What follows belongs to an exercise in optimizing a design on an open flow for small area and few clock cycles; a production flow would make more cautious choices. Where RTL was checked, it was by simulation tests only, not by an equivalence proof against the original. Not every run is shown, and edits may drop behaviour that the tests do not exercise. Only the layout flow was run in run 2; the RTL was not checked for function there. No activity file was given, so power comes from the tool's default toggle rates.

--- flow/design.v: outline only ---
// module c_a222oi: 3 lines
// module c_a22o: 3 lines
// module c_o22ai: 3 lines
// module c_a21o: 3 lines
// module c_and2: 3 lines
// module c_or2: 3 lines
// module c_or3: 3 lines
// module c_nand2: 3 lines
// module c_nand3: 3 lines
// module c_nand4: 3 lines
// module c_inv: 3 lines
// module c_xor2: 3 lines
// module c_ha: 4 lines
// module c_fa: 4 lines
// module c_wmux: 3 lines
// module c_o21ai: 3 lines
// module mux32: 17 lines
// module mux31: 16 lines
// module Data_Road: 2867 lines
module Data_Road (
  input               clk,
  input               rst,
  output     [63:0]   pc,
  input      [31:0]   instruction,
  output     [63:0]   dmem_addr,
  output     [63:0]   dmem_wdata,
  output     [7:0]    dmem_wmask,
  output              dmem_we,
  input      [63:0]   dmem_rdata
);
  // ...
==> flow/flow/run.sh <==
#!/bin/bash
# Layout flow: the standard ORFS flow (standard.sh, step by step), with
#  - port buffers made of the smallest buffer cell (buf_1), which repair
#    resizes where timing needs it
#  - a clock tree of clkbuf_8 cells with clusters of at most 16 sinks and
#    no dummy loads
# Each step's full output goes to its own log file in this folder.
set -euo pipefail
export BUFFER_PORTS_ARGS="-buffer_cell sky130_fd_sc_hd__buf_1"
export CTS_ARGS="-sink_clustering_enable -repair_clock_nets -dont_use_dummy_load -buf_list sky130_fd_sc_hd__clkbuf_8 -sink_clustering_size 16 -sink_clustering_max_diameter 50"
for step in synth floorplan place cts route finish; do
  bash standard.sh "$step" > "log_$step.txt" 2>&1
done
test -f out/final.def
==> flow/standard.sh <==
#!/bin/bash
# synth_recipe.tcl (not shown) runs the flow's synth.tcl, then flattens the netlist and writes it again
# the make line also repeats each setting of config.mk as NAME=value (left out here)
make -C /OpenROAD-flow-scripts/flow DESIGN_CONFIG=/design/flow/config.mk WORK_HOME=/design/flow/orfs CLKGATE_MAP_FILE= SYNTH_SCRIPT=/design/flow/synth_recipe.tcl "${@:-finish}"
==> flow/config.mk <==
export PLATFORM = sky130hd
export DESIGN_NAME = Data_Road
export DESIGN_NICKNAME = Data_Road
export VERILOG_FILES = /design/flow/design.v
export SDC_FILE = /design/flow/constraint.sdc
export NUM_CORES = 8
export LEC_CHECK = 0
export CAP_MARGIN = 20
export CORE_MARGIN = 2
export CORE_UTILIZATION = 40
export MAX_ROUTING_LAYER = met5
export PLACE_DENSITY = 0.5
export SLEW_MARGIN = 20
export SYNTH_HIERARCHICAL = 1
==> flow/constraint.sdc <==
create_clock -name core_clock -period 18.0 [get_ports {clk}]
set_input_delay 3.6000 -clock core_clock [delete_from_list [all_inputs] [get_ports {clk}]]
set_output_delay 3.6000 -clock core_clock [all_outputs]
set_load 0.01 [all_outputs]
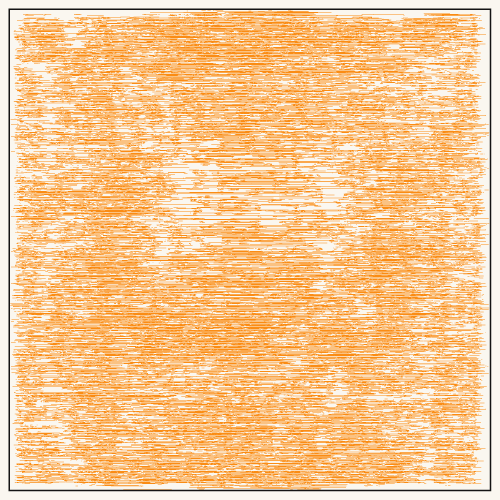
Run 1: met1 routing
Drawn at 1 px/µm.
wire length on this layer: 229 mm
share of all routed wire: 34%
nets with wire on the layer: 8,994
main direction: horizontal
longest straight run: 166 µm
met1 usage: 63.2%
Vias: 108,000
DRT Wirelength: 665 mm

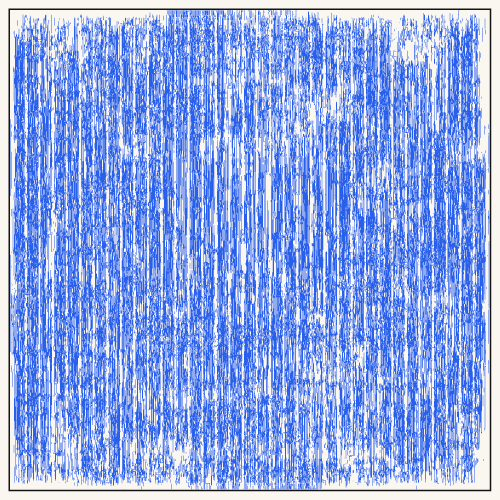
Run 1: the metal 2 layer
Drawn at 1 px/µm.
nets with wire on the layer: 8,174
wire length on this layer: 256 mm
share of all routed wire: 38%
longest straight run: 172 µm
main direction: vertical
Global Route met2 Usage: 73.0%

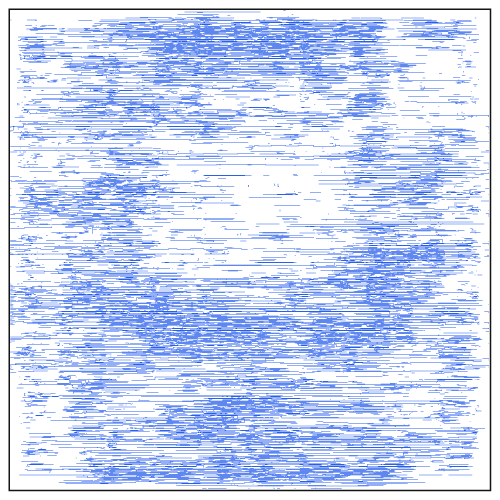
Run 1: signal wires on met3
Drawn at 1 px/µm.
wire length on this layer: 113 mm
share of all routed wire: 17%
main direction: horizontal
longest straight run: 213 µm
nets with wire on the layer: 2,032
met3 Use GR: 29.4%

==> results.yml, run 1 <==
cells_and_area:
  buffer_area_share_pct: 4.51
  final_cell_area_um2: 103000
  final_core_util_pct: 45.6
  areaGrowthSynthToFinish_pct: 13.4
  largest_reg_flops: 1984
  nFillCells: 21300
  seq_area_share_pct: 40.2
  final-clk-cell-share_pct: 3.04
  clkbuf_count: 227
  multiInputGateArea_um2: 49200
  diodes: 71
  dominant_cells: "multi-input gates"
critical_path:
  path_max_fanout: 20
  crit_type: "in -> out"
  path_cells: "buf_1 > nand2b_1 > nor2_4 > buf_4 > a222oi_1 > nand4_1 > or3_1 > buf_4 > xor2_1 > a22o_1 > ha_1 > a21o_1 > a21o_1 > a21o_1 > a21o_1 > a21o_1 > a21o_1 > buf_4 > a21o_1 > a21o_1 > a21o_1 > a21o_1 > xor2_1 > buf_1"
  cp.arrival_ns: 12.30
  r2r_cells: 55
  cpMaxStageDelayCell: "nor2_4"
  cpPeakStageDelay_ns: 1.21
  timing.critical_path.mode_cell: "a21o_1"
  endpoint_kind: "output port"
  r2r_slack_ns: 3.90
place:
  dpl_cell_area_um2: 99200
  placed_cells: 11800
  gp_congestion: 1.16
  dp_slack_ns: 3.13
yosys:
  yosys.area_share.xor_xnor_pct: 1.89
  muxShareOfSynthArea_pct: 0.194
  yosysWarnings: 8
  yosys.area_share.simple_pct: 7.70
  synth_async_sr_flop_share_pct: 3.03
  synth-compound-area-share_pct: 42.0
  yosysTopAreaCell: "dfxtp_1"
  ys_seq_elements: 2046
pwr:
  power_frac_seq_pct: 45.7
  p_sw_uw: 6080
  power.share.clock_pct: 19.8
  p_total_uw: 14200
  p_leak_uw: 0.0395
  power_density_nw_per_um2: 138
min_path:
  hp-class: "reg -> reg"
  hold_path_depth: 1
global_routing:
  antenna_found_initial: 91
  grtUsageTotal_pct: 54.6
  grt_pass1_vias: 97700
floorplanning:
  core_um2: 225000
  rows: 174
  start_util_pct: 40.2
timing:
  worst_pin_slew_ns: 1.39
  clock_skew_ns: 0.168
  rsz0062_at_grt: "no"
  setup_ws_ns: 2.10
  tns_ns: 0
  finalHoldViolCount: 0
  hold_slack_ns: 0.514
routing:
  drt_iter0_markers: 32100
  via_per_inst: 8.88
  first_pass_iters: 22
cts:
  cts_tree: "done"
  clkSinkCount: 2046
  path_clk_slew_ns: 0.07
  numCtsBuffers: 227
  h-tree-depth: 4
status:
  status: "complete, no violations"
Testbench counts for the RTL of run 1, summed over its fixed seeds: cycles 87,125.
## run 1: cells in the final DEF, fill, tap and decap left out, drive strengths merged, types with 3 or more instances in the layout
cell / instances
xor2: 179
clkbuf: 229
nand4: 352
buf: 714
nand2b: 10
nor2b: 11
and2: 118
or2: 52
and3: 5
ha: 80
nand2: 467
diode: 71
dfrtp: 62
o31ai: 6
xnor2: 16
o21ai: 63
mux2i: 16
inv: 97
o22ai: 385
or3: 134
a222oi: 1503
dfxtp: 1984
a21oi: 51
conb: 6
nor2: 83
a31oi: 6
nor3b: 3
nor3: 17
fa: 11
a21o: 130
clkinv: 4
a22o: 2145
nand3: 98
## run 1: critical path, delay by kind of cell
| family | cells | cell delay [ns] |
|---|---|---|
| fa+ha+maj | 1 | 0.40 |
| buf+inv | 5 | 2.06 |
| simple gates | 4 | 2.07 |
| compound gates | 12 | 3.00 |
| xor+xnor | 2 | 1.08 |
## run 1: power groups by stage
stage | sequential, µW | combinational [µW] | clock, µW
5_1_grt | 6550 | 4850 | 2940
3_5_place_dp | 6490 | 4500 | 0
6_report | 6490 | 4880 | 2810
3_3_place_gp | 6470 | 4470 | 0
4_1_cts | 6400 | 4520 | 2770
2_1_floorplan | 6160 | 2560 | 0
Run 1, IR drop over the die:
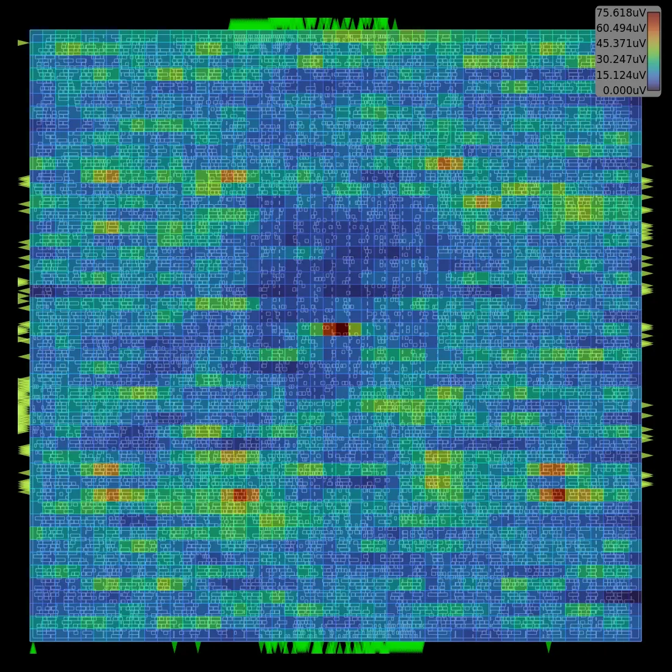

==> run 2: a larger rewrite; changed files in full <==
removed: flow/flow/run.sh
removed: flow/standard.sh
==> flow/design.v <==
`timescale 1ns/1ps
module Data_Road (
  input               clk,
  input               rst,
  output     [63:0]   pc,
  input      [31:0]   instruction,
  output     [63:0]   dmem_addr,
  output     [63:0]   dmem_wdata,
  output     [7:0]    dmem_wmask,
  output              dmem_we,
  input      [63:0]   dmem_rdata
);
  wire       [31:0]   inst;
  wire       [63:0]   inst_fetcher_pc_debug;
  wire       [3:0]    controller_1_aluCtr;
  wire                controller_1_aluSrc;
  wire                controller_1_shiftCtr;
  wire                controller_1_strip32;
  wire       [1:0]    controller_1_exRes;
  wire                controller_1_regWriteEnable;
  wire       [2:0]    controller_1_branch;
  wire                controller_1_jump;
  wire                controller_1_jalr;
  wire       [2:0]    controller_1_load;
  wire       [2:0]    controller_1_store;
  wire                controller_1_memWriteEnable;
  wire       [4:0]    controller_1_rs1;
  wire       [4:0]    controller_1_rs2;
  wire       [4:0]    controller_1_rd;
  wire       [63:0]   reg_1_readData1;
  wire       [63:0]   reg_1_readData2;
  wire       [63:0]   reg_1_writeData;
  wire                alu_1_Zero;
  wire                alu_1_Less;
  wire                alu_1_LessU;
  wire       [63:0]   alu_1_aluResult;
  wire       [11:0]   branchAddr;
  wire       [19:0]   jumpAddr;
  reg                 branch;
  reg        [63:0]   data1;
  reg        [63:0]   immediate;
  reg        [63:0]   data2;
  wire       [63:0]   exResult;
  wire       [63:0]   upper_immediate;
  reg        [63:0]   write_data;
  wire       [2:0]    byteOffset;
  wire       [63:0]   load_lane;
  reg        [63:0]   load_data;
  reg        [7:0]    store_mask;
  Instruction_Fetcher inst_fetcher (
    .clk           (clk                   ),  
    .rst           (rst                   ),  
    .branch        (branch                ),  
    .jump          (controller_1_jump     ),  
    .jalr          (controller_1_jalr     ),  
    .enable        (1'b1                  ),  
    .branchAddr    (branchAddr            ),  
    .jumpAddr      (jumpAddr              ),  
    .jalrAddr      (alu_1_aluResult       ),  
    .romData       (instruction           ),  
    .instruction   (inst                  ),  
    .pc_debug      (inst_fetcher_pc_debug )   
  );
  Controller controller_1 (
    .instruction    (inst                       ),  
    .aluCtr         (controller_1_aluCtr        ),  
    .aluSrc         (controller_1_aluSrc        ),  
    .shiftCtr       (controller_1_shiftCtr      ),  
    .strip32        (controller_1_strip32       ),  
    .exRes          (controller_1_exRes         ),  
    .regWriteEnable (controller_1_regWriteEnable),  
    .branch         (controller_1_branch        ),  
    .jump           (controller_1_jump          ),  
    .jalr           (controller_1_jalr          ),  
    .load           (controller_1_load          ),  
    .store          (controller_1_store         ),  
    .memWriteEnable (controller_1_memWriteEnable),  
    .rs1            (controller_1_rs1           ),  
    .rs2            (controller_1_rs2           ),  
    .rd             (controller_1_rd            )   
  );
  Register_file reg_1 (
    .clk       (clk                        ),  
    .rst       (rst                        ),  
    .RegWrite  (controller_1_regWriteEnable),  
    .readReg1  (controller_1_rs1           ),  
    .readReg2  (controller_1_rs2           ),  
    .writeReg  (controller_1_rd            ),  
    .writeData (reg_1_writeData            ),  
    .readData1 (reg_1_readData1            ),  
    .readData2 (reg_1_readData2            )   
  );
  ALU alu_1 (
    .aluOp     (controller_1_aluCtr  ),  
    .word      (controller_1_strip32 ),  
    .data1     (data1                ),  
    .data2     (data2                ),  
    .Zero      (alu_1_Zero           ),  
    .Less      (alu_1_Less           ),  
    .LessU     (alu_1_LessU          ),  
    .aluResult (alu_1_aluResult      )   
  );
  assign pc = inst_fetcher_pc_debug;
  always @(*) begin
    if(controller_1_store != 3'b000) begin
      immediate = {{52{inst[31]}},inst[31 : 25],inst[11 : 7]};
    end else begin
      immediate = {{52{inst[31]}},inst[31 : 20]};
    end
  end
  assign branchAddr = {inst[31],inst[7],inst[30 : 25],inst[11 : 8]};
  assign jumpAddr = {inst[31],inst[19 : 12],inst[20],inst[30 : 21]};
  always @(*) begin
    data1 = reg_1_readData1;
    if(controller_1_strip32) begin
      data1[63 : 32] = (controller_1_aluCtr == 4'b1001) ? {32{reg_1_readData1[31]}} : 32'h0;
    end
  end
  always @(*) begin
    data2 = (controller_1_aluSrc ? reg_1_readData2 : immediate);
    if(controller_1_strip32) begin
      data2[63 : 32] = 32'h0;
    end
  end
  always @(*) begin
    case(controller_1_branch)
      3'b001 : branch = alu_1_Zero;
      3'b010 : branch = (! alu_1_Zero);
      3'b011 : branch = alu_1_Less;
      3'b100 : branch = (! alu_1_Less);
      3'b101 : branch = alu_1_LessU;
      3'b110 : branch = (! alu_1_LessU);
      default : branch = 1'b0;
    endcase
  end
  assign exResult = (controller_1_strip32 ? {{32{alu_1_aluResult[31]}},alu_1_aluResult[31 : 0]} : alu_1_aluResult);
  assign upper_immediate = {{32{inst[31]}},inst[31 : 12],12'h0};
  always @(*) begin
    case(controller_1_exRes)
      2'b00 : write_data = exResult;
      2'b01 : write_data = (inst_fetcher_pc_debug + 64'h0000000000000004);
      2'b10 : write_data = upper_immediate;
      default : write_data = (upper_immediate + inst_fetcher_pc_debug);
    endcase
  end
  assign byteOffset = alu_1_aluResult[2 : 0];
  assign load_lane = (dmem_rdata >> {byteOffset,3'b000});
  always @(*) begin
    case(controller_1_load)
      3'b001 : load_data = {{56{load_lane[7]}},load_lane[7 : 0]};
      3'b010 : load_data = {{48{load_lane[15]}},load_lane[15 : 0]};
      3'b011 : load_data = {{32{load_lane[31]}},load_lane[31 : 0]};
      3'b101 : load_data = {56'h0,load_lane[7 : 0]};
      3'b110 : load_data = {48'h0,load_lane[15 : 0]};
      3'b111 : load_data = {32'h0,load_lane[31 : 0]};
      default : load_data = load_lane;
    endcase
  end
  assign reg_1_writeData = ((controller_1_load == 3'b000) ? write_data : load_data);
  always @(*) begin
    case(controller_1_store)
      3'b001 : store_mask = 8'h01;
      3'b010 : store_mask = 8'h03;
      3'b011 : store_mask = 8'h0f;
      default : store_mask = 8'hff;
    endcase
  end
  assign dmem_addr = alu_1_aluResult;
  assign dmem_wdata = (reg_1_readData2 << {byteOffset,3'b000});
  assign dmem_wmask = (store_mask << byteOffset);
  assign dmem_we = controller_1_memWriteEnable;
endmodule
module ALU (
  input      [3:0]    aluOp,
  input               word,
  input      [63:0]   data1,
  input      [63:0]   data2,
  output              Zero,
  output              Less,
  output              LessU,
  output     [63:0]   aluResult
);
  wire       [63:0]   adder_1_data2;
  wire                adder_1_carryOut;
  wire                adder_1_overflow;
  wire                adder_1_sign;
  wire                adder_1_zero;
  wire       [63:0]   adder_1_adderResult;
  wire       [63:0]   shifter_1_shiftResult;
  wire       [5:0]    shamt;
  reg        [1:0]    opCtr;
  reg                 signCtr;
  reg                 subCtr;
  reg        [1:0]    shiftCtr;
  reg        [1:0]    logicCtr;
  wire                sltLess;
  wire                sltuLess;
  wire       [63:0]   sltResult;
  reg        [63:0]   logicResult;
  reg        [63:0]   _zz_aluResult;
  Adder adder_1 (
    .data1       (data1              ),  
    .data2       (adder_1_data2      ),  
    .subCtr      (subCtr             ),  
    .carryOut    (adder_1_carryOut   ),  
    .overflow    (adder_1_overflow   ),  
    .sign        (adder_1_sign       ),  
    .zero        (adder_1_zero       ),  
    .adderResult (adder_1_adderResult)   
  );
  Shifter shifter_1 (
    .data        (data1                ),  
    .shamt       (shamt                ),  
    .shiftCtr    (shiftCtr             ),  
    .shiftResult (shifter_1_shiftResult)   
  );
  always @(*) begin
    case(aluOp)
      4'b0000, 4'b1000 : opCtr = 2'b00;
      4'b0001, 4'b0010 : opCtr = 2'b01;
      4'b0110, 4'b0111, 4'b1001 : opCtr = 2'b10;
      4'b0011, 4'b0100, 4'b0101 : opCtr = 2'b11;
      default : opCtr = 2'b00;
    endcase
  end
  always @(*) begin
    case(aluOp)
      4'b0010 : signCtr = 1'b0;
      default : signCtr = 1'b1;
    endcase
  end
  always @(*) begin
    case(aluOp)
      4'b0001, 4'b0010, 4'b1000 : subCtr = 1'b1;
      default : subCtr = 1'b0;
    endcase
  end
  always @(*) begin
    case(aluOp)
      4'b0110 : shiftCtr = 2'b00;
      4'b0111 : shiftCtr = 2'b10;
      4'b1001 : shiftCtr = 2'b01;
      default : shiftCtr = 2'b00;
    endcase
  end
  always @(*) begin
    case(aluOp)
      4'b0011 : logicCtr = 2'b00;
      4'b0100 : logicCtr = 2'b01;
      4'b0101 : logicCtr = 2'b10;
      default : logicCtr = 2'b00;
    endcase
  end
  assign shamt = {(data2[5] && (! word)),data2[4 : 0]};
  assign adder_1_data2 = (subCtr ? (~ data2) : data2);
  assign Zero = adder_1_zero;
  assign sltLess = (adder_1_sign ^ adder_1_overflow);
  assign sltuLess = (! adder_1_carryOut);
  assign Less = sltLess;
  assign LessU = sltuLess;
  assign sltResult = {63'h0,(signCtr ? sltLess : sltuLess)};
  always @(*) begin
    case(logicCtr)
      2'b00 : logicResult = (data1 & data2);
      2'b01 : logicResult = (data1 | data2);
      2'b10 : logicResult = (data1 ^ data2);
      default : logicResult = 64'h0;
    endcase
  end
  always @(*) begin
    case(opCtr)
      2'b00 : _zz_aluResult = adder_1_adderResult;
      2'b01 : _zz_aluResult = sltResult;
      2'b10 : _zz_aluResult = shifter_1_shiftResult;
      default : _zz_aluResult = logicResult;
    endcase
  end
  assign aluResult = _zz_aluResult;
endmodule
module Adder (
  input      [63:0]   data1,
  input      [63:0]   data2,
  input               subCtr,
  output              carryOut,
  output              overflow,
  output              sign,
  output              zero,
  output     [63:0]   adderResult
);
  wire       [64:0]   tempResult;
  assign tempResult = (({1'b0,data1} + {1'b0,data2}) + {64'h0,subCtr});
  assign zero = (tempResult[63 : 0] == 64'h0);
  assign overflow = (((data1[63] && data2[63]) && (! tempResult[63])) || (((! data1[63]) && (! data2[63])) && tempResult[63]));
  assign sign = tempResult[63];
  assign carryOut = tempResult[64];
  assign adderResult = tempResult[63 : 0];
endmodule
module Shifter (
  input      [63:0]   data,
  input      [5:0]    shamt,
  input      [1:0]    shiftCtr,
  output     [63:0]   shiftResult
);
  reg        [63:0]   reversed;
  wire       [63:0]   tempShift;
  reg        [63:0]   leftShiftResult;
  wire       [63:0]   sraMask;
  reg        [63:0]   _zz_shiftResult;
  integer             i;
  always @(*) begin
    for(i = 0; i < 64; i = i + 1) begin
      reversed[i] = data[63 - i];
    end
  end
  assign tempShift = (((shiftCtr == 2'b00) ? reversed : data) >> shamt);
  always @(*) begin
    for(i = 0; i < 64; i = i + 1) begin
      leftShiftResult[i] = tempShift[63 - i];
    end
  end
  assign sraMask = (~ (64'hffffffffffffffff >> shamt));
  always @(*) begin
    case(shiftCtr)
      2'b00 : _zz_shiftResult = leftShiftResult;
      2'b01 : _zz_shiftResult = (tempShift | (sraMask & {64{data[63]}}));
      2'b10 : _zz_shiftResult = tempShift;
      default : _zz_shiftResult = 64'h0;
    endcase
  end
  assign shiftResult = _zz_shiftResult;
endmodule
module Register_file (
  input               clk,
  input               rst,
  input               RegWrite,
  input      [4:0]    readReg1,
  input      [4:0]    readReg2,
  input      [4:0]    writeReg,
  input      [63:0]   writeData,
  output     [63:0]   readData1,
  output     [63:0]   readData2
);
  reg        [63:0]   coreArea_Regs [1:31];
  integer             i;
  assign readData1 = ((readReg1 == 5'b00000) ? 64'h0 : coreArea_Regs[readReg1]);
  assign readData2 = ((readReg2 == 5'b00000) ? 64'h0 : coreArea_Regs[readReg2]);
  always @(posedge clk or posedge rst) begin
    if(rst) begin
      for(i = 1; i < 32; i = i + 1) begin
        coreArea_Regs[i] <= 64'h0;
      end
    end else begin
      if(RegWrite && (writeReg != 5'b00000)) begin
        coreArea_Regs[writeReg] <= writeData;
      end
    end
  end
endmodule
module Instruction_Fetcher (
  input               clk,
  input               rst,
  input               branch,
  input               jump,
  input               jalr,
  input               enable,
  input      [11:0]   branchAddr,
  input      [19:0]   jumpAddr,
  input      [63:0]   jalrAddr,
  input      [31:0]   romData,
  output     [31:0]   instruction,
  output     [63:0]   pc_debug
);
  reg        [63:0]   coreArea_pc;
  reg        [63:0]   coreArea_pc_reg;
  wire       [63:0]   coreArea_pc_add_4;
  wire       [63:0]   coreArea_jumpAddr;
  wire       [63:0]   coreArea_branchAddr;
  reg        [63:0]   coreArea_next_pc;
  assign pc_debug = coreArea_pc;
  assign coreArea_pc_add_4 = (coreArea_pc + 64'h0000000000000004);
  assign coreArea_jumpAddr = (coreArea_pc + {{43{jumpAddr[19]}},jumpAddr,1'b0});
  assign coreArea_branchAddr = (coreArea_pc + {{51{branchAddr[11]}},branchAddr,1'b0});
  always @(*) begin
    if(jalr) begin
      coreArea_next_pc = {jalrAddr[63 : 1],1'b0};
    end else if(jump) begin
      coreArea_next_pc = coreArea_jumpAddr;
    end else if(branch) begin
      coreArea_next_pc = coreArea_branchAddr;
    end else begin
      coreArea_next_pc = coreArea_pc_add_4;
    end
    if(rst) begin
      coreArea_next_pc = 64'h0;
    end
  end
  assign instruction = (rst ? 32'h0 : romData);
  always @(*) begin
    coreArea_pc = coreArea_pc_reg;
    if(rst) begin
      coreArea_pc = 64'h0;
    end
  end
  always @(posedge clk or posedge rst) begin
    if(rst) begin
      coreArea_pc_reg <= 64'h0;
    end else begin
      if(enable) begin
        coreArea_pc_reg <= coreArea_next_pc;
      end
    end
  end
endmodule
module Controller (
  input      [31:0]   instruction,
  output reg [3:0]    aluCtr,
  output reg          aluSrc,
  output reg          shiftCtr,
  output reg          strip32,
  output reg [1:0]    exRes,
  output reg          regWriteEnable,
  output reg [2:0]    branch,
  output reg          jump,
  output reg          jalr,
  output reg [2:0]    load,
  output reg [2:0]    store,
  output reg          memWriteEnable,
  output     [4:0]    rs1,
  output     [4:0]    rs2,
  output     [4:0]    rd
);
  wire       [6:0]    funct7;
  wire       [2:0]    funct3;
  wire       [6:0]    opcode;
  assign funct7 = instruction[31 : 25];
  assign funct3 = instruction[14 : 12];
  assign opcode = instruction[6 : 0];
  assign rs2 = instruction[24 : 20];
  assign rs1 = instruction[19 : 15];
  assign rd = instruction[11 : 7];
  always @(*) begin
    aluCtr = 4'b0000;
    aluSrc = 1'b0;
    shiftCtr = 1'b0;
    strip32 = 1'b0;
    exRes = 2'b00;
    regWriteEnable = 1'b0;
    branch = 3'b000;
    jump = 1'b0;
    jalr = 1'b0;
    load = 3'b000;
    store = 3'b000;
    memWriteEnable = 1'b0;
    case(opcode)
      7'b0000011 : begin
        regWriteEnable = 1'b1;
        case(funct3)
          3'b000 : load = 3'b001;
          3'b001 : load = 3'b010;
          3'b010 : load = 3'b011;
          3'b011 : load = 3'b100;
          3'b100 : load = 3'b101;
          3'b101 : load = 3'b110;
          3'b110 : load = 3'b111;
          default : load = 3'b100;
        endcase
      end
      7'b0010011, 7'b0011011, 7'b0110011, 7'b0111011 : begin
        regWriteEnable = 1'b1;
        aluSrc = opcode[5];
        strip32 = opcode[3];
        case(funct3)
          3'b000 : aluCtr = ((opcode[5] && funct7[5]) ? 4'b1000 : 4'b0000);
          3'b010 : aluCtr = 4'b0001;
          3'b011 : aluCtr = 4'b0010;
          3'b111 : aluCtr = 4'b0011;
          3'b110 : aluCtr = 4'b0100;
          3'b100 : aluCtr = 4'b0101;
          3'b001 : begin
            aluCtr = 4'b0110;
            shiftCtr = 1'b1;
          end
          default : begin
            aluCtr = (funct7[5] ? 4'b1001 : 4'b0111);
            shiftCtr = 1'b1;
          end
        endcase
      end
      7'b0100011 : begin
        memWriteEnable = 1'b1;
        case(funct3)
          3'b000 : store = 3'b001;
          3'b001 : store = 3'b010;
          3'b010 : store = 3'b011;
          default : store = 3'b100;
        endcase
      end
      7'b0110111 : begin
        regWriteEnable = 1'b1;
        exRes = 2'b10;
      end
      7'b0010111 : begin
        regWriteEnable = 1'b1;
        exRes = 2'b11;
      end
      7'b1100011 : begin
        aluCtr = 4'b1000;
        aluSrc = 1'b1;
        case(funct3)
          3'b000 : branch = 3'b001;
          3'b001 : branch = 3'b010;
          3'b100 : branch = 3'b011;
          3'b101 : branch = 3'b100;
          3'b110 : branch = 3'b101;
          3'b111 : branch = 3'b110;
          default : branch = 3'b000;
        endcase
      end
      7'b1100111 : begin
        regWriteEnable = 1'b1;
        jump = 1'b1;
        jalr = 1'b1;
        exRes = 2'b01;
      end
      7'b1101111 : begin
        regWriteEnable = 1'b1;
        jump = 1'b1;
        exRes = 2'b01;
      end
      default : begin
      end
    endcase
  end
endmodule
==> flow/run.sh <==
#!/bin/bash
# synth_recipe.tcl (not shown) runs the flow's synth.tcl, then flattens the netlist and writes it again
# the make line also repeats each setting of config.mk as NAME=value (left out here)
make -C /OpenROAD-flow-scripts/flow DESIGN_CONFIG=/design/flow/config.mk WORK_HOME=/design/flow/orfs CLKGATE_MAP_FILE= SYNTH_SCRIPT=/design/flow/synth_recipe.tcl finish
==> flow/config.mk <==
export PLATFORM = sky130hd
export DESIGN_NAME = Data_Road
export DESIGN_NICKNAME = Data_Road
export VERILOG_FILES = /design/flow/design.v
export SDC_FILE = /design/flow/constraint.sdc
export NUM_CORES = 8
export LEC_CHECK = 0
export CAP_MARGIN = 20
export CORE_MARGIN = 2
export CORE_UTILIZATION = 35
export MAX_ROUTING_LAYER = met4
export PLACE_DENSITY = 0.5
export SLEW_MARGIN = 20
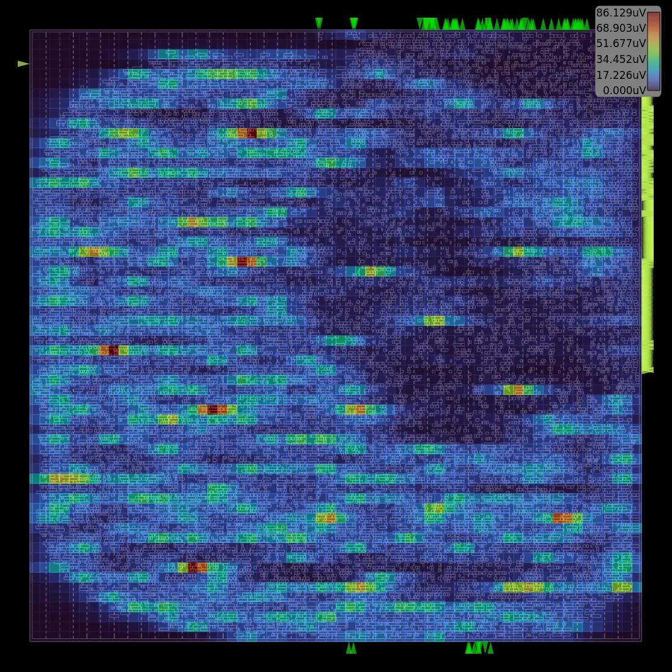
Run 2: IR drop over the die
net switching power: 4110 µW
Power Total: 12,300 µW
Internal Power: 8220 µW

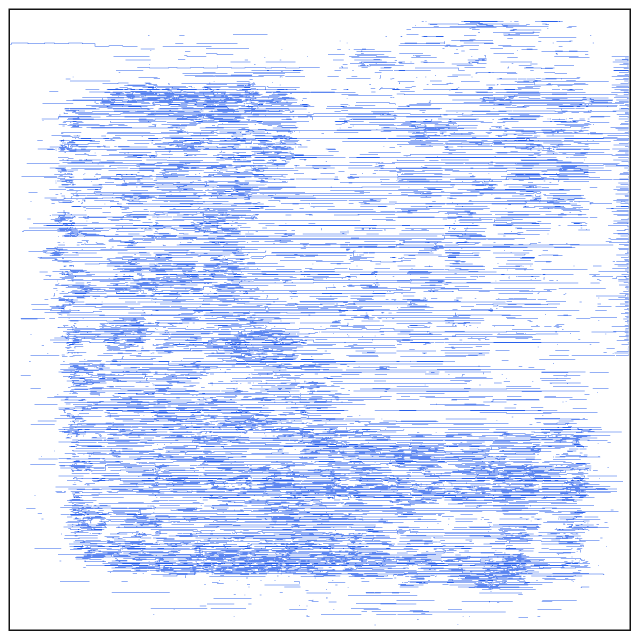
Run 2: signal wires on met3
Drawn at 1 px/µm.
longest straight run: 427 µm
share of all routed wire: 14%
main direction: horizontal
DRT Wirelength: 954 mm
Vias: 151,000
met3 Use GR: 18.8%

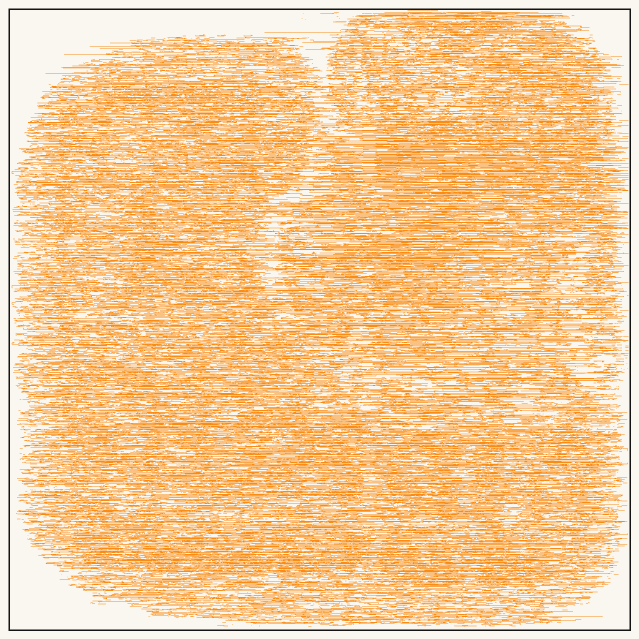
Run 2: met1 routing
Drawn at 1 px/µm.
nets with wire on the layer: 15,472
longest straight run: 215 µm
wire length on this layer: 360 mm
main direction: horizontal
met1 usage: 60.9%

==> run 2 against run 1 <==
  * Die area is 67% higher
  * Synthesized cell count is 98% higher
  * Register-to-register slack better by 3.6 ns
  * Wire length is 43% higher
  * Non-clock buffer count is 430 higher
  * Clock-buffer cell count is 120 higher
  * Worst hold slack worse by 0.012 ns
  * Critical path depth is 8 higher
  * Highest routed layer is now met4
==> results.yml, run 2 <==
critical_path:
  r2r_slack_ns: 7.45
  cpMaxStageDelayCell: "clkdlybuf4s50_1"
  cp.arrival_ns: 14.00
  cp_num_cells: 32
  cp_num_buf_inv: 7
  cpPeakStageDelay_ns: 0.90
  r2r_cells: 26
  timing.critical_path.mode_cell: "nand2_1"
  crit_type: "in -> out"
  path_delay_family: "compound AO/OA/AOI/OAI gates"
  endpoint_kind: "output port"
global_routing:
  grt_use_met2_pct: 65.9
  grt_pass1_vias: 138000
  antenna_found_initial: 151
  grtUsageTotal_pct: 49.6
yosys:
  synth-compound-area-share_pct: 26.9
  yosys.area_share.xor_xnor_pct: 1.99
  yosys.area_share.simple_pct: 20.6
  synth_async_sr_flop_share_pct: 100
  muxShareOfSynthArea_pct: 3.76
  yosysTopAreaCell: "dfrtp_1"
  ys_seq_area_share_pct: 38.7
  yosysWarnings: 7
  ys_seq_elements: 2048
cts:
  cts_tree: "done"
  clkSinkCount: 2048
  h-tree-depth: 4
  path_clk_slew_ns: 0.06
place:
  dpl_cell_area_um2: 145000
  dp_slack_ns: 0.922
  gp_congestion: 1.09
  placed_cells: 20800
floorplanning:
  start_util_pct: 35.1
  core_um2: 378000
  rows: 226
routing:
  via_per_inst: 7.03
  first_pass_iters: 14
  drt_iter0_markers: 28600
min_path:
  hp-class: "reg -> reg"
  hold_path_depth: 2
cells_and_area:
  largest_reg_flops: 1984
  areaGrowthSynthToFinish_pct: 15.8
  layout_common_cells: "2,813 x nand2_1, 2,092 x o21ai_0, 2,048 x dfrtp_1, 979 x and3_1, 954 x a22oi_1"
  layout_commonest_cell: "nand2_1"
  nFillCells: 38700
  final_cell_area_um2: 154000
  nNetsFinal: 16400
  final_core_util_pct: 40.6
timing:
  slew_headroom_pct: 5.88
  rsz0062_at_grt: "no"
  tns_ns: 0
  clock_skew_ns: 0.166
  worst_pin_slew_ns: 1.41
  finalHoldViolCount: 0
  hold_slack_ns: 0.502
  setup_ws_ns: 0.400
pwr:
  p_leak_uw: 0.0684
  power_density_nw_per_um2: 80.3
status:
  status: "complete, no violations"
run 2: cell count changes after synthesis, sizes merged, moves of 515 or more:
| cell | previous run | this run |
|---|---|---|
| a21oi | 51 | 644 |
| a222oi | 1503 | 66 |
| a22o | 2145 | 33 |
| a22oi | 1 | 955 |
| and3 | 5 | 980 |
| clkbuf | 26 | 1333 |
| dfrtp | 62 | 2048 |
| dfxtp | 1984 | 0 |
| nand2 | 467 | 2851 |
| nor2 | 83 | 598 |
| o21ai | 63 | 2272 |
run 2: layout make-up:
class                      instances  area (µm²)  share of cell area, %
antenna                          203         508                  0.331
clock buffer                     347        6920                   4.50
clock inverter                    91        1220                  0.798
inverter                         239         907                  0.591
multi-input combinational      12400       75900                   49.4
sequential                      2048       51200                   33.4
tap                             5016        6280                   4.09
timing repair buffer            1146       10600                   6.88
run 2: power by group:
part / total, µW / switching (µW) / internal [µW]
Combinational: 2330 / 1770 / 560
Clock: 5230 / 2260 / 2980
Sequential: 4760 / 83.7 / 4680
Run 2, metal 4:
Drawn at 1 px/µm.
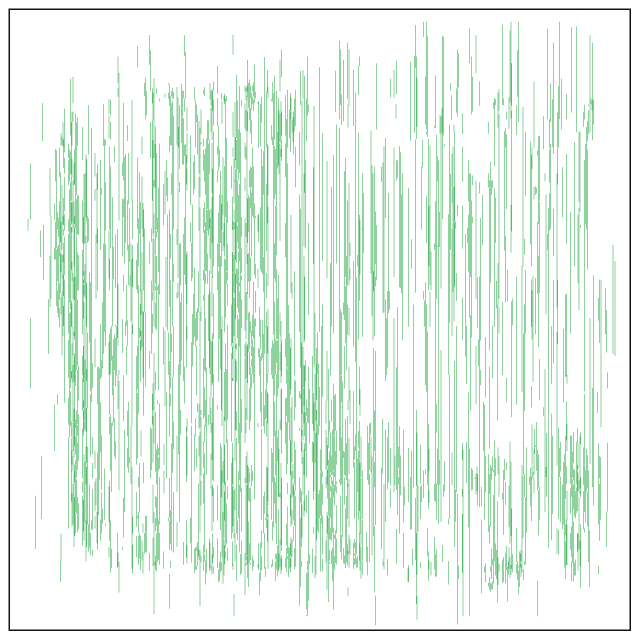

==> run 3: too many edits to list; what changed since run 2 <==
flow/design.v: 534 -> 2715 lines; modules unchanged: 0
  c_a222oi: new, 3 lines
  c_a22o: new, 3 lines
  c_o22ai: new, 3 lines
  c_a21o: new, 3 lines
  c_and2: new, 3 lines
  c_or2: new, 3 lines
  c_or3: new, 3 lines
  c_nand2: new, 3 lines
  c_nand3: new, 3 lines
  c_nand4: new, 3 lines
  c_inv: new, 3 lines
  c_xor2: new, 3 lines
  c_ha: new, 4 lines
  c_fa: new, 4 lines
  c_wmux: new, 3 lines
  c_o21ai: new, 3 lines
  mux32: new, 17 lines
  mux31: new, 16 lines
  Data_Road: edited, 171 -> 2631 lines
  removed: ALU, Adder, Shifter, Register_file, Instruction_Fetcher, Controller
==> module mux31 as of run 3 <==
module mux31(input [30:0] d, input [30:0] s, output y);
  wire [10:0] l;
  wire h0, h1, h2;
  genvar j;
  generate
    for (j = 0; j < 10; j = j + 1) begin : t
      c_a222oi u(.a0(d[3*j]), .s0(s[3*j]), .a1(d[3*j+1]), .s1(s[3*j+1]),
                 .a2(d[3*j+2]), .s2(s[3*j+2]), .y(l[j]));
    end
  endgenerate
  c_nand2 u10(.a(d[30]), .b(s[30]), .y(l[10]));
  c_nand4 n0(.a(l[0]), .b(l[1]), .c(l[2]), .d(l[3]), .y(h0));
  c_nand4 n1(.a(l[4]), .b(l[5]), .c(l[6]), .d(l[7]), .y(h1));
  c_nand3 n2(.a(l[8]), .b(l[9]), .c(l[10]), .y(h2));
  c_or3 o(.a(h0), .b(h1), .c(h2), .y(y));
endmodule
==> module c_inv as of run 3 <==
module c_inv(input a, output y);
  assign y = ~a;
endmodule
==> module c_nand2 as of run 3 <==
module c_nand2(input a, input b, output y);
  assign y = ~(a & b);
endmodule
==> module mux32 as of run 3 <==
module mux32(input [31:0] d, input [31:0] s, output y);
  wire [11:0] l;
  wire h0, h1, h2;
  genvar j;
  generate
    for (j = 0; j < 10; j = j + 1) begin : t
      c_a222oi u(.a0(d[3*j]), .s0(s[3*j]), .a1(d[3*j+1]), .s1(s[3*j+1]),
                 .a2(d[3*j+2]), .s2(s[3*j+2]), .y(l[j]));
    end
  endgenerate
  c_nand2 u10(.a(d[30]), .b(s[30]), .y(l[10]));
  c_nand2 u11(.a(d[31]), .b(s[31]), .y(l[11]));
  c_nand4 n0(.a(l[0]), .b(l[1]), .c(l[2]), .d(l[3]), .y(h0));
  c_nand4 n1(.a(l[4]), .b(l[5]), .c(l[6]), .d(l[7]), .y(h1));
  c_nand4 n2(.a(l[8]), .b(l[9]), .c(l[10]), .d(l[11]), .y(h2));
  c_or3 o(.a(h0), .b(h1), .c(h2), .y(y));
endmodule
==> module c_ha as of run 3 <==
module c_ha(input a, input b, output s, output c);
  assign s = a ^ b;
  assign c = a & b;
endmodule
==> module c_or3 as of run 3 <==
module c_or3(input a, input b, input c, output y);
  assign y = a | b | c;
endmodule
==> module c_a21o as of run 3 <==
module c_a21o(input a1, input a2, input b1, output y);
  assign y = (a1 & a2) | b1;
endmodule
==> module c_nand3 as of run 3 <==
module c_nand3(input a, input b, input c, output y);
  assign y = ~(a & b & c);
endmodule
==> module c_o21ai as of run 3 <==
module c_o21ai(input a1, input a2, input b1, output y);
  assign y = ~((a1 | a2) & b1);
endmodule
==> module c_wmux as of run 3 <==
module c_wmux(input q, input wen, input wd, input we, output y);
  assign y = (q & wen) | (wd & we);
endmodule
==> module c_a22o as of run 3 <==
module c_a22o(input a0, input s0, input a1, input s1, output y);
  assign y = (a0 & s0) | (a1 & s1);
endmodule
==> module c_xor2 as of run 3 <==
module c_xor2(input a, input b, output y);
  assign y = a ^ b;
endmodule
==> module c_or2 as of run 3 <==
module c_or2(input a, input b, output y);
  assign y = a | b;
endmodule
==> module c_and2 as of run 3 <==
module c_and2(input a, input b, output y);
  assign y = a & b;
endmodule
==> module c_o22ai as of run 3 <==
module c_o22ai(input x, input sn, input z, input s, output y);
  assign y = ~((x | sn) & (z | s));
endmodule
==> module c_nand4 as of run 3 <==
module c_nand4(input a, input b, input c, input d, output y);
  assign y = ~(a & b & c & d);
endmodule
==> module c_a222oi as of run 3 <==
module c_a222oi(input a0, input s0, input a1, input s1, input a2, input s2, output y);
  assign y = ~((a0 & s0) | (a1 & s1) | (a2 & s2));
endmodule
==> module c_fa as of run 3 <==
module c_fa(input a, input b, input ci, output s, output co);
  assign s = a ^ b ^ ci;
  assign co = (a & b) | (ci & (a ^ b));
endmodule
==> flow/flow/run.sh (new file) <==
#!/bin/bash
# Layout flow: the standard ORFS flow (standard.sh, step by step), with
#  - port buffers made of the smallest buffer cell (buf_1), which repair
#    resizes where timing needs it
#  - a clock tree of clkbuf_8 cells with clusters of at most 16 sinks and
#    no dummy loads
# Each step's full output goes to its own log file in this folder.
set -euo pipefail
export BUFFER_PORTS_ARGS="-buffer_cell sky130_fd_sc_hd__buf_1"
export CTS_ARGS="-sink_clustering_enable -repair_clock_nets -dont_use_dummy_load -buf_list sky130_fd_sc_hd__clkbuf_8 -sink_clustering_size 16 -sink_clustering_max_diameter 50"
for step in synth floorplan place cts route finish; do
  bash standard.sh "$step" > "log_$step.txt" 2>&1
done
test -f out/final.def
==> flow/standard.sh (new file) <==
#!/bin/bash
# synth_recipe.tcl (not shown) runs the flow's synth.tcl, then flattens the netlist and writes it again
# the make line also repeats each setting of config.mk as NAME=value (left out here)
make -C /OpenROAD-flow-scripts/flow DESIGN_CONFIG=/design/flow/config.mk WORK_HOME=/design/flow/orfs CLKGATE_MAP_FILE= SYNTH_SCRIPT=/design/flow/synth_recipe.tcl "${@:-finish}"
--- a/flow/config.mk
+++ b/flow/config.mk
@@ -8,6 +8,7 @@
 export CAP_MARGIN = 20
 export CORE_MARGIN = 2
-export CORE_UTILIZATION = 35
-export MAX_ROUTING_LAYER = met4
+export CORE_UTILIZATION = 40
+export MAX_ROUTING_LAYER = met5
 export PLACE_DENSITY = 0.5
 export SLEW_MARGIN = 20
+export SYNTH_HIERARCHICAL = 1
removed: flow/run.sh
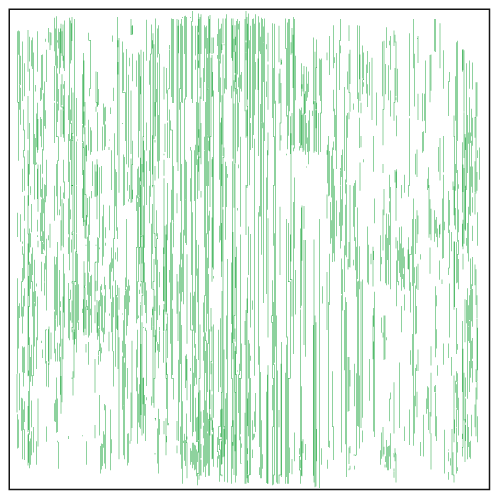
Run 3: metal 4
Drawn at 1 px/µm.
share of all routed wire: 9.5%
main direction: vertical
nets with wire on the layer: 589
DRT Wirelength: 630 mm
Vias: 104,000

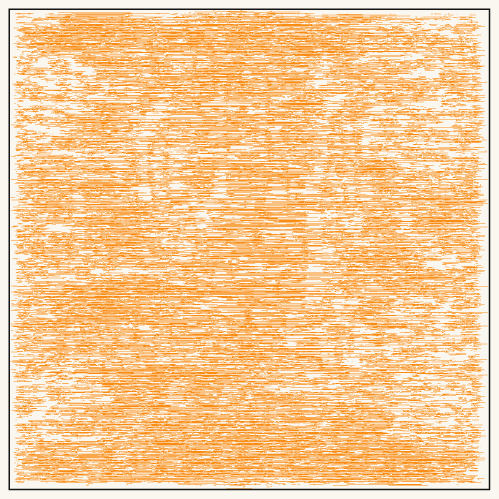
Run 3: met1 routing
Drawn at 1 px/µm.
share of all routed wire: 35%
nets with wire on the layer: 8,864
met1 usage: 60.7%

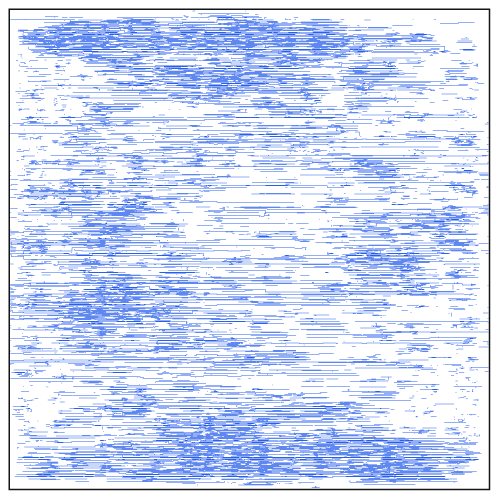
Run 3: signal wires on met3
Drawn at 1 px/µm.
main direction: horizontal
longest straight run: 198 µm
met3 Use GR: 23.8%

==> run 3 against run 2 <==
  * Global-route usage up 2.1 points
  * Critical path type unchanged
  * Sequential share of layout area up 7.1 points
  * Cell count decreased by 44%
  * Total power is 12% higher
  * Sequential power is 34% higher
  * Largest cell class unchanged
  * Combinational power increased by 96%
  * Clock skew is 0.017 ns higher
  * Clock-buffer cell count down 124
  * Flip-flop and latch count decreased by 2
==> results.yml, run 3 <==
routing:
  drc_errors: 0
  top_layer: "met5"
  met1Wirelength_mm: 219
  via_per_inst: 8.70
  drt_iter0_markers: 28800
  first_pass_iters: 21
min_path:
  hp-class: "reg -> reg"
  hold_path_depth: 1
cells_and_area:
  areaGrowthSynthToFinish_pct: 13.1
  final_cell_area_um2: 102000
  layout_common_cells: "2,146 x a22o_1, 1,984 x dfxtp_1, 1,503 x a222oi_1, 391 x buf_4, 384 x o22ai_1"
  nFillCells: 21400
  final_core_util_pct: 45.4
  instances_no_fill: 11900
  largest_reg_flops: 1984
  layout_commonest_cell: "a22o_1"
  nNetsFinal: 9102
pwr:
  power_density_nw_per_um2: 135
  top_power_group: "registers"
  p_sw_uw: 5790
  swShare_pct: 42.1
  internal_power_uw: 7960
  p_comb_uw: 4570
  pwr-share-comb_pct: 33.3
  power.share.clock_pct: 20.3
  p_clk_uw: 2780
  power_frac_seq_pct: 46.5
  p_leak_uw: 0.0394
  p_total_uw: 13700
  seq_power_uw: 6390
place:
  placed_cells: 11700
  gp_congestion: 1.14
  dp_slack_ns: 2.48
  hpwl_mm: 400
  dpl_cell_area_um2: 98800
critical_path:
  r2r_cells: 55
  endpoint_kind: "output port"
  crit_type: "in -> out"
  cp.arrival_ns: 12.56
  r2r_slack_ns: 3.76
yosys:
  synth_edf_count: 0
  synth-compound-area-share_pct: 42.4
  muxShareOfSynthArea_pct: 0.0805
  yosysWarnings: 8
  netlist_instances: 8104
  synth.distinct_cells: 64
  yosys.area_share.xor_xnor_pct: 1.98
  synthAdderAreaFrac_pct: 1.35
  ys_seq_elements: 2046
  ys_seq_area_share_pct: 45.8
  synth_commonest_cells: "2,146 x a22o_1, 1,984 x dfxtp_1, 1,503 x a222oi_1"
  yosys.area_share.simple_pct: 7.18
  avgSynthCellArea_um2: 11.1
  synth_async_sr_flop_share_pct: 3.03
  synth_most_common_cell: "a22o_1"
  yosysTopAreaCell: "dfxtp_1"
timing:
  hold_slack_ns: 0.511
  tns_ns: 0
  worst_pin_slew_ns: 1.37
  clock_skew_ns: 0.183
  slew_headroom_pct: 8.50
  setup_ws_ns: 1.84
  finalHoldViolCount: 0
  slew_viol_final: 0
  rsz0062_at_grt: "no"
floorplanning:
  start_util_pct: 40.2
  rows: 174
  chipWidth_um: 479
  core_um2: 224000
  pin_count: 299
cts:
  holdBufCountCts: 0
  cts_resized: 0
  cts_tree: "done"
  postCtsSetupRepairBufs: 0
  path_clk_slew_ns: 0.05
  h-tree-depth: 4
  clkSinkCount: 2046
  clk_path_buf_depth: 3
global_routing:
  antenna_found_initial: 96
  grtUsageTotal_pct: 51.7
  grt_pass1_vias: 95100
job:
  drv_cap: 0
status:
  status: "complete, no violations"
Testbench counts for the RTL of run 3, summed over its fixed seeds: cycles 87,125.
-- run 3: final cells by class --
cell class	count	area, µm²	share of cell area [%]
Inverter	77	300	0.294
Sequential cell	2046	41300	40.5
Clock buffer	223	3070	3.01
Tap cell	2992	3740	3.67
Multi-Input combinational cell	5859	49100	48.1
Antenna cell	35	87.6	0.0859
Timing Repair Buffer	707	4430	4.34
-- run 3: layer usage --
metal  global-route usage (%)  up-vias
met3                     23.8     3099
li1                         -    38500
met1                     60.7    51200
met5                     2.20        -
met2                     71.6    11100
met4                     41.6       76
-- run 3: critical path, stage by stage --
cell and delay, ns:
buf_1 0.73, nand3b_1 0.39, and3b_1 0.29, nand2_1 0.21, nor2_4 0.87, buf_4 0.52
buf_4 0.58, a222oi_1 0.24, nand4_1 0.29, or3_1 0.48, ha_1 0.37, and2_1 0.19
a21o_1 0.23, a21o_1 0.29, a21o_1 0.37, a21o_1 0.26, buf_4 0.19, a21o_1 0.25
a21o_1 0.24, a21o_1 0.21, a21o_1 0.19, a21o_1 0.16, xor2_1 0.87, buf_1 0.23
Run 3, IR drop over the die:
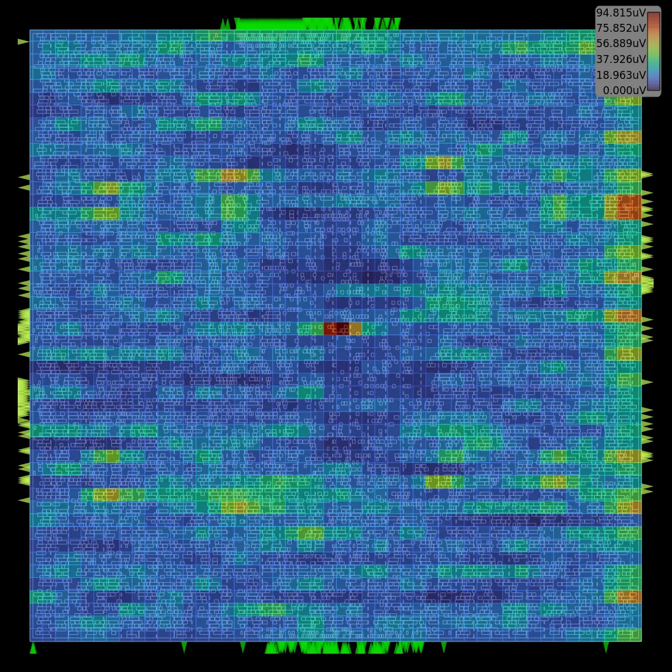

## Run 4: large edit since run 3, in outline
flow/design.v: 2715 -> 2803 lines; modules unchanged: 18
  Data_Road: edited, 2631 -> 2719 lines
==> flow/flow/run.sh (replaced) <==
#!/bin/bash
# Layout flow: the standard ORFS flow, step by step, with
#  - port buffers made of the smallest buffer cell (buf_1), which repair
#    resizes where timing needs it
#  - a clock tree of clkbuf_8 cells, clusters of at most 14 sinks within
#    60 um, and no dummy loads
#  - ORFS's power recovery after global routing (RECOVER_POWER), which
#    downsizes cells off the critical paths
# The synthesis is the standard one (standard.sh synth), unchanged.
# Each step's full output goes to its own log file in this folder.
set -euo pipefail
here=$(pwd)
export BUFFER_PORTS_ARGS="-buffer_cell sky130_fd_sc_hd__buf_1"
export CTS_ARGS="-sink_clustering_enable -repair_clock_nets -dont_use_dummy_load -buf_list sky130_fd_sc_hd__clkbuf_8 -sink_clustering_size 14 -sink_clustering_max_diameter 60"
# The standard flow's config with the power recovery setting added
printf 'include %s/config.mk\nexport RECOVER_POWER = 100\n' "$here" > "$here/flow_config.mk"
sed "s#DESIGN_CONFIG=[^ ]*#DESIGN_CONFIG=$here/flow_config.mk#" standard.sh > flow_standard.sh
bash standard.sh synth > log_synth.txt 2>&1
for step in floorplan place cts route finish; do
  bash flow_standard.sh "$step" > "log_$step.txt" 2>&1
done
test -f out/final.def
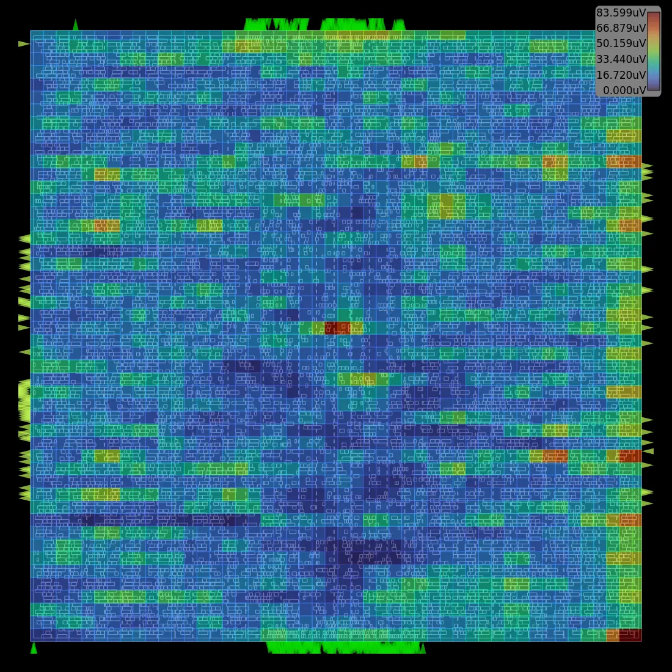
Run 4: IR drop over the die
Internal Power: 7910 µW
Power Total: 13,900 µW
net switching power: 6030 µW

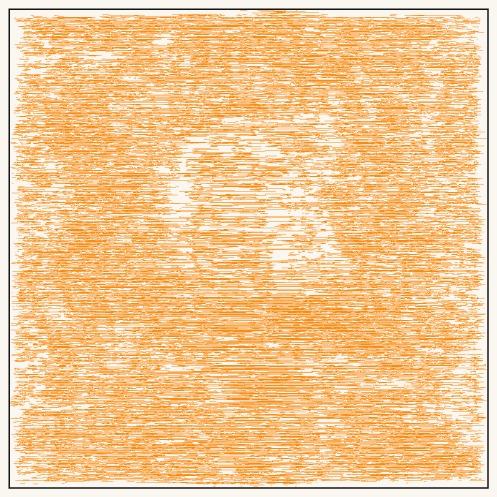
Run 4: met1 routing
Drawn at 1 px/µm.
wire length on this layer: 225 mm
main direction: horizontal
share of all routed wire: 34%
nets with wire on the layer: 8,818
longest straight run: 185 µm
met1 usage: 63.9%
DRT Wirelength: 659 mm
Vias: 106,000

==> run 4 against run 3 <==
  * The layout now fails its checks (capacitance limit, slew limit)
  * Non-clock buffer count increased by 33
  * Global-route usage increased by 2.7 points
  * Clock-buffer cell count decreased by 35
  * Clock power decreased by 6%
  * Clock skew decreased by 0.016 ns
  * Critical path type is now in -> reg
  * Largest cell class unchanged
  * Highest routed layer unchanged
==> results.yml, run 4 <==
cts:
  holdBufCountCts: 0
  clkSinkCount: 2046
  clk_path_buf_depth: 3
  path_clk_slew_ns: 0.09
  cts_resized: 0
  cts_tree: "done"
  postCtsSetupRepairBufs: 0
  h-tree-depth: 4
pwr:
  power_density_nw_per_um2: 138
global_routing:
  grtUsageTotal_pct: 54.4
  busiest_layer: "met2"
  antenna_found_initial: 65
  grt_use_met2_pct: 72.9
  use_met3_pct: 26.8
floorplanning:
  chipWidth_um: 477
  rows: 173
  core_um2: 223000
  start_util_pct: 40.3
critical_path:
  cp.arrival_ns: 17.68
  crit_type: "in -> reg"
  endpoint_kind: "flop"
  r2r_slack_ns: 3.65
yosys:
  yosysTopAreaCell: "dfxtp_1"
  synth_commonest_cells: "2,121 x a22o_1, 1,984 x dfxtp_1, 1,471 x a222oi_1"
  synth.distinct_cells: 61
  synth_edf_count: 0
  netlist_instances: 8072
  ys_seq_elements: 2046
  avgSynthCellArea_um2: 11.1
  synth_most_common_cell: "a22o_1"
  yosysWarnings: 8
  synth_async_sr_flop_share_pct: 3.03
place:
  placed_cells: 11700
  hpwl_mm: 396
  dpl_cell_area_um2: 98600
  gp_congestion: 1.04
timing:
  slew_viol_final: 862
  setup_ws_ns: 1.25
  slew_headroom_pct: -104
  rsz0062_at_grt: "no"
  tns_ns: 0
  worst_pin_slew_ns: 3.06
  clock_skew_ns: 0.168
  hold_slack_ns: 0.517
status:
  status: "complete, but fails checks"
  check.faults: "capacitance limit, slew limit"
cells_and_area:
  final-seq-area_um2: 41300
  layout_common_cells: "2,121 x a22o_1, 1,984 x dfxtp_1, 1,471 x a222oi_1, 400 x nand2_1, 384 x o22ai_1"
  nNetsFinal: 9073
  nFillCells: 21300
  instances_no_fill: 11900
  final_core_util_pct: 45.4
  layout_commonest_cell: "a22o_1"
  areaGrowthSynthToFinish_pct: 12.9
  final_cell_area_um2: 101000
routing:
  drc_errors: 0
  via_per_inst: 8.93
  first_pass_iters: 17
  drt_iter0_markers: 33800
job:
  drv_cap: 30
min_path:
  hp-class: "reg -> reg"
  hold_path_depth: 1
Testbench counts for the RTL of run 4, summed over its fixed seeds: cycles 87,125.
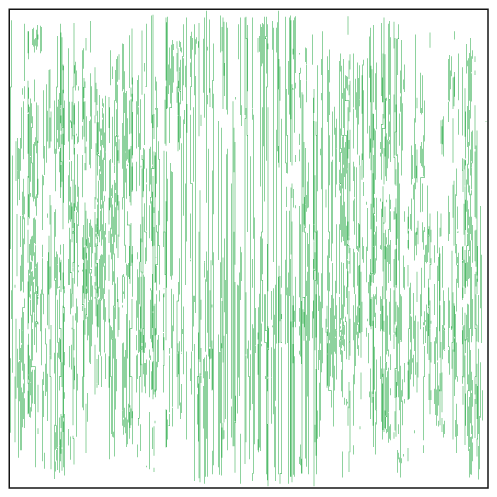
Run 4: metal 4
Drawn at 1 px/µm.
share of all routed wire: 11%
main direction: vertical
longest straight run: 381 µm
nets with wire on the layer: 624
wire length on this layer: 69.6 mm

## run 4: area by class of cell
class                   instances  area share [%]
multi-input cells            5894            48.3
flip-flops and latches       2046            40.8
repair buffers                740            4.45
well taps                    2975            3.68
clock buffers                 188            2.56
diodes                         51           0.126
inverters                      19          0.0792
## run 4: layer usage
layer  part of all wire (%)  wire (µm)
met1                     34     225000
met2                     38     252000
met3                     17     111000
met4                     11      69600
met5                   0.12        791
## run 4: worst max-delay path: cells and delay by family
family	cells	cell delay, ns
AOI/OAI and AO/OA	14	5.33
xor gates and xnor gates	2	0.46
adders and majority gates	1	0.39
buffers and inverters	6	6.08
and+or+nand+nor	8	1.68
## run 4: where the power goes
group          internal, µW  switching (µW)  leakage [µW]
sequential             5490            1000        0.0170
clock                   925            1670       0.00135
combinational          1500            3350        0.0201
## run 4: logic make-up (layout without fill, tap and decap cells)
kind of cell	after synthesis	after routing	synth area share, %
compound gates	4255	4255	41.9
flops	2046	2046	46.1
simple gates	1338	1338	7.79
xor+xnor	200	200	1.96
buf+inv	136	947	0.872
fa+ha+maj	86	86	1.29
mux	9	9	0.103
other cells	2	57	0.00838
Run 4, signal wires on met3:
Drawn at 1 px/µm.
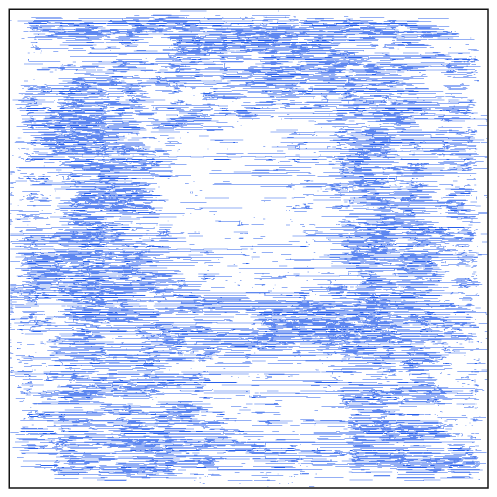

--- run 5 (diff from run 4) ---
==> flow/flow/run.sh (replaced) <==
#!/bin/bash
# Layout flow: the standard ORFS flow (standard.sh, step by step), with
#  - port buffers made of the smallest buffer cell (buf_1), which repair
#    resizes where timing needs it
#  - a clock tree of clkbuf_8 cells, clusters of at most 14 sinks within
#    60 um, and no dummy loads
# Each step's full output goes to its own log file in this folder.
set -euo pipefail
export BUFFER_PORTS_ARGS="-buffer_cell sky130_fd_sc_hd__buf_1"
export CTS_ARGS="-sink_clustering_enable -repair_clock_nets -dont_use_dummy_load -buf_list sky130_fd_sc_hd__clkbuf_8 -sink_clustering_size 14 -sink_clustering_max_diameter 60"
for step in synth floorplan place cts route finish; do
  bash standard.sh "$step" > "log_$step.txt" 2>&1
done
test -f out/final.def
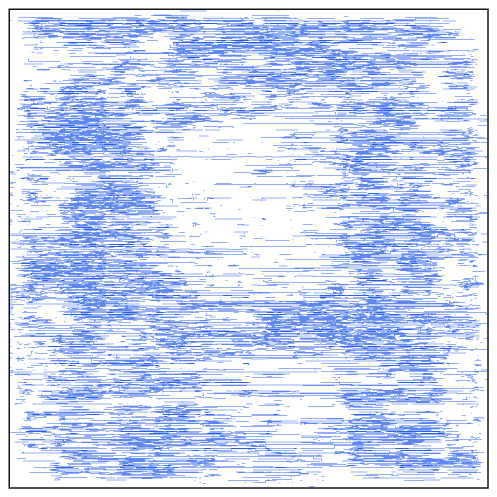
Run 5: signal wires on met3
Drawn at 1 px/µm.
longest straight run: 212 µm
wire length on this layer: 110 mm
share of all routed wire: 17%
nets with wire on the layer: 2,056
main direction: horizontal
DRT Wirelength: 659 mm
Vias: 107,000
met3 Use GR: 26.8%

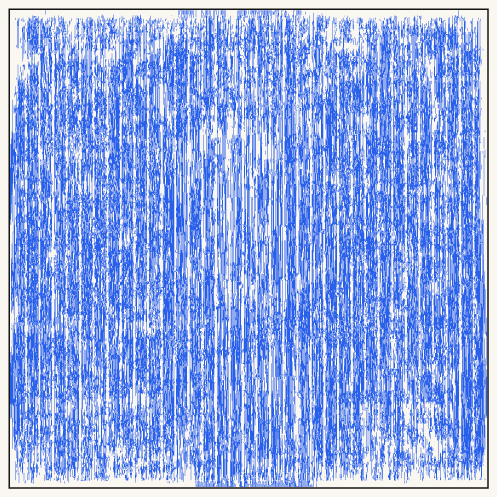
Run 5: the metal 2 layer
Drawn at 1 px/µm.
share of all routed wire: 38%
nets with wire on the layer: 8,021
longest straight run: 182 µm
Global Route met2 Usage: 72.9%

==> run 5 against run 4 <==
  * The run now finishes clean
  * Synthesized cell count unchanged
  * Flip-flop and latch count did not move
  * Design area increased by 0.47%
  * Sequential power about the same
  * Non-clock buffer count unchanged
  * Clock power about the same
  * Critical path depth shrank 10
  * Sequential share of layout area shrank 0.19 points
  * Worst hold slack improved by 0.0019 ns
  * Utilization is 0.21 points higher
  * Total power is 0.48% higher
  * Register-to-register slack got worse by 0.10 ns
  * Critical path type is now in -> out
  * Largest cell class unchanged
  * Largest power group unchanged
==> results.yml, run 5 <==
place:
  hpwl_mm: 396
  dpl_cell_area_um2: 98600
  gp_congestion: 1.04
  io_buffers: 294
  dp_slack_ns: 2.46
  placed_cells: 11700
yosys:
  synth_async_sr_flop_share_pct: 3.03
  ys_seq_elements: 2046
  yosysTopAreaCell: "dfxtp_1"
  avgSynthCellArea_um2: 11.1
  synth_most_common_cell: "a22o_1"
  yosys_most_used_dff: "dfxtp_1"
  synth_edf_count: 0
  yosysWarnings: 8
  synth.distinct_cells: 61
  netlist_instances: 8072
  yosys.area.top_type_share_pct: 44.3
  ys_top_cells_by_area: "dfxtp_1 44%, a22o_1 21%, a222oi_1 16%"
  synth_commonest_cells: "2,121 x a22o_1, 1,984 x dfxtp_1, 1,471 x a222oi_1"
routing:
  via_per_inst: 8.96
  first_pass_iters: 22
  drc_errors: 0
  ant_nets: 0
  drt_iter0_markers: 34200
global_routing:
  grt_pass1_vias: 95900
  overflow: 0
  grt_max_degree: 92
  grtUsageTotal_pct: 54.4
  antenna_found_initial: 67
  grt_pass1_wl_mm: 859
cts:
  clkSinkCount: 2046
  cts_resized: 0
  holdBufCountCts: 0
  h-tree-depth: 4
  root_buffer: "clkbuf_8"
  clk_latency_ns: 1.08
  clk_path_buf_depth: 3
  path_clk_slew_ns: 0.05
  postCtsSetupRepairBufs: 0
  cts_tree: "done"
critical_path:
  endpoint_kind: "output port"
  crit_type: "in -> out"
  crit_path_start_kind: "input pin"
  path_delay_family: "compound AO/OA/AOI/OAI gates"
  cp_num_cells: 21
  cpPeakStageDelay_ns: 1.16
  required_ns: 14.40
  path_cells: "buf_1 > nand2b_1 > nor2_4 > buf_4 > a222oi_1 > nand4_1 > or3_1 > xor2_1 > a22o_1 > ha_1 > a21o_1 > a21o_1 > a21o_1 > a21o_1 > a21o_1 > a21o_1 > a21o_1 > a21o_1 > a21o_1 > xor2_1 > buf_1"
  cp_num_buf_inv: 3
  r2r_slack_ns: 3.55
  cp.arrival_ns: 12.35
  r2r_cells: 55
cells_and_area:
  layout_common_cells: "2,121 x a22o_1, 1,984 x dfxtp_1, 1,471 x a222oi_1, 417 x buf_4, 394 x nand2_1"
  multi_input_gates: 5894
  buffer_area_share_pct: 4.74
  instances_no_fill: 11900
  clkbuf_count: 188
  nFillCells: 21200
  n_all_buffers: 740
  multi_input_area_share_pct: 48.1
  dominant_cells: "multi-input gates"
  seq_area_share_pct: 40.6
  inverters: 19
  areaGrowthSynthToFinish_pct: 13.4
  largest_reg_flops: 1984
  final_core_util_pct: 45.6
  layout-drive-gt1-share_pct: 9.28
  seq_cells: 2046
  final-seq-area_um2: 41300
  diodes: 76
  final-clk-cell-share_pct: 2.55
  layout_commonest_cell: "a22o_1"
  final_cell_area_um2: 102000
  nNetsFinal: 9073
  multiInputGateArea_um2: 48900
timing:
  setup_viol: 0
  slew_headroom_pct: 9.05
  tns_ns: 0
  slew_viol_final: 0
  setup_ws_ns: 2.05
  finalCriticalPeriod_ns: 15.95
  finalCritPeriodShare_pct: 88.6
  clock_skew_ns: 0.166
  hold_slack_ns: 0.519
  rsz0062_at_grt: "no"
  max_clock_freq_ghz: 0.0627
  finalHoldViolCount: 0
  worst_pin_slew_ns: 1.36
pwr:
  irDropWorstVdd_v: 0.0000779
  pwr-share-comb_pct: 35.2
  power_frac_seq_pct: 46.3
  swShare_pct: 43.1
  power.share.clock_pct: 18.5
  p_leak_uw: 0.0388
  p_sw_uw: 6040
floorplanning:
  core_um2: 223000
  rows: 173
  chipWidth_um: 477
  start_util_pct: 40.3
  die_h_um: 477
  pin_count: 299
  taps: 2975
  die_area_um2: 228000
min_path:
  hp-class: "reg -> reg"
  hold_path_depth: 1
job:
  drv_cap: 0
status:
  status: "complete, no violations"
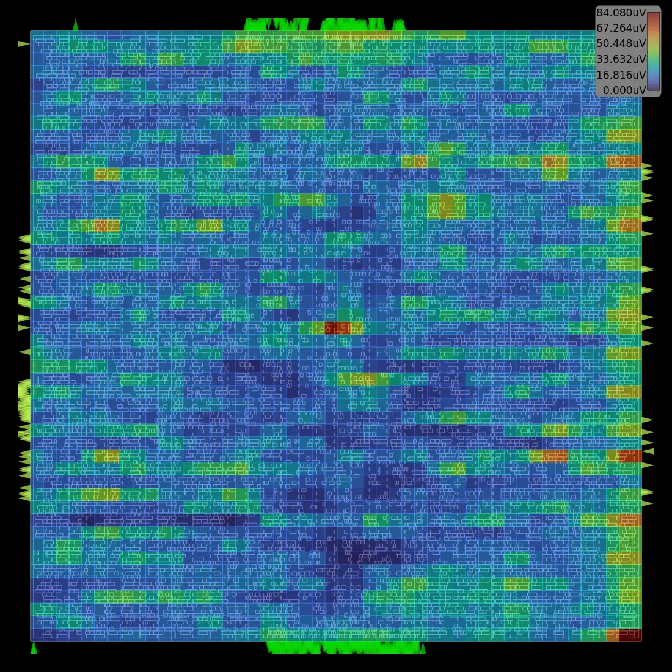
Run 5: IR drop over the die
Power Total: 14,000 µW
Internal Power: 7970 µW
Power Density: 138 nW/µm²

[run 5: cell counts after synthesis]
Identical to the previous run, type by type.
[run 5: worst reg2reg max path, delay by kind of cell, from the launching register on]
| family | cells | cell delay (ns) |
|---|---|---|
| compound gates | 3 | 0.93 |
| xor+xnor | 1 | 0.13 |
| simple gates | 50 | 12.53 |
| flops | 1 | 0.59 |
| buf+inv | 1 | 0.27 |
[run 5: per-layer routing]
layer	GRT usage (%)	vias to the layer above	wire length, µm
met1	63.9	52300	226000
met4	46.0	34	69200
li1	-	38400	-
met2	72.9	12700	253000
met5	2.10	-	658
met3	26.8	3629	110000
[run 5: cells by family (layout without fill, tap and decap cells)]
logic type	count (synthesis)	after routing	share of synthesized area, %
simple gates	1338	1338	7.79
buf+inv	136	947	0.872
mux	9	9	0.103
compound gates	4255	4255	41.9
flops	2046	2046	46.1
xor+xnor	200	200	1.96
fa+ha+maj	86	86	1.29
other cells	2	82	0.00838
[run 5: power by group through the flow]
stage	clock, µW	sequential [µW]	combinational, µW
2_1_floorplan	0	6160	2550
3_3_place_gp	0	6470	4550
3_5_place_dp	0	6490	4580
4_1_cts	2540	6400	4600
5_1_grt	2700	6550	4890
6_report	2600	6490	4920
Run 5, metal 4:
Drawn at 1 px/µm.
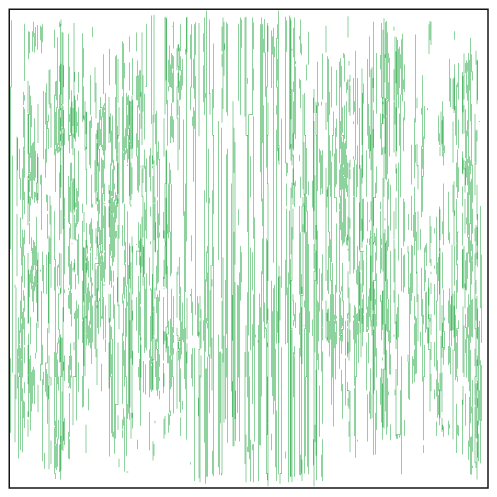

--- run 6 (diff from run 5) ---
--- a/flow/config.mk
+++ b/flow/config.mk
@@ -9,5 +9,5 @@
 export CORE_MARGIN = 2
-export CORE_UTILIZATION = 40
+export CORE_UTILIZATION = 50
 export MAX_ROUTING_LAYER = met5
-export PLACE_DENSITY = 0.5
+export PLACE_DENSITY = 0.6
 export SLEW_MARGIN = 20
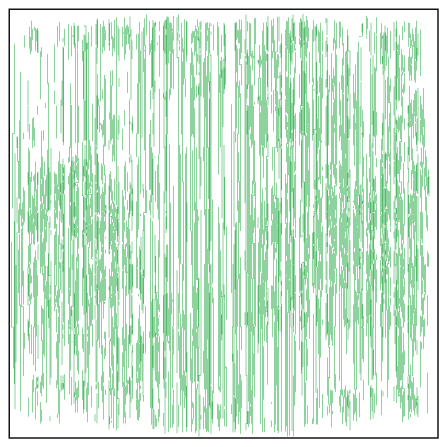
Run 6: metal 4
Drawn at 1 px/µm.
nets with wire on the layer: 818
longest straight run: 314 µm
wire length on this layer: 76.7 mm
Vias: 107,000
DRT Wirelength: 593 mm

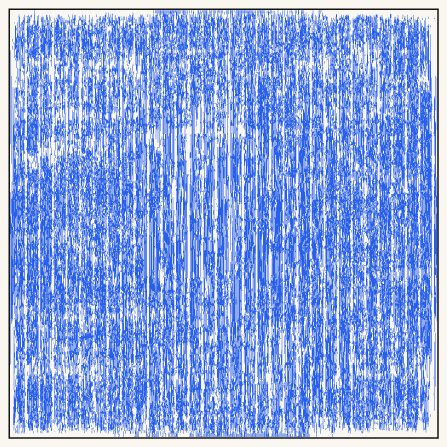
Run 6: the metal 2 layer
Drawn at 1 px/µm.
wire length on this layer: 214 mm
main direction: vertical
longest straight run: 183 µm
nets with wire on the layer: 8,150
Global Route met2 Usage: 77.5%

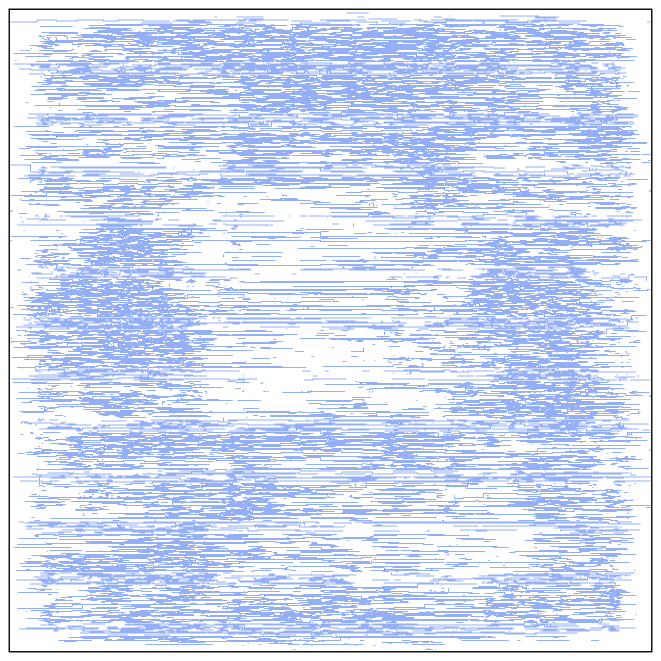
Run 6: signal wires on met3
Drawn at 1.5 px/µm.
wire length on this layer: 113 mm
main direction: horizontal
nets with wire on the layer: 2,112
longest straight run: 174 µm
met3 Use GR: 38.1%

==> run 6 against run 5 <==
  * Still clean on timing, DRC and antenna
  * Wire length is 9.9% lower
  * Register-to-register slack worse by 0.18 ns
  * Worst hold slack worse by 0.0019 ns
  * First-iteration DRC count is 8.1% higher
  * Design area is 1.2% lower
  * Sequential share of layout area is 0.49 points higher
  * Area after synthesis stayed put
  * Synthesized cell count stayed put
  * Maximum frequency is 4.9% lower
  * Utilization is 11 points higher
  * Combinational power is 3% lower
  * Clock power is 4% lower
  * Critical endpoint is now dmem_addr[63]
==> results.yml, run 6 <==
pwr:
  p_leak_uw: 0.0386
  p_total_uw: 13800
  swShare_pct: 42.7
  internal_power_uw: 7900
  pwr-share-comb_pct: 34.7
  power_density_nw_per_um2: 138
  power.share.clock_pct: 18.1
global_routing:
  overflow: 0
  grt_pass1_wl_mm: 787
  grt_pass1_vias: 95900
  antenna_found_initial: 48
  grt_max_degree: 66
  busiest_layer: "met2"
floorplanning:
  pin_count: 299
  die_h_um: 427
  rows: 155
  start_util_pct: 50.3
  chipWidth_um: 427
  die_area_um2: 183000
cells_and_area:
  largest_reg_flops: 1984
  layout_common_cells: "2,121 x a22o_1, 1,984 x dfxtp_1, 1,471 x a222oi_1, 403 x buf_4, 398 x nand2_1"
  instances_no_fill: 11300
  final_cell_area_um2: 100000
  layout_commonest_cell: "a22o_1"
  areaGrowthSynthToFinish_pct: 12.0
  layout-drive-gt1-share_pct: 8.91
  nNetsFinal: 9039
  nFillCells: 15700
cts:
  h-tree-depth: 4
  clkSinkCount: 2046
  clk_path_buf_depth: 3
  clk_latency_ns: 1.09
  path_clk_slew_ns: 0.06
  cts_tree: "done"
  root_buffer: "clkbuf_8"
  cts_resized: 0
yosys:
  ys_top_cells_by_area: "dfxtp_1 44%, a22o_1 21%, a222oi_1 16%"
  yosysWarnings: 8
  yosys_most_used_dff: "dfxtp_1"
  yosys.area.top_type_share_pct: 44.3
  synth_edf_count: 0
  synth_async_sr_flop_share_pct: 3.03
  ys_seq_elements: 2046
  synth.distinct_cells: 61
  yosysTopAreaCell: "dfxtp_1"
routing:
  wl_met3_mm: 113
  drc_errors: 0
  first_pass_iters: 33
  drt_iter0_markers: 37000
  wl_met2_mm: 214
  met1Wirelength_mm: 188
  via_per_inst: 9.46
critical_path:
  cp_num_buf_inv: 4
  path_cells: "buf_1 > nand2_1 > o21ai_0 > nor2_1 > nand2_1 > nor2_4 > buf_4 > buf_4 > a222oi_1 > nand4_1 > or3_1 > ha_1 > and2_1 > and2_1 > and2_1 > and2_1 > a21o_1 > a21o_1 > a21o_1 > a21o_1 > a21o_1 > a21o_1 > xor2_1 > buf_1"
  cpPeakStageDelay_ns: 1.10
  cp_num_cells: 24
  required_ns: 14.40
  r2r_cells: 55
  r2r_slack_ns: 3.37
  crit_path_start_kind: "input pin"
min_path:
  hp-class: "reg -> reg"
  hold_path_depth: 1
timing:
  slew_viol_final: 0
  clock_skew_ns: 0.122
  finalHoldViolCount: 0
  slew_headroom_pct: 4.29
  worst_pin_slew_ns: 1.44
place:
  gp_congestion: 1.13
  dpl_cell_area_um2: 97600
  io_buffers: 294
  dp_slack_ns: 2.39
  placed_cells: 11000
  hpwl_mm: 369
status:
  status: "complete, no violations"
## run 6: power groups by stage
stage / logic, µW / clock network (µW) / registers [µW]
after global placement: 4320 / 0 / 6460
after floorplan: 2550 / 0 / 6160
final: 4790 / 2500 / 6510
after CTS: 4380 / 2430 / 6400
after detailed placement: 4370 / 0 / 6500
after global routing: 4740 / 2590 / 6550
## run 6: layout make-up
| cell class | instances | area [µm²] | share of cell area (%) |
|---|---|---|---|
| Multi-Input combinational cell | 5894 | 48900 | 48.7 |
| Sequential cell | 2046 | 41300 | 41.1 |
| Timing Repair Buffer | 714 | 4480 | 4.47 |
| Tap cell | 2355 | 2950 | 2.94 |
| Clock buffer | 180 | 2480 | 2.47 |
| Antenna cell | 74 | 185 | 0.184 |
| Inverter | 19 | 80.1 | 0.0798 |
## run 6: cells by family after synthesis
family,synth area share (%)
buffers and inverters,0.872
AOI/OAI and AO/OA,41.9
DFF,46.1
and+or+nand+nor,7.79
adders and majority gates,1.29
muxes,0.103
xor gates and xnor gates,1.96
other,0.00838

-- what the ideal ports hide --
The results above use ideal ports. As a check the final layouts listed here were re-extracted and re-timed, cells and wires unchanged.
Step 1 sets driving cells, clkbuf_16 on the clock port and buf_2 on the other inputs (assumed; they add their load-dependent delay and slew).
Step 2 also shifts input and output timing later by t, the mid clock arrival at the registers, as if the neighbouring blocks saw the same clock.
a / b / c = ideal / step 1 / step 2; a / b = the first two.
run	t, ns	setup WS [ns]	hold WS [ns]	latest minus earliest clock arrival (ns)	worst data-port slew with drivers (ns)
run 1	1.107	2.097 / 1.994 / 1.994	0.514 / 0.514 / 0.514	0.168 / 0.167	0.10
run 2	1.090	0.400 / 0.348 / 0.348	0.502 / 0.502 / 0.502	0.166 / 0.166	0.12
run 3	1.108	1.838 / 1.801 / 1.801	0.511 / 0.511 / 0.511	0.183 / 0.183	0.31
run 4	1.107	1.254 / 1.316 / 0.209	0.517 / 0.517 / 0.517	0.167 / 0.168	0.22
run 5	1.092	2.047 / 1.961 / 1.961	0.519 / 0.519 / 0.519	0.167 / 0.166	0.22
run 6	1.132	1.227 / 1.202 / 1.202	0.517 / 0.517 / 0.517	0.123 / 0.122	0.17
The setup slack of run 4, which loses most, moves by +0.062 ns with the drivers and by -1.045 ns with both steps.
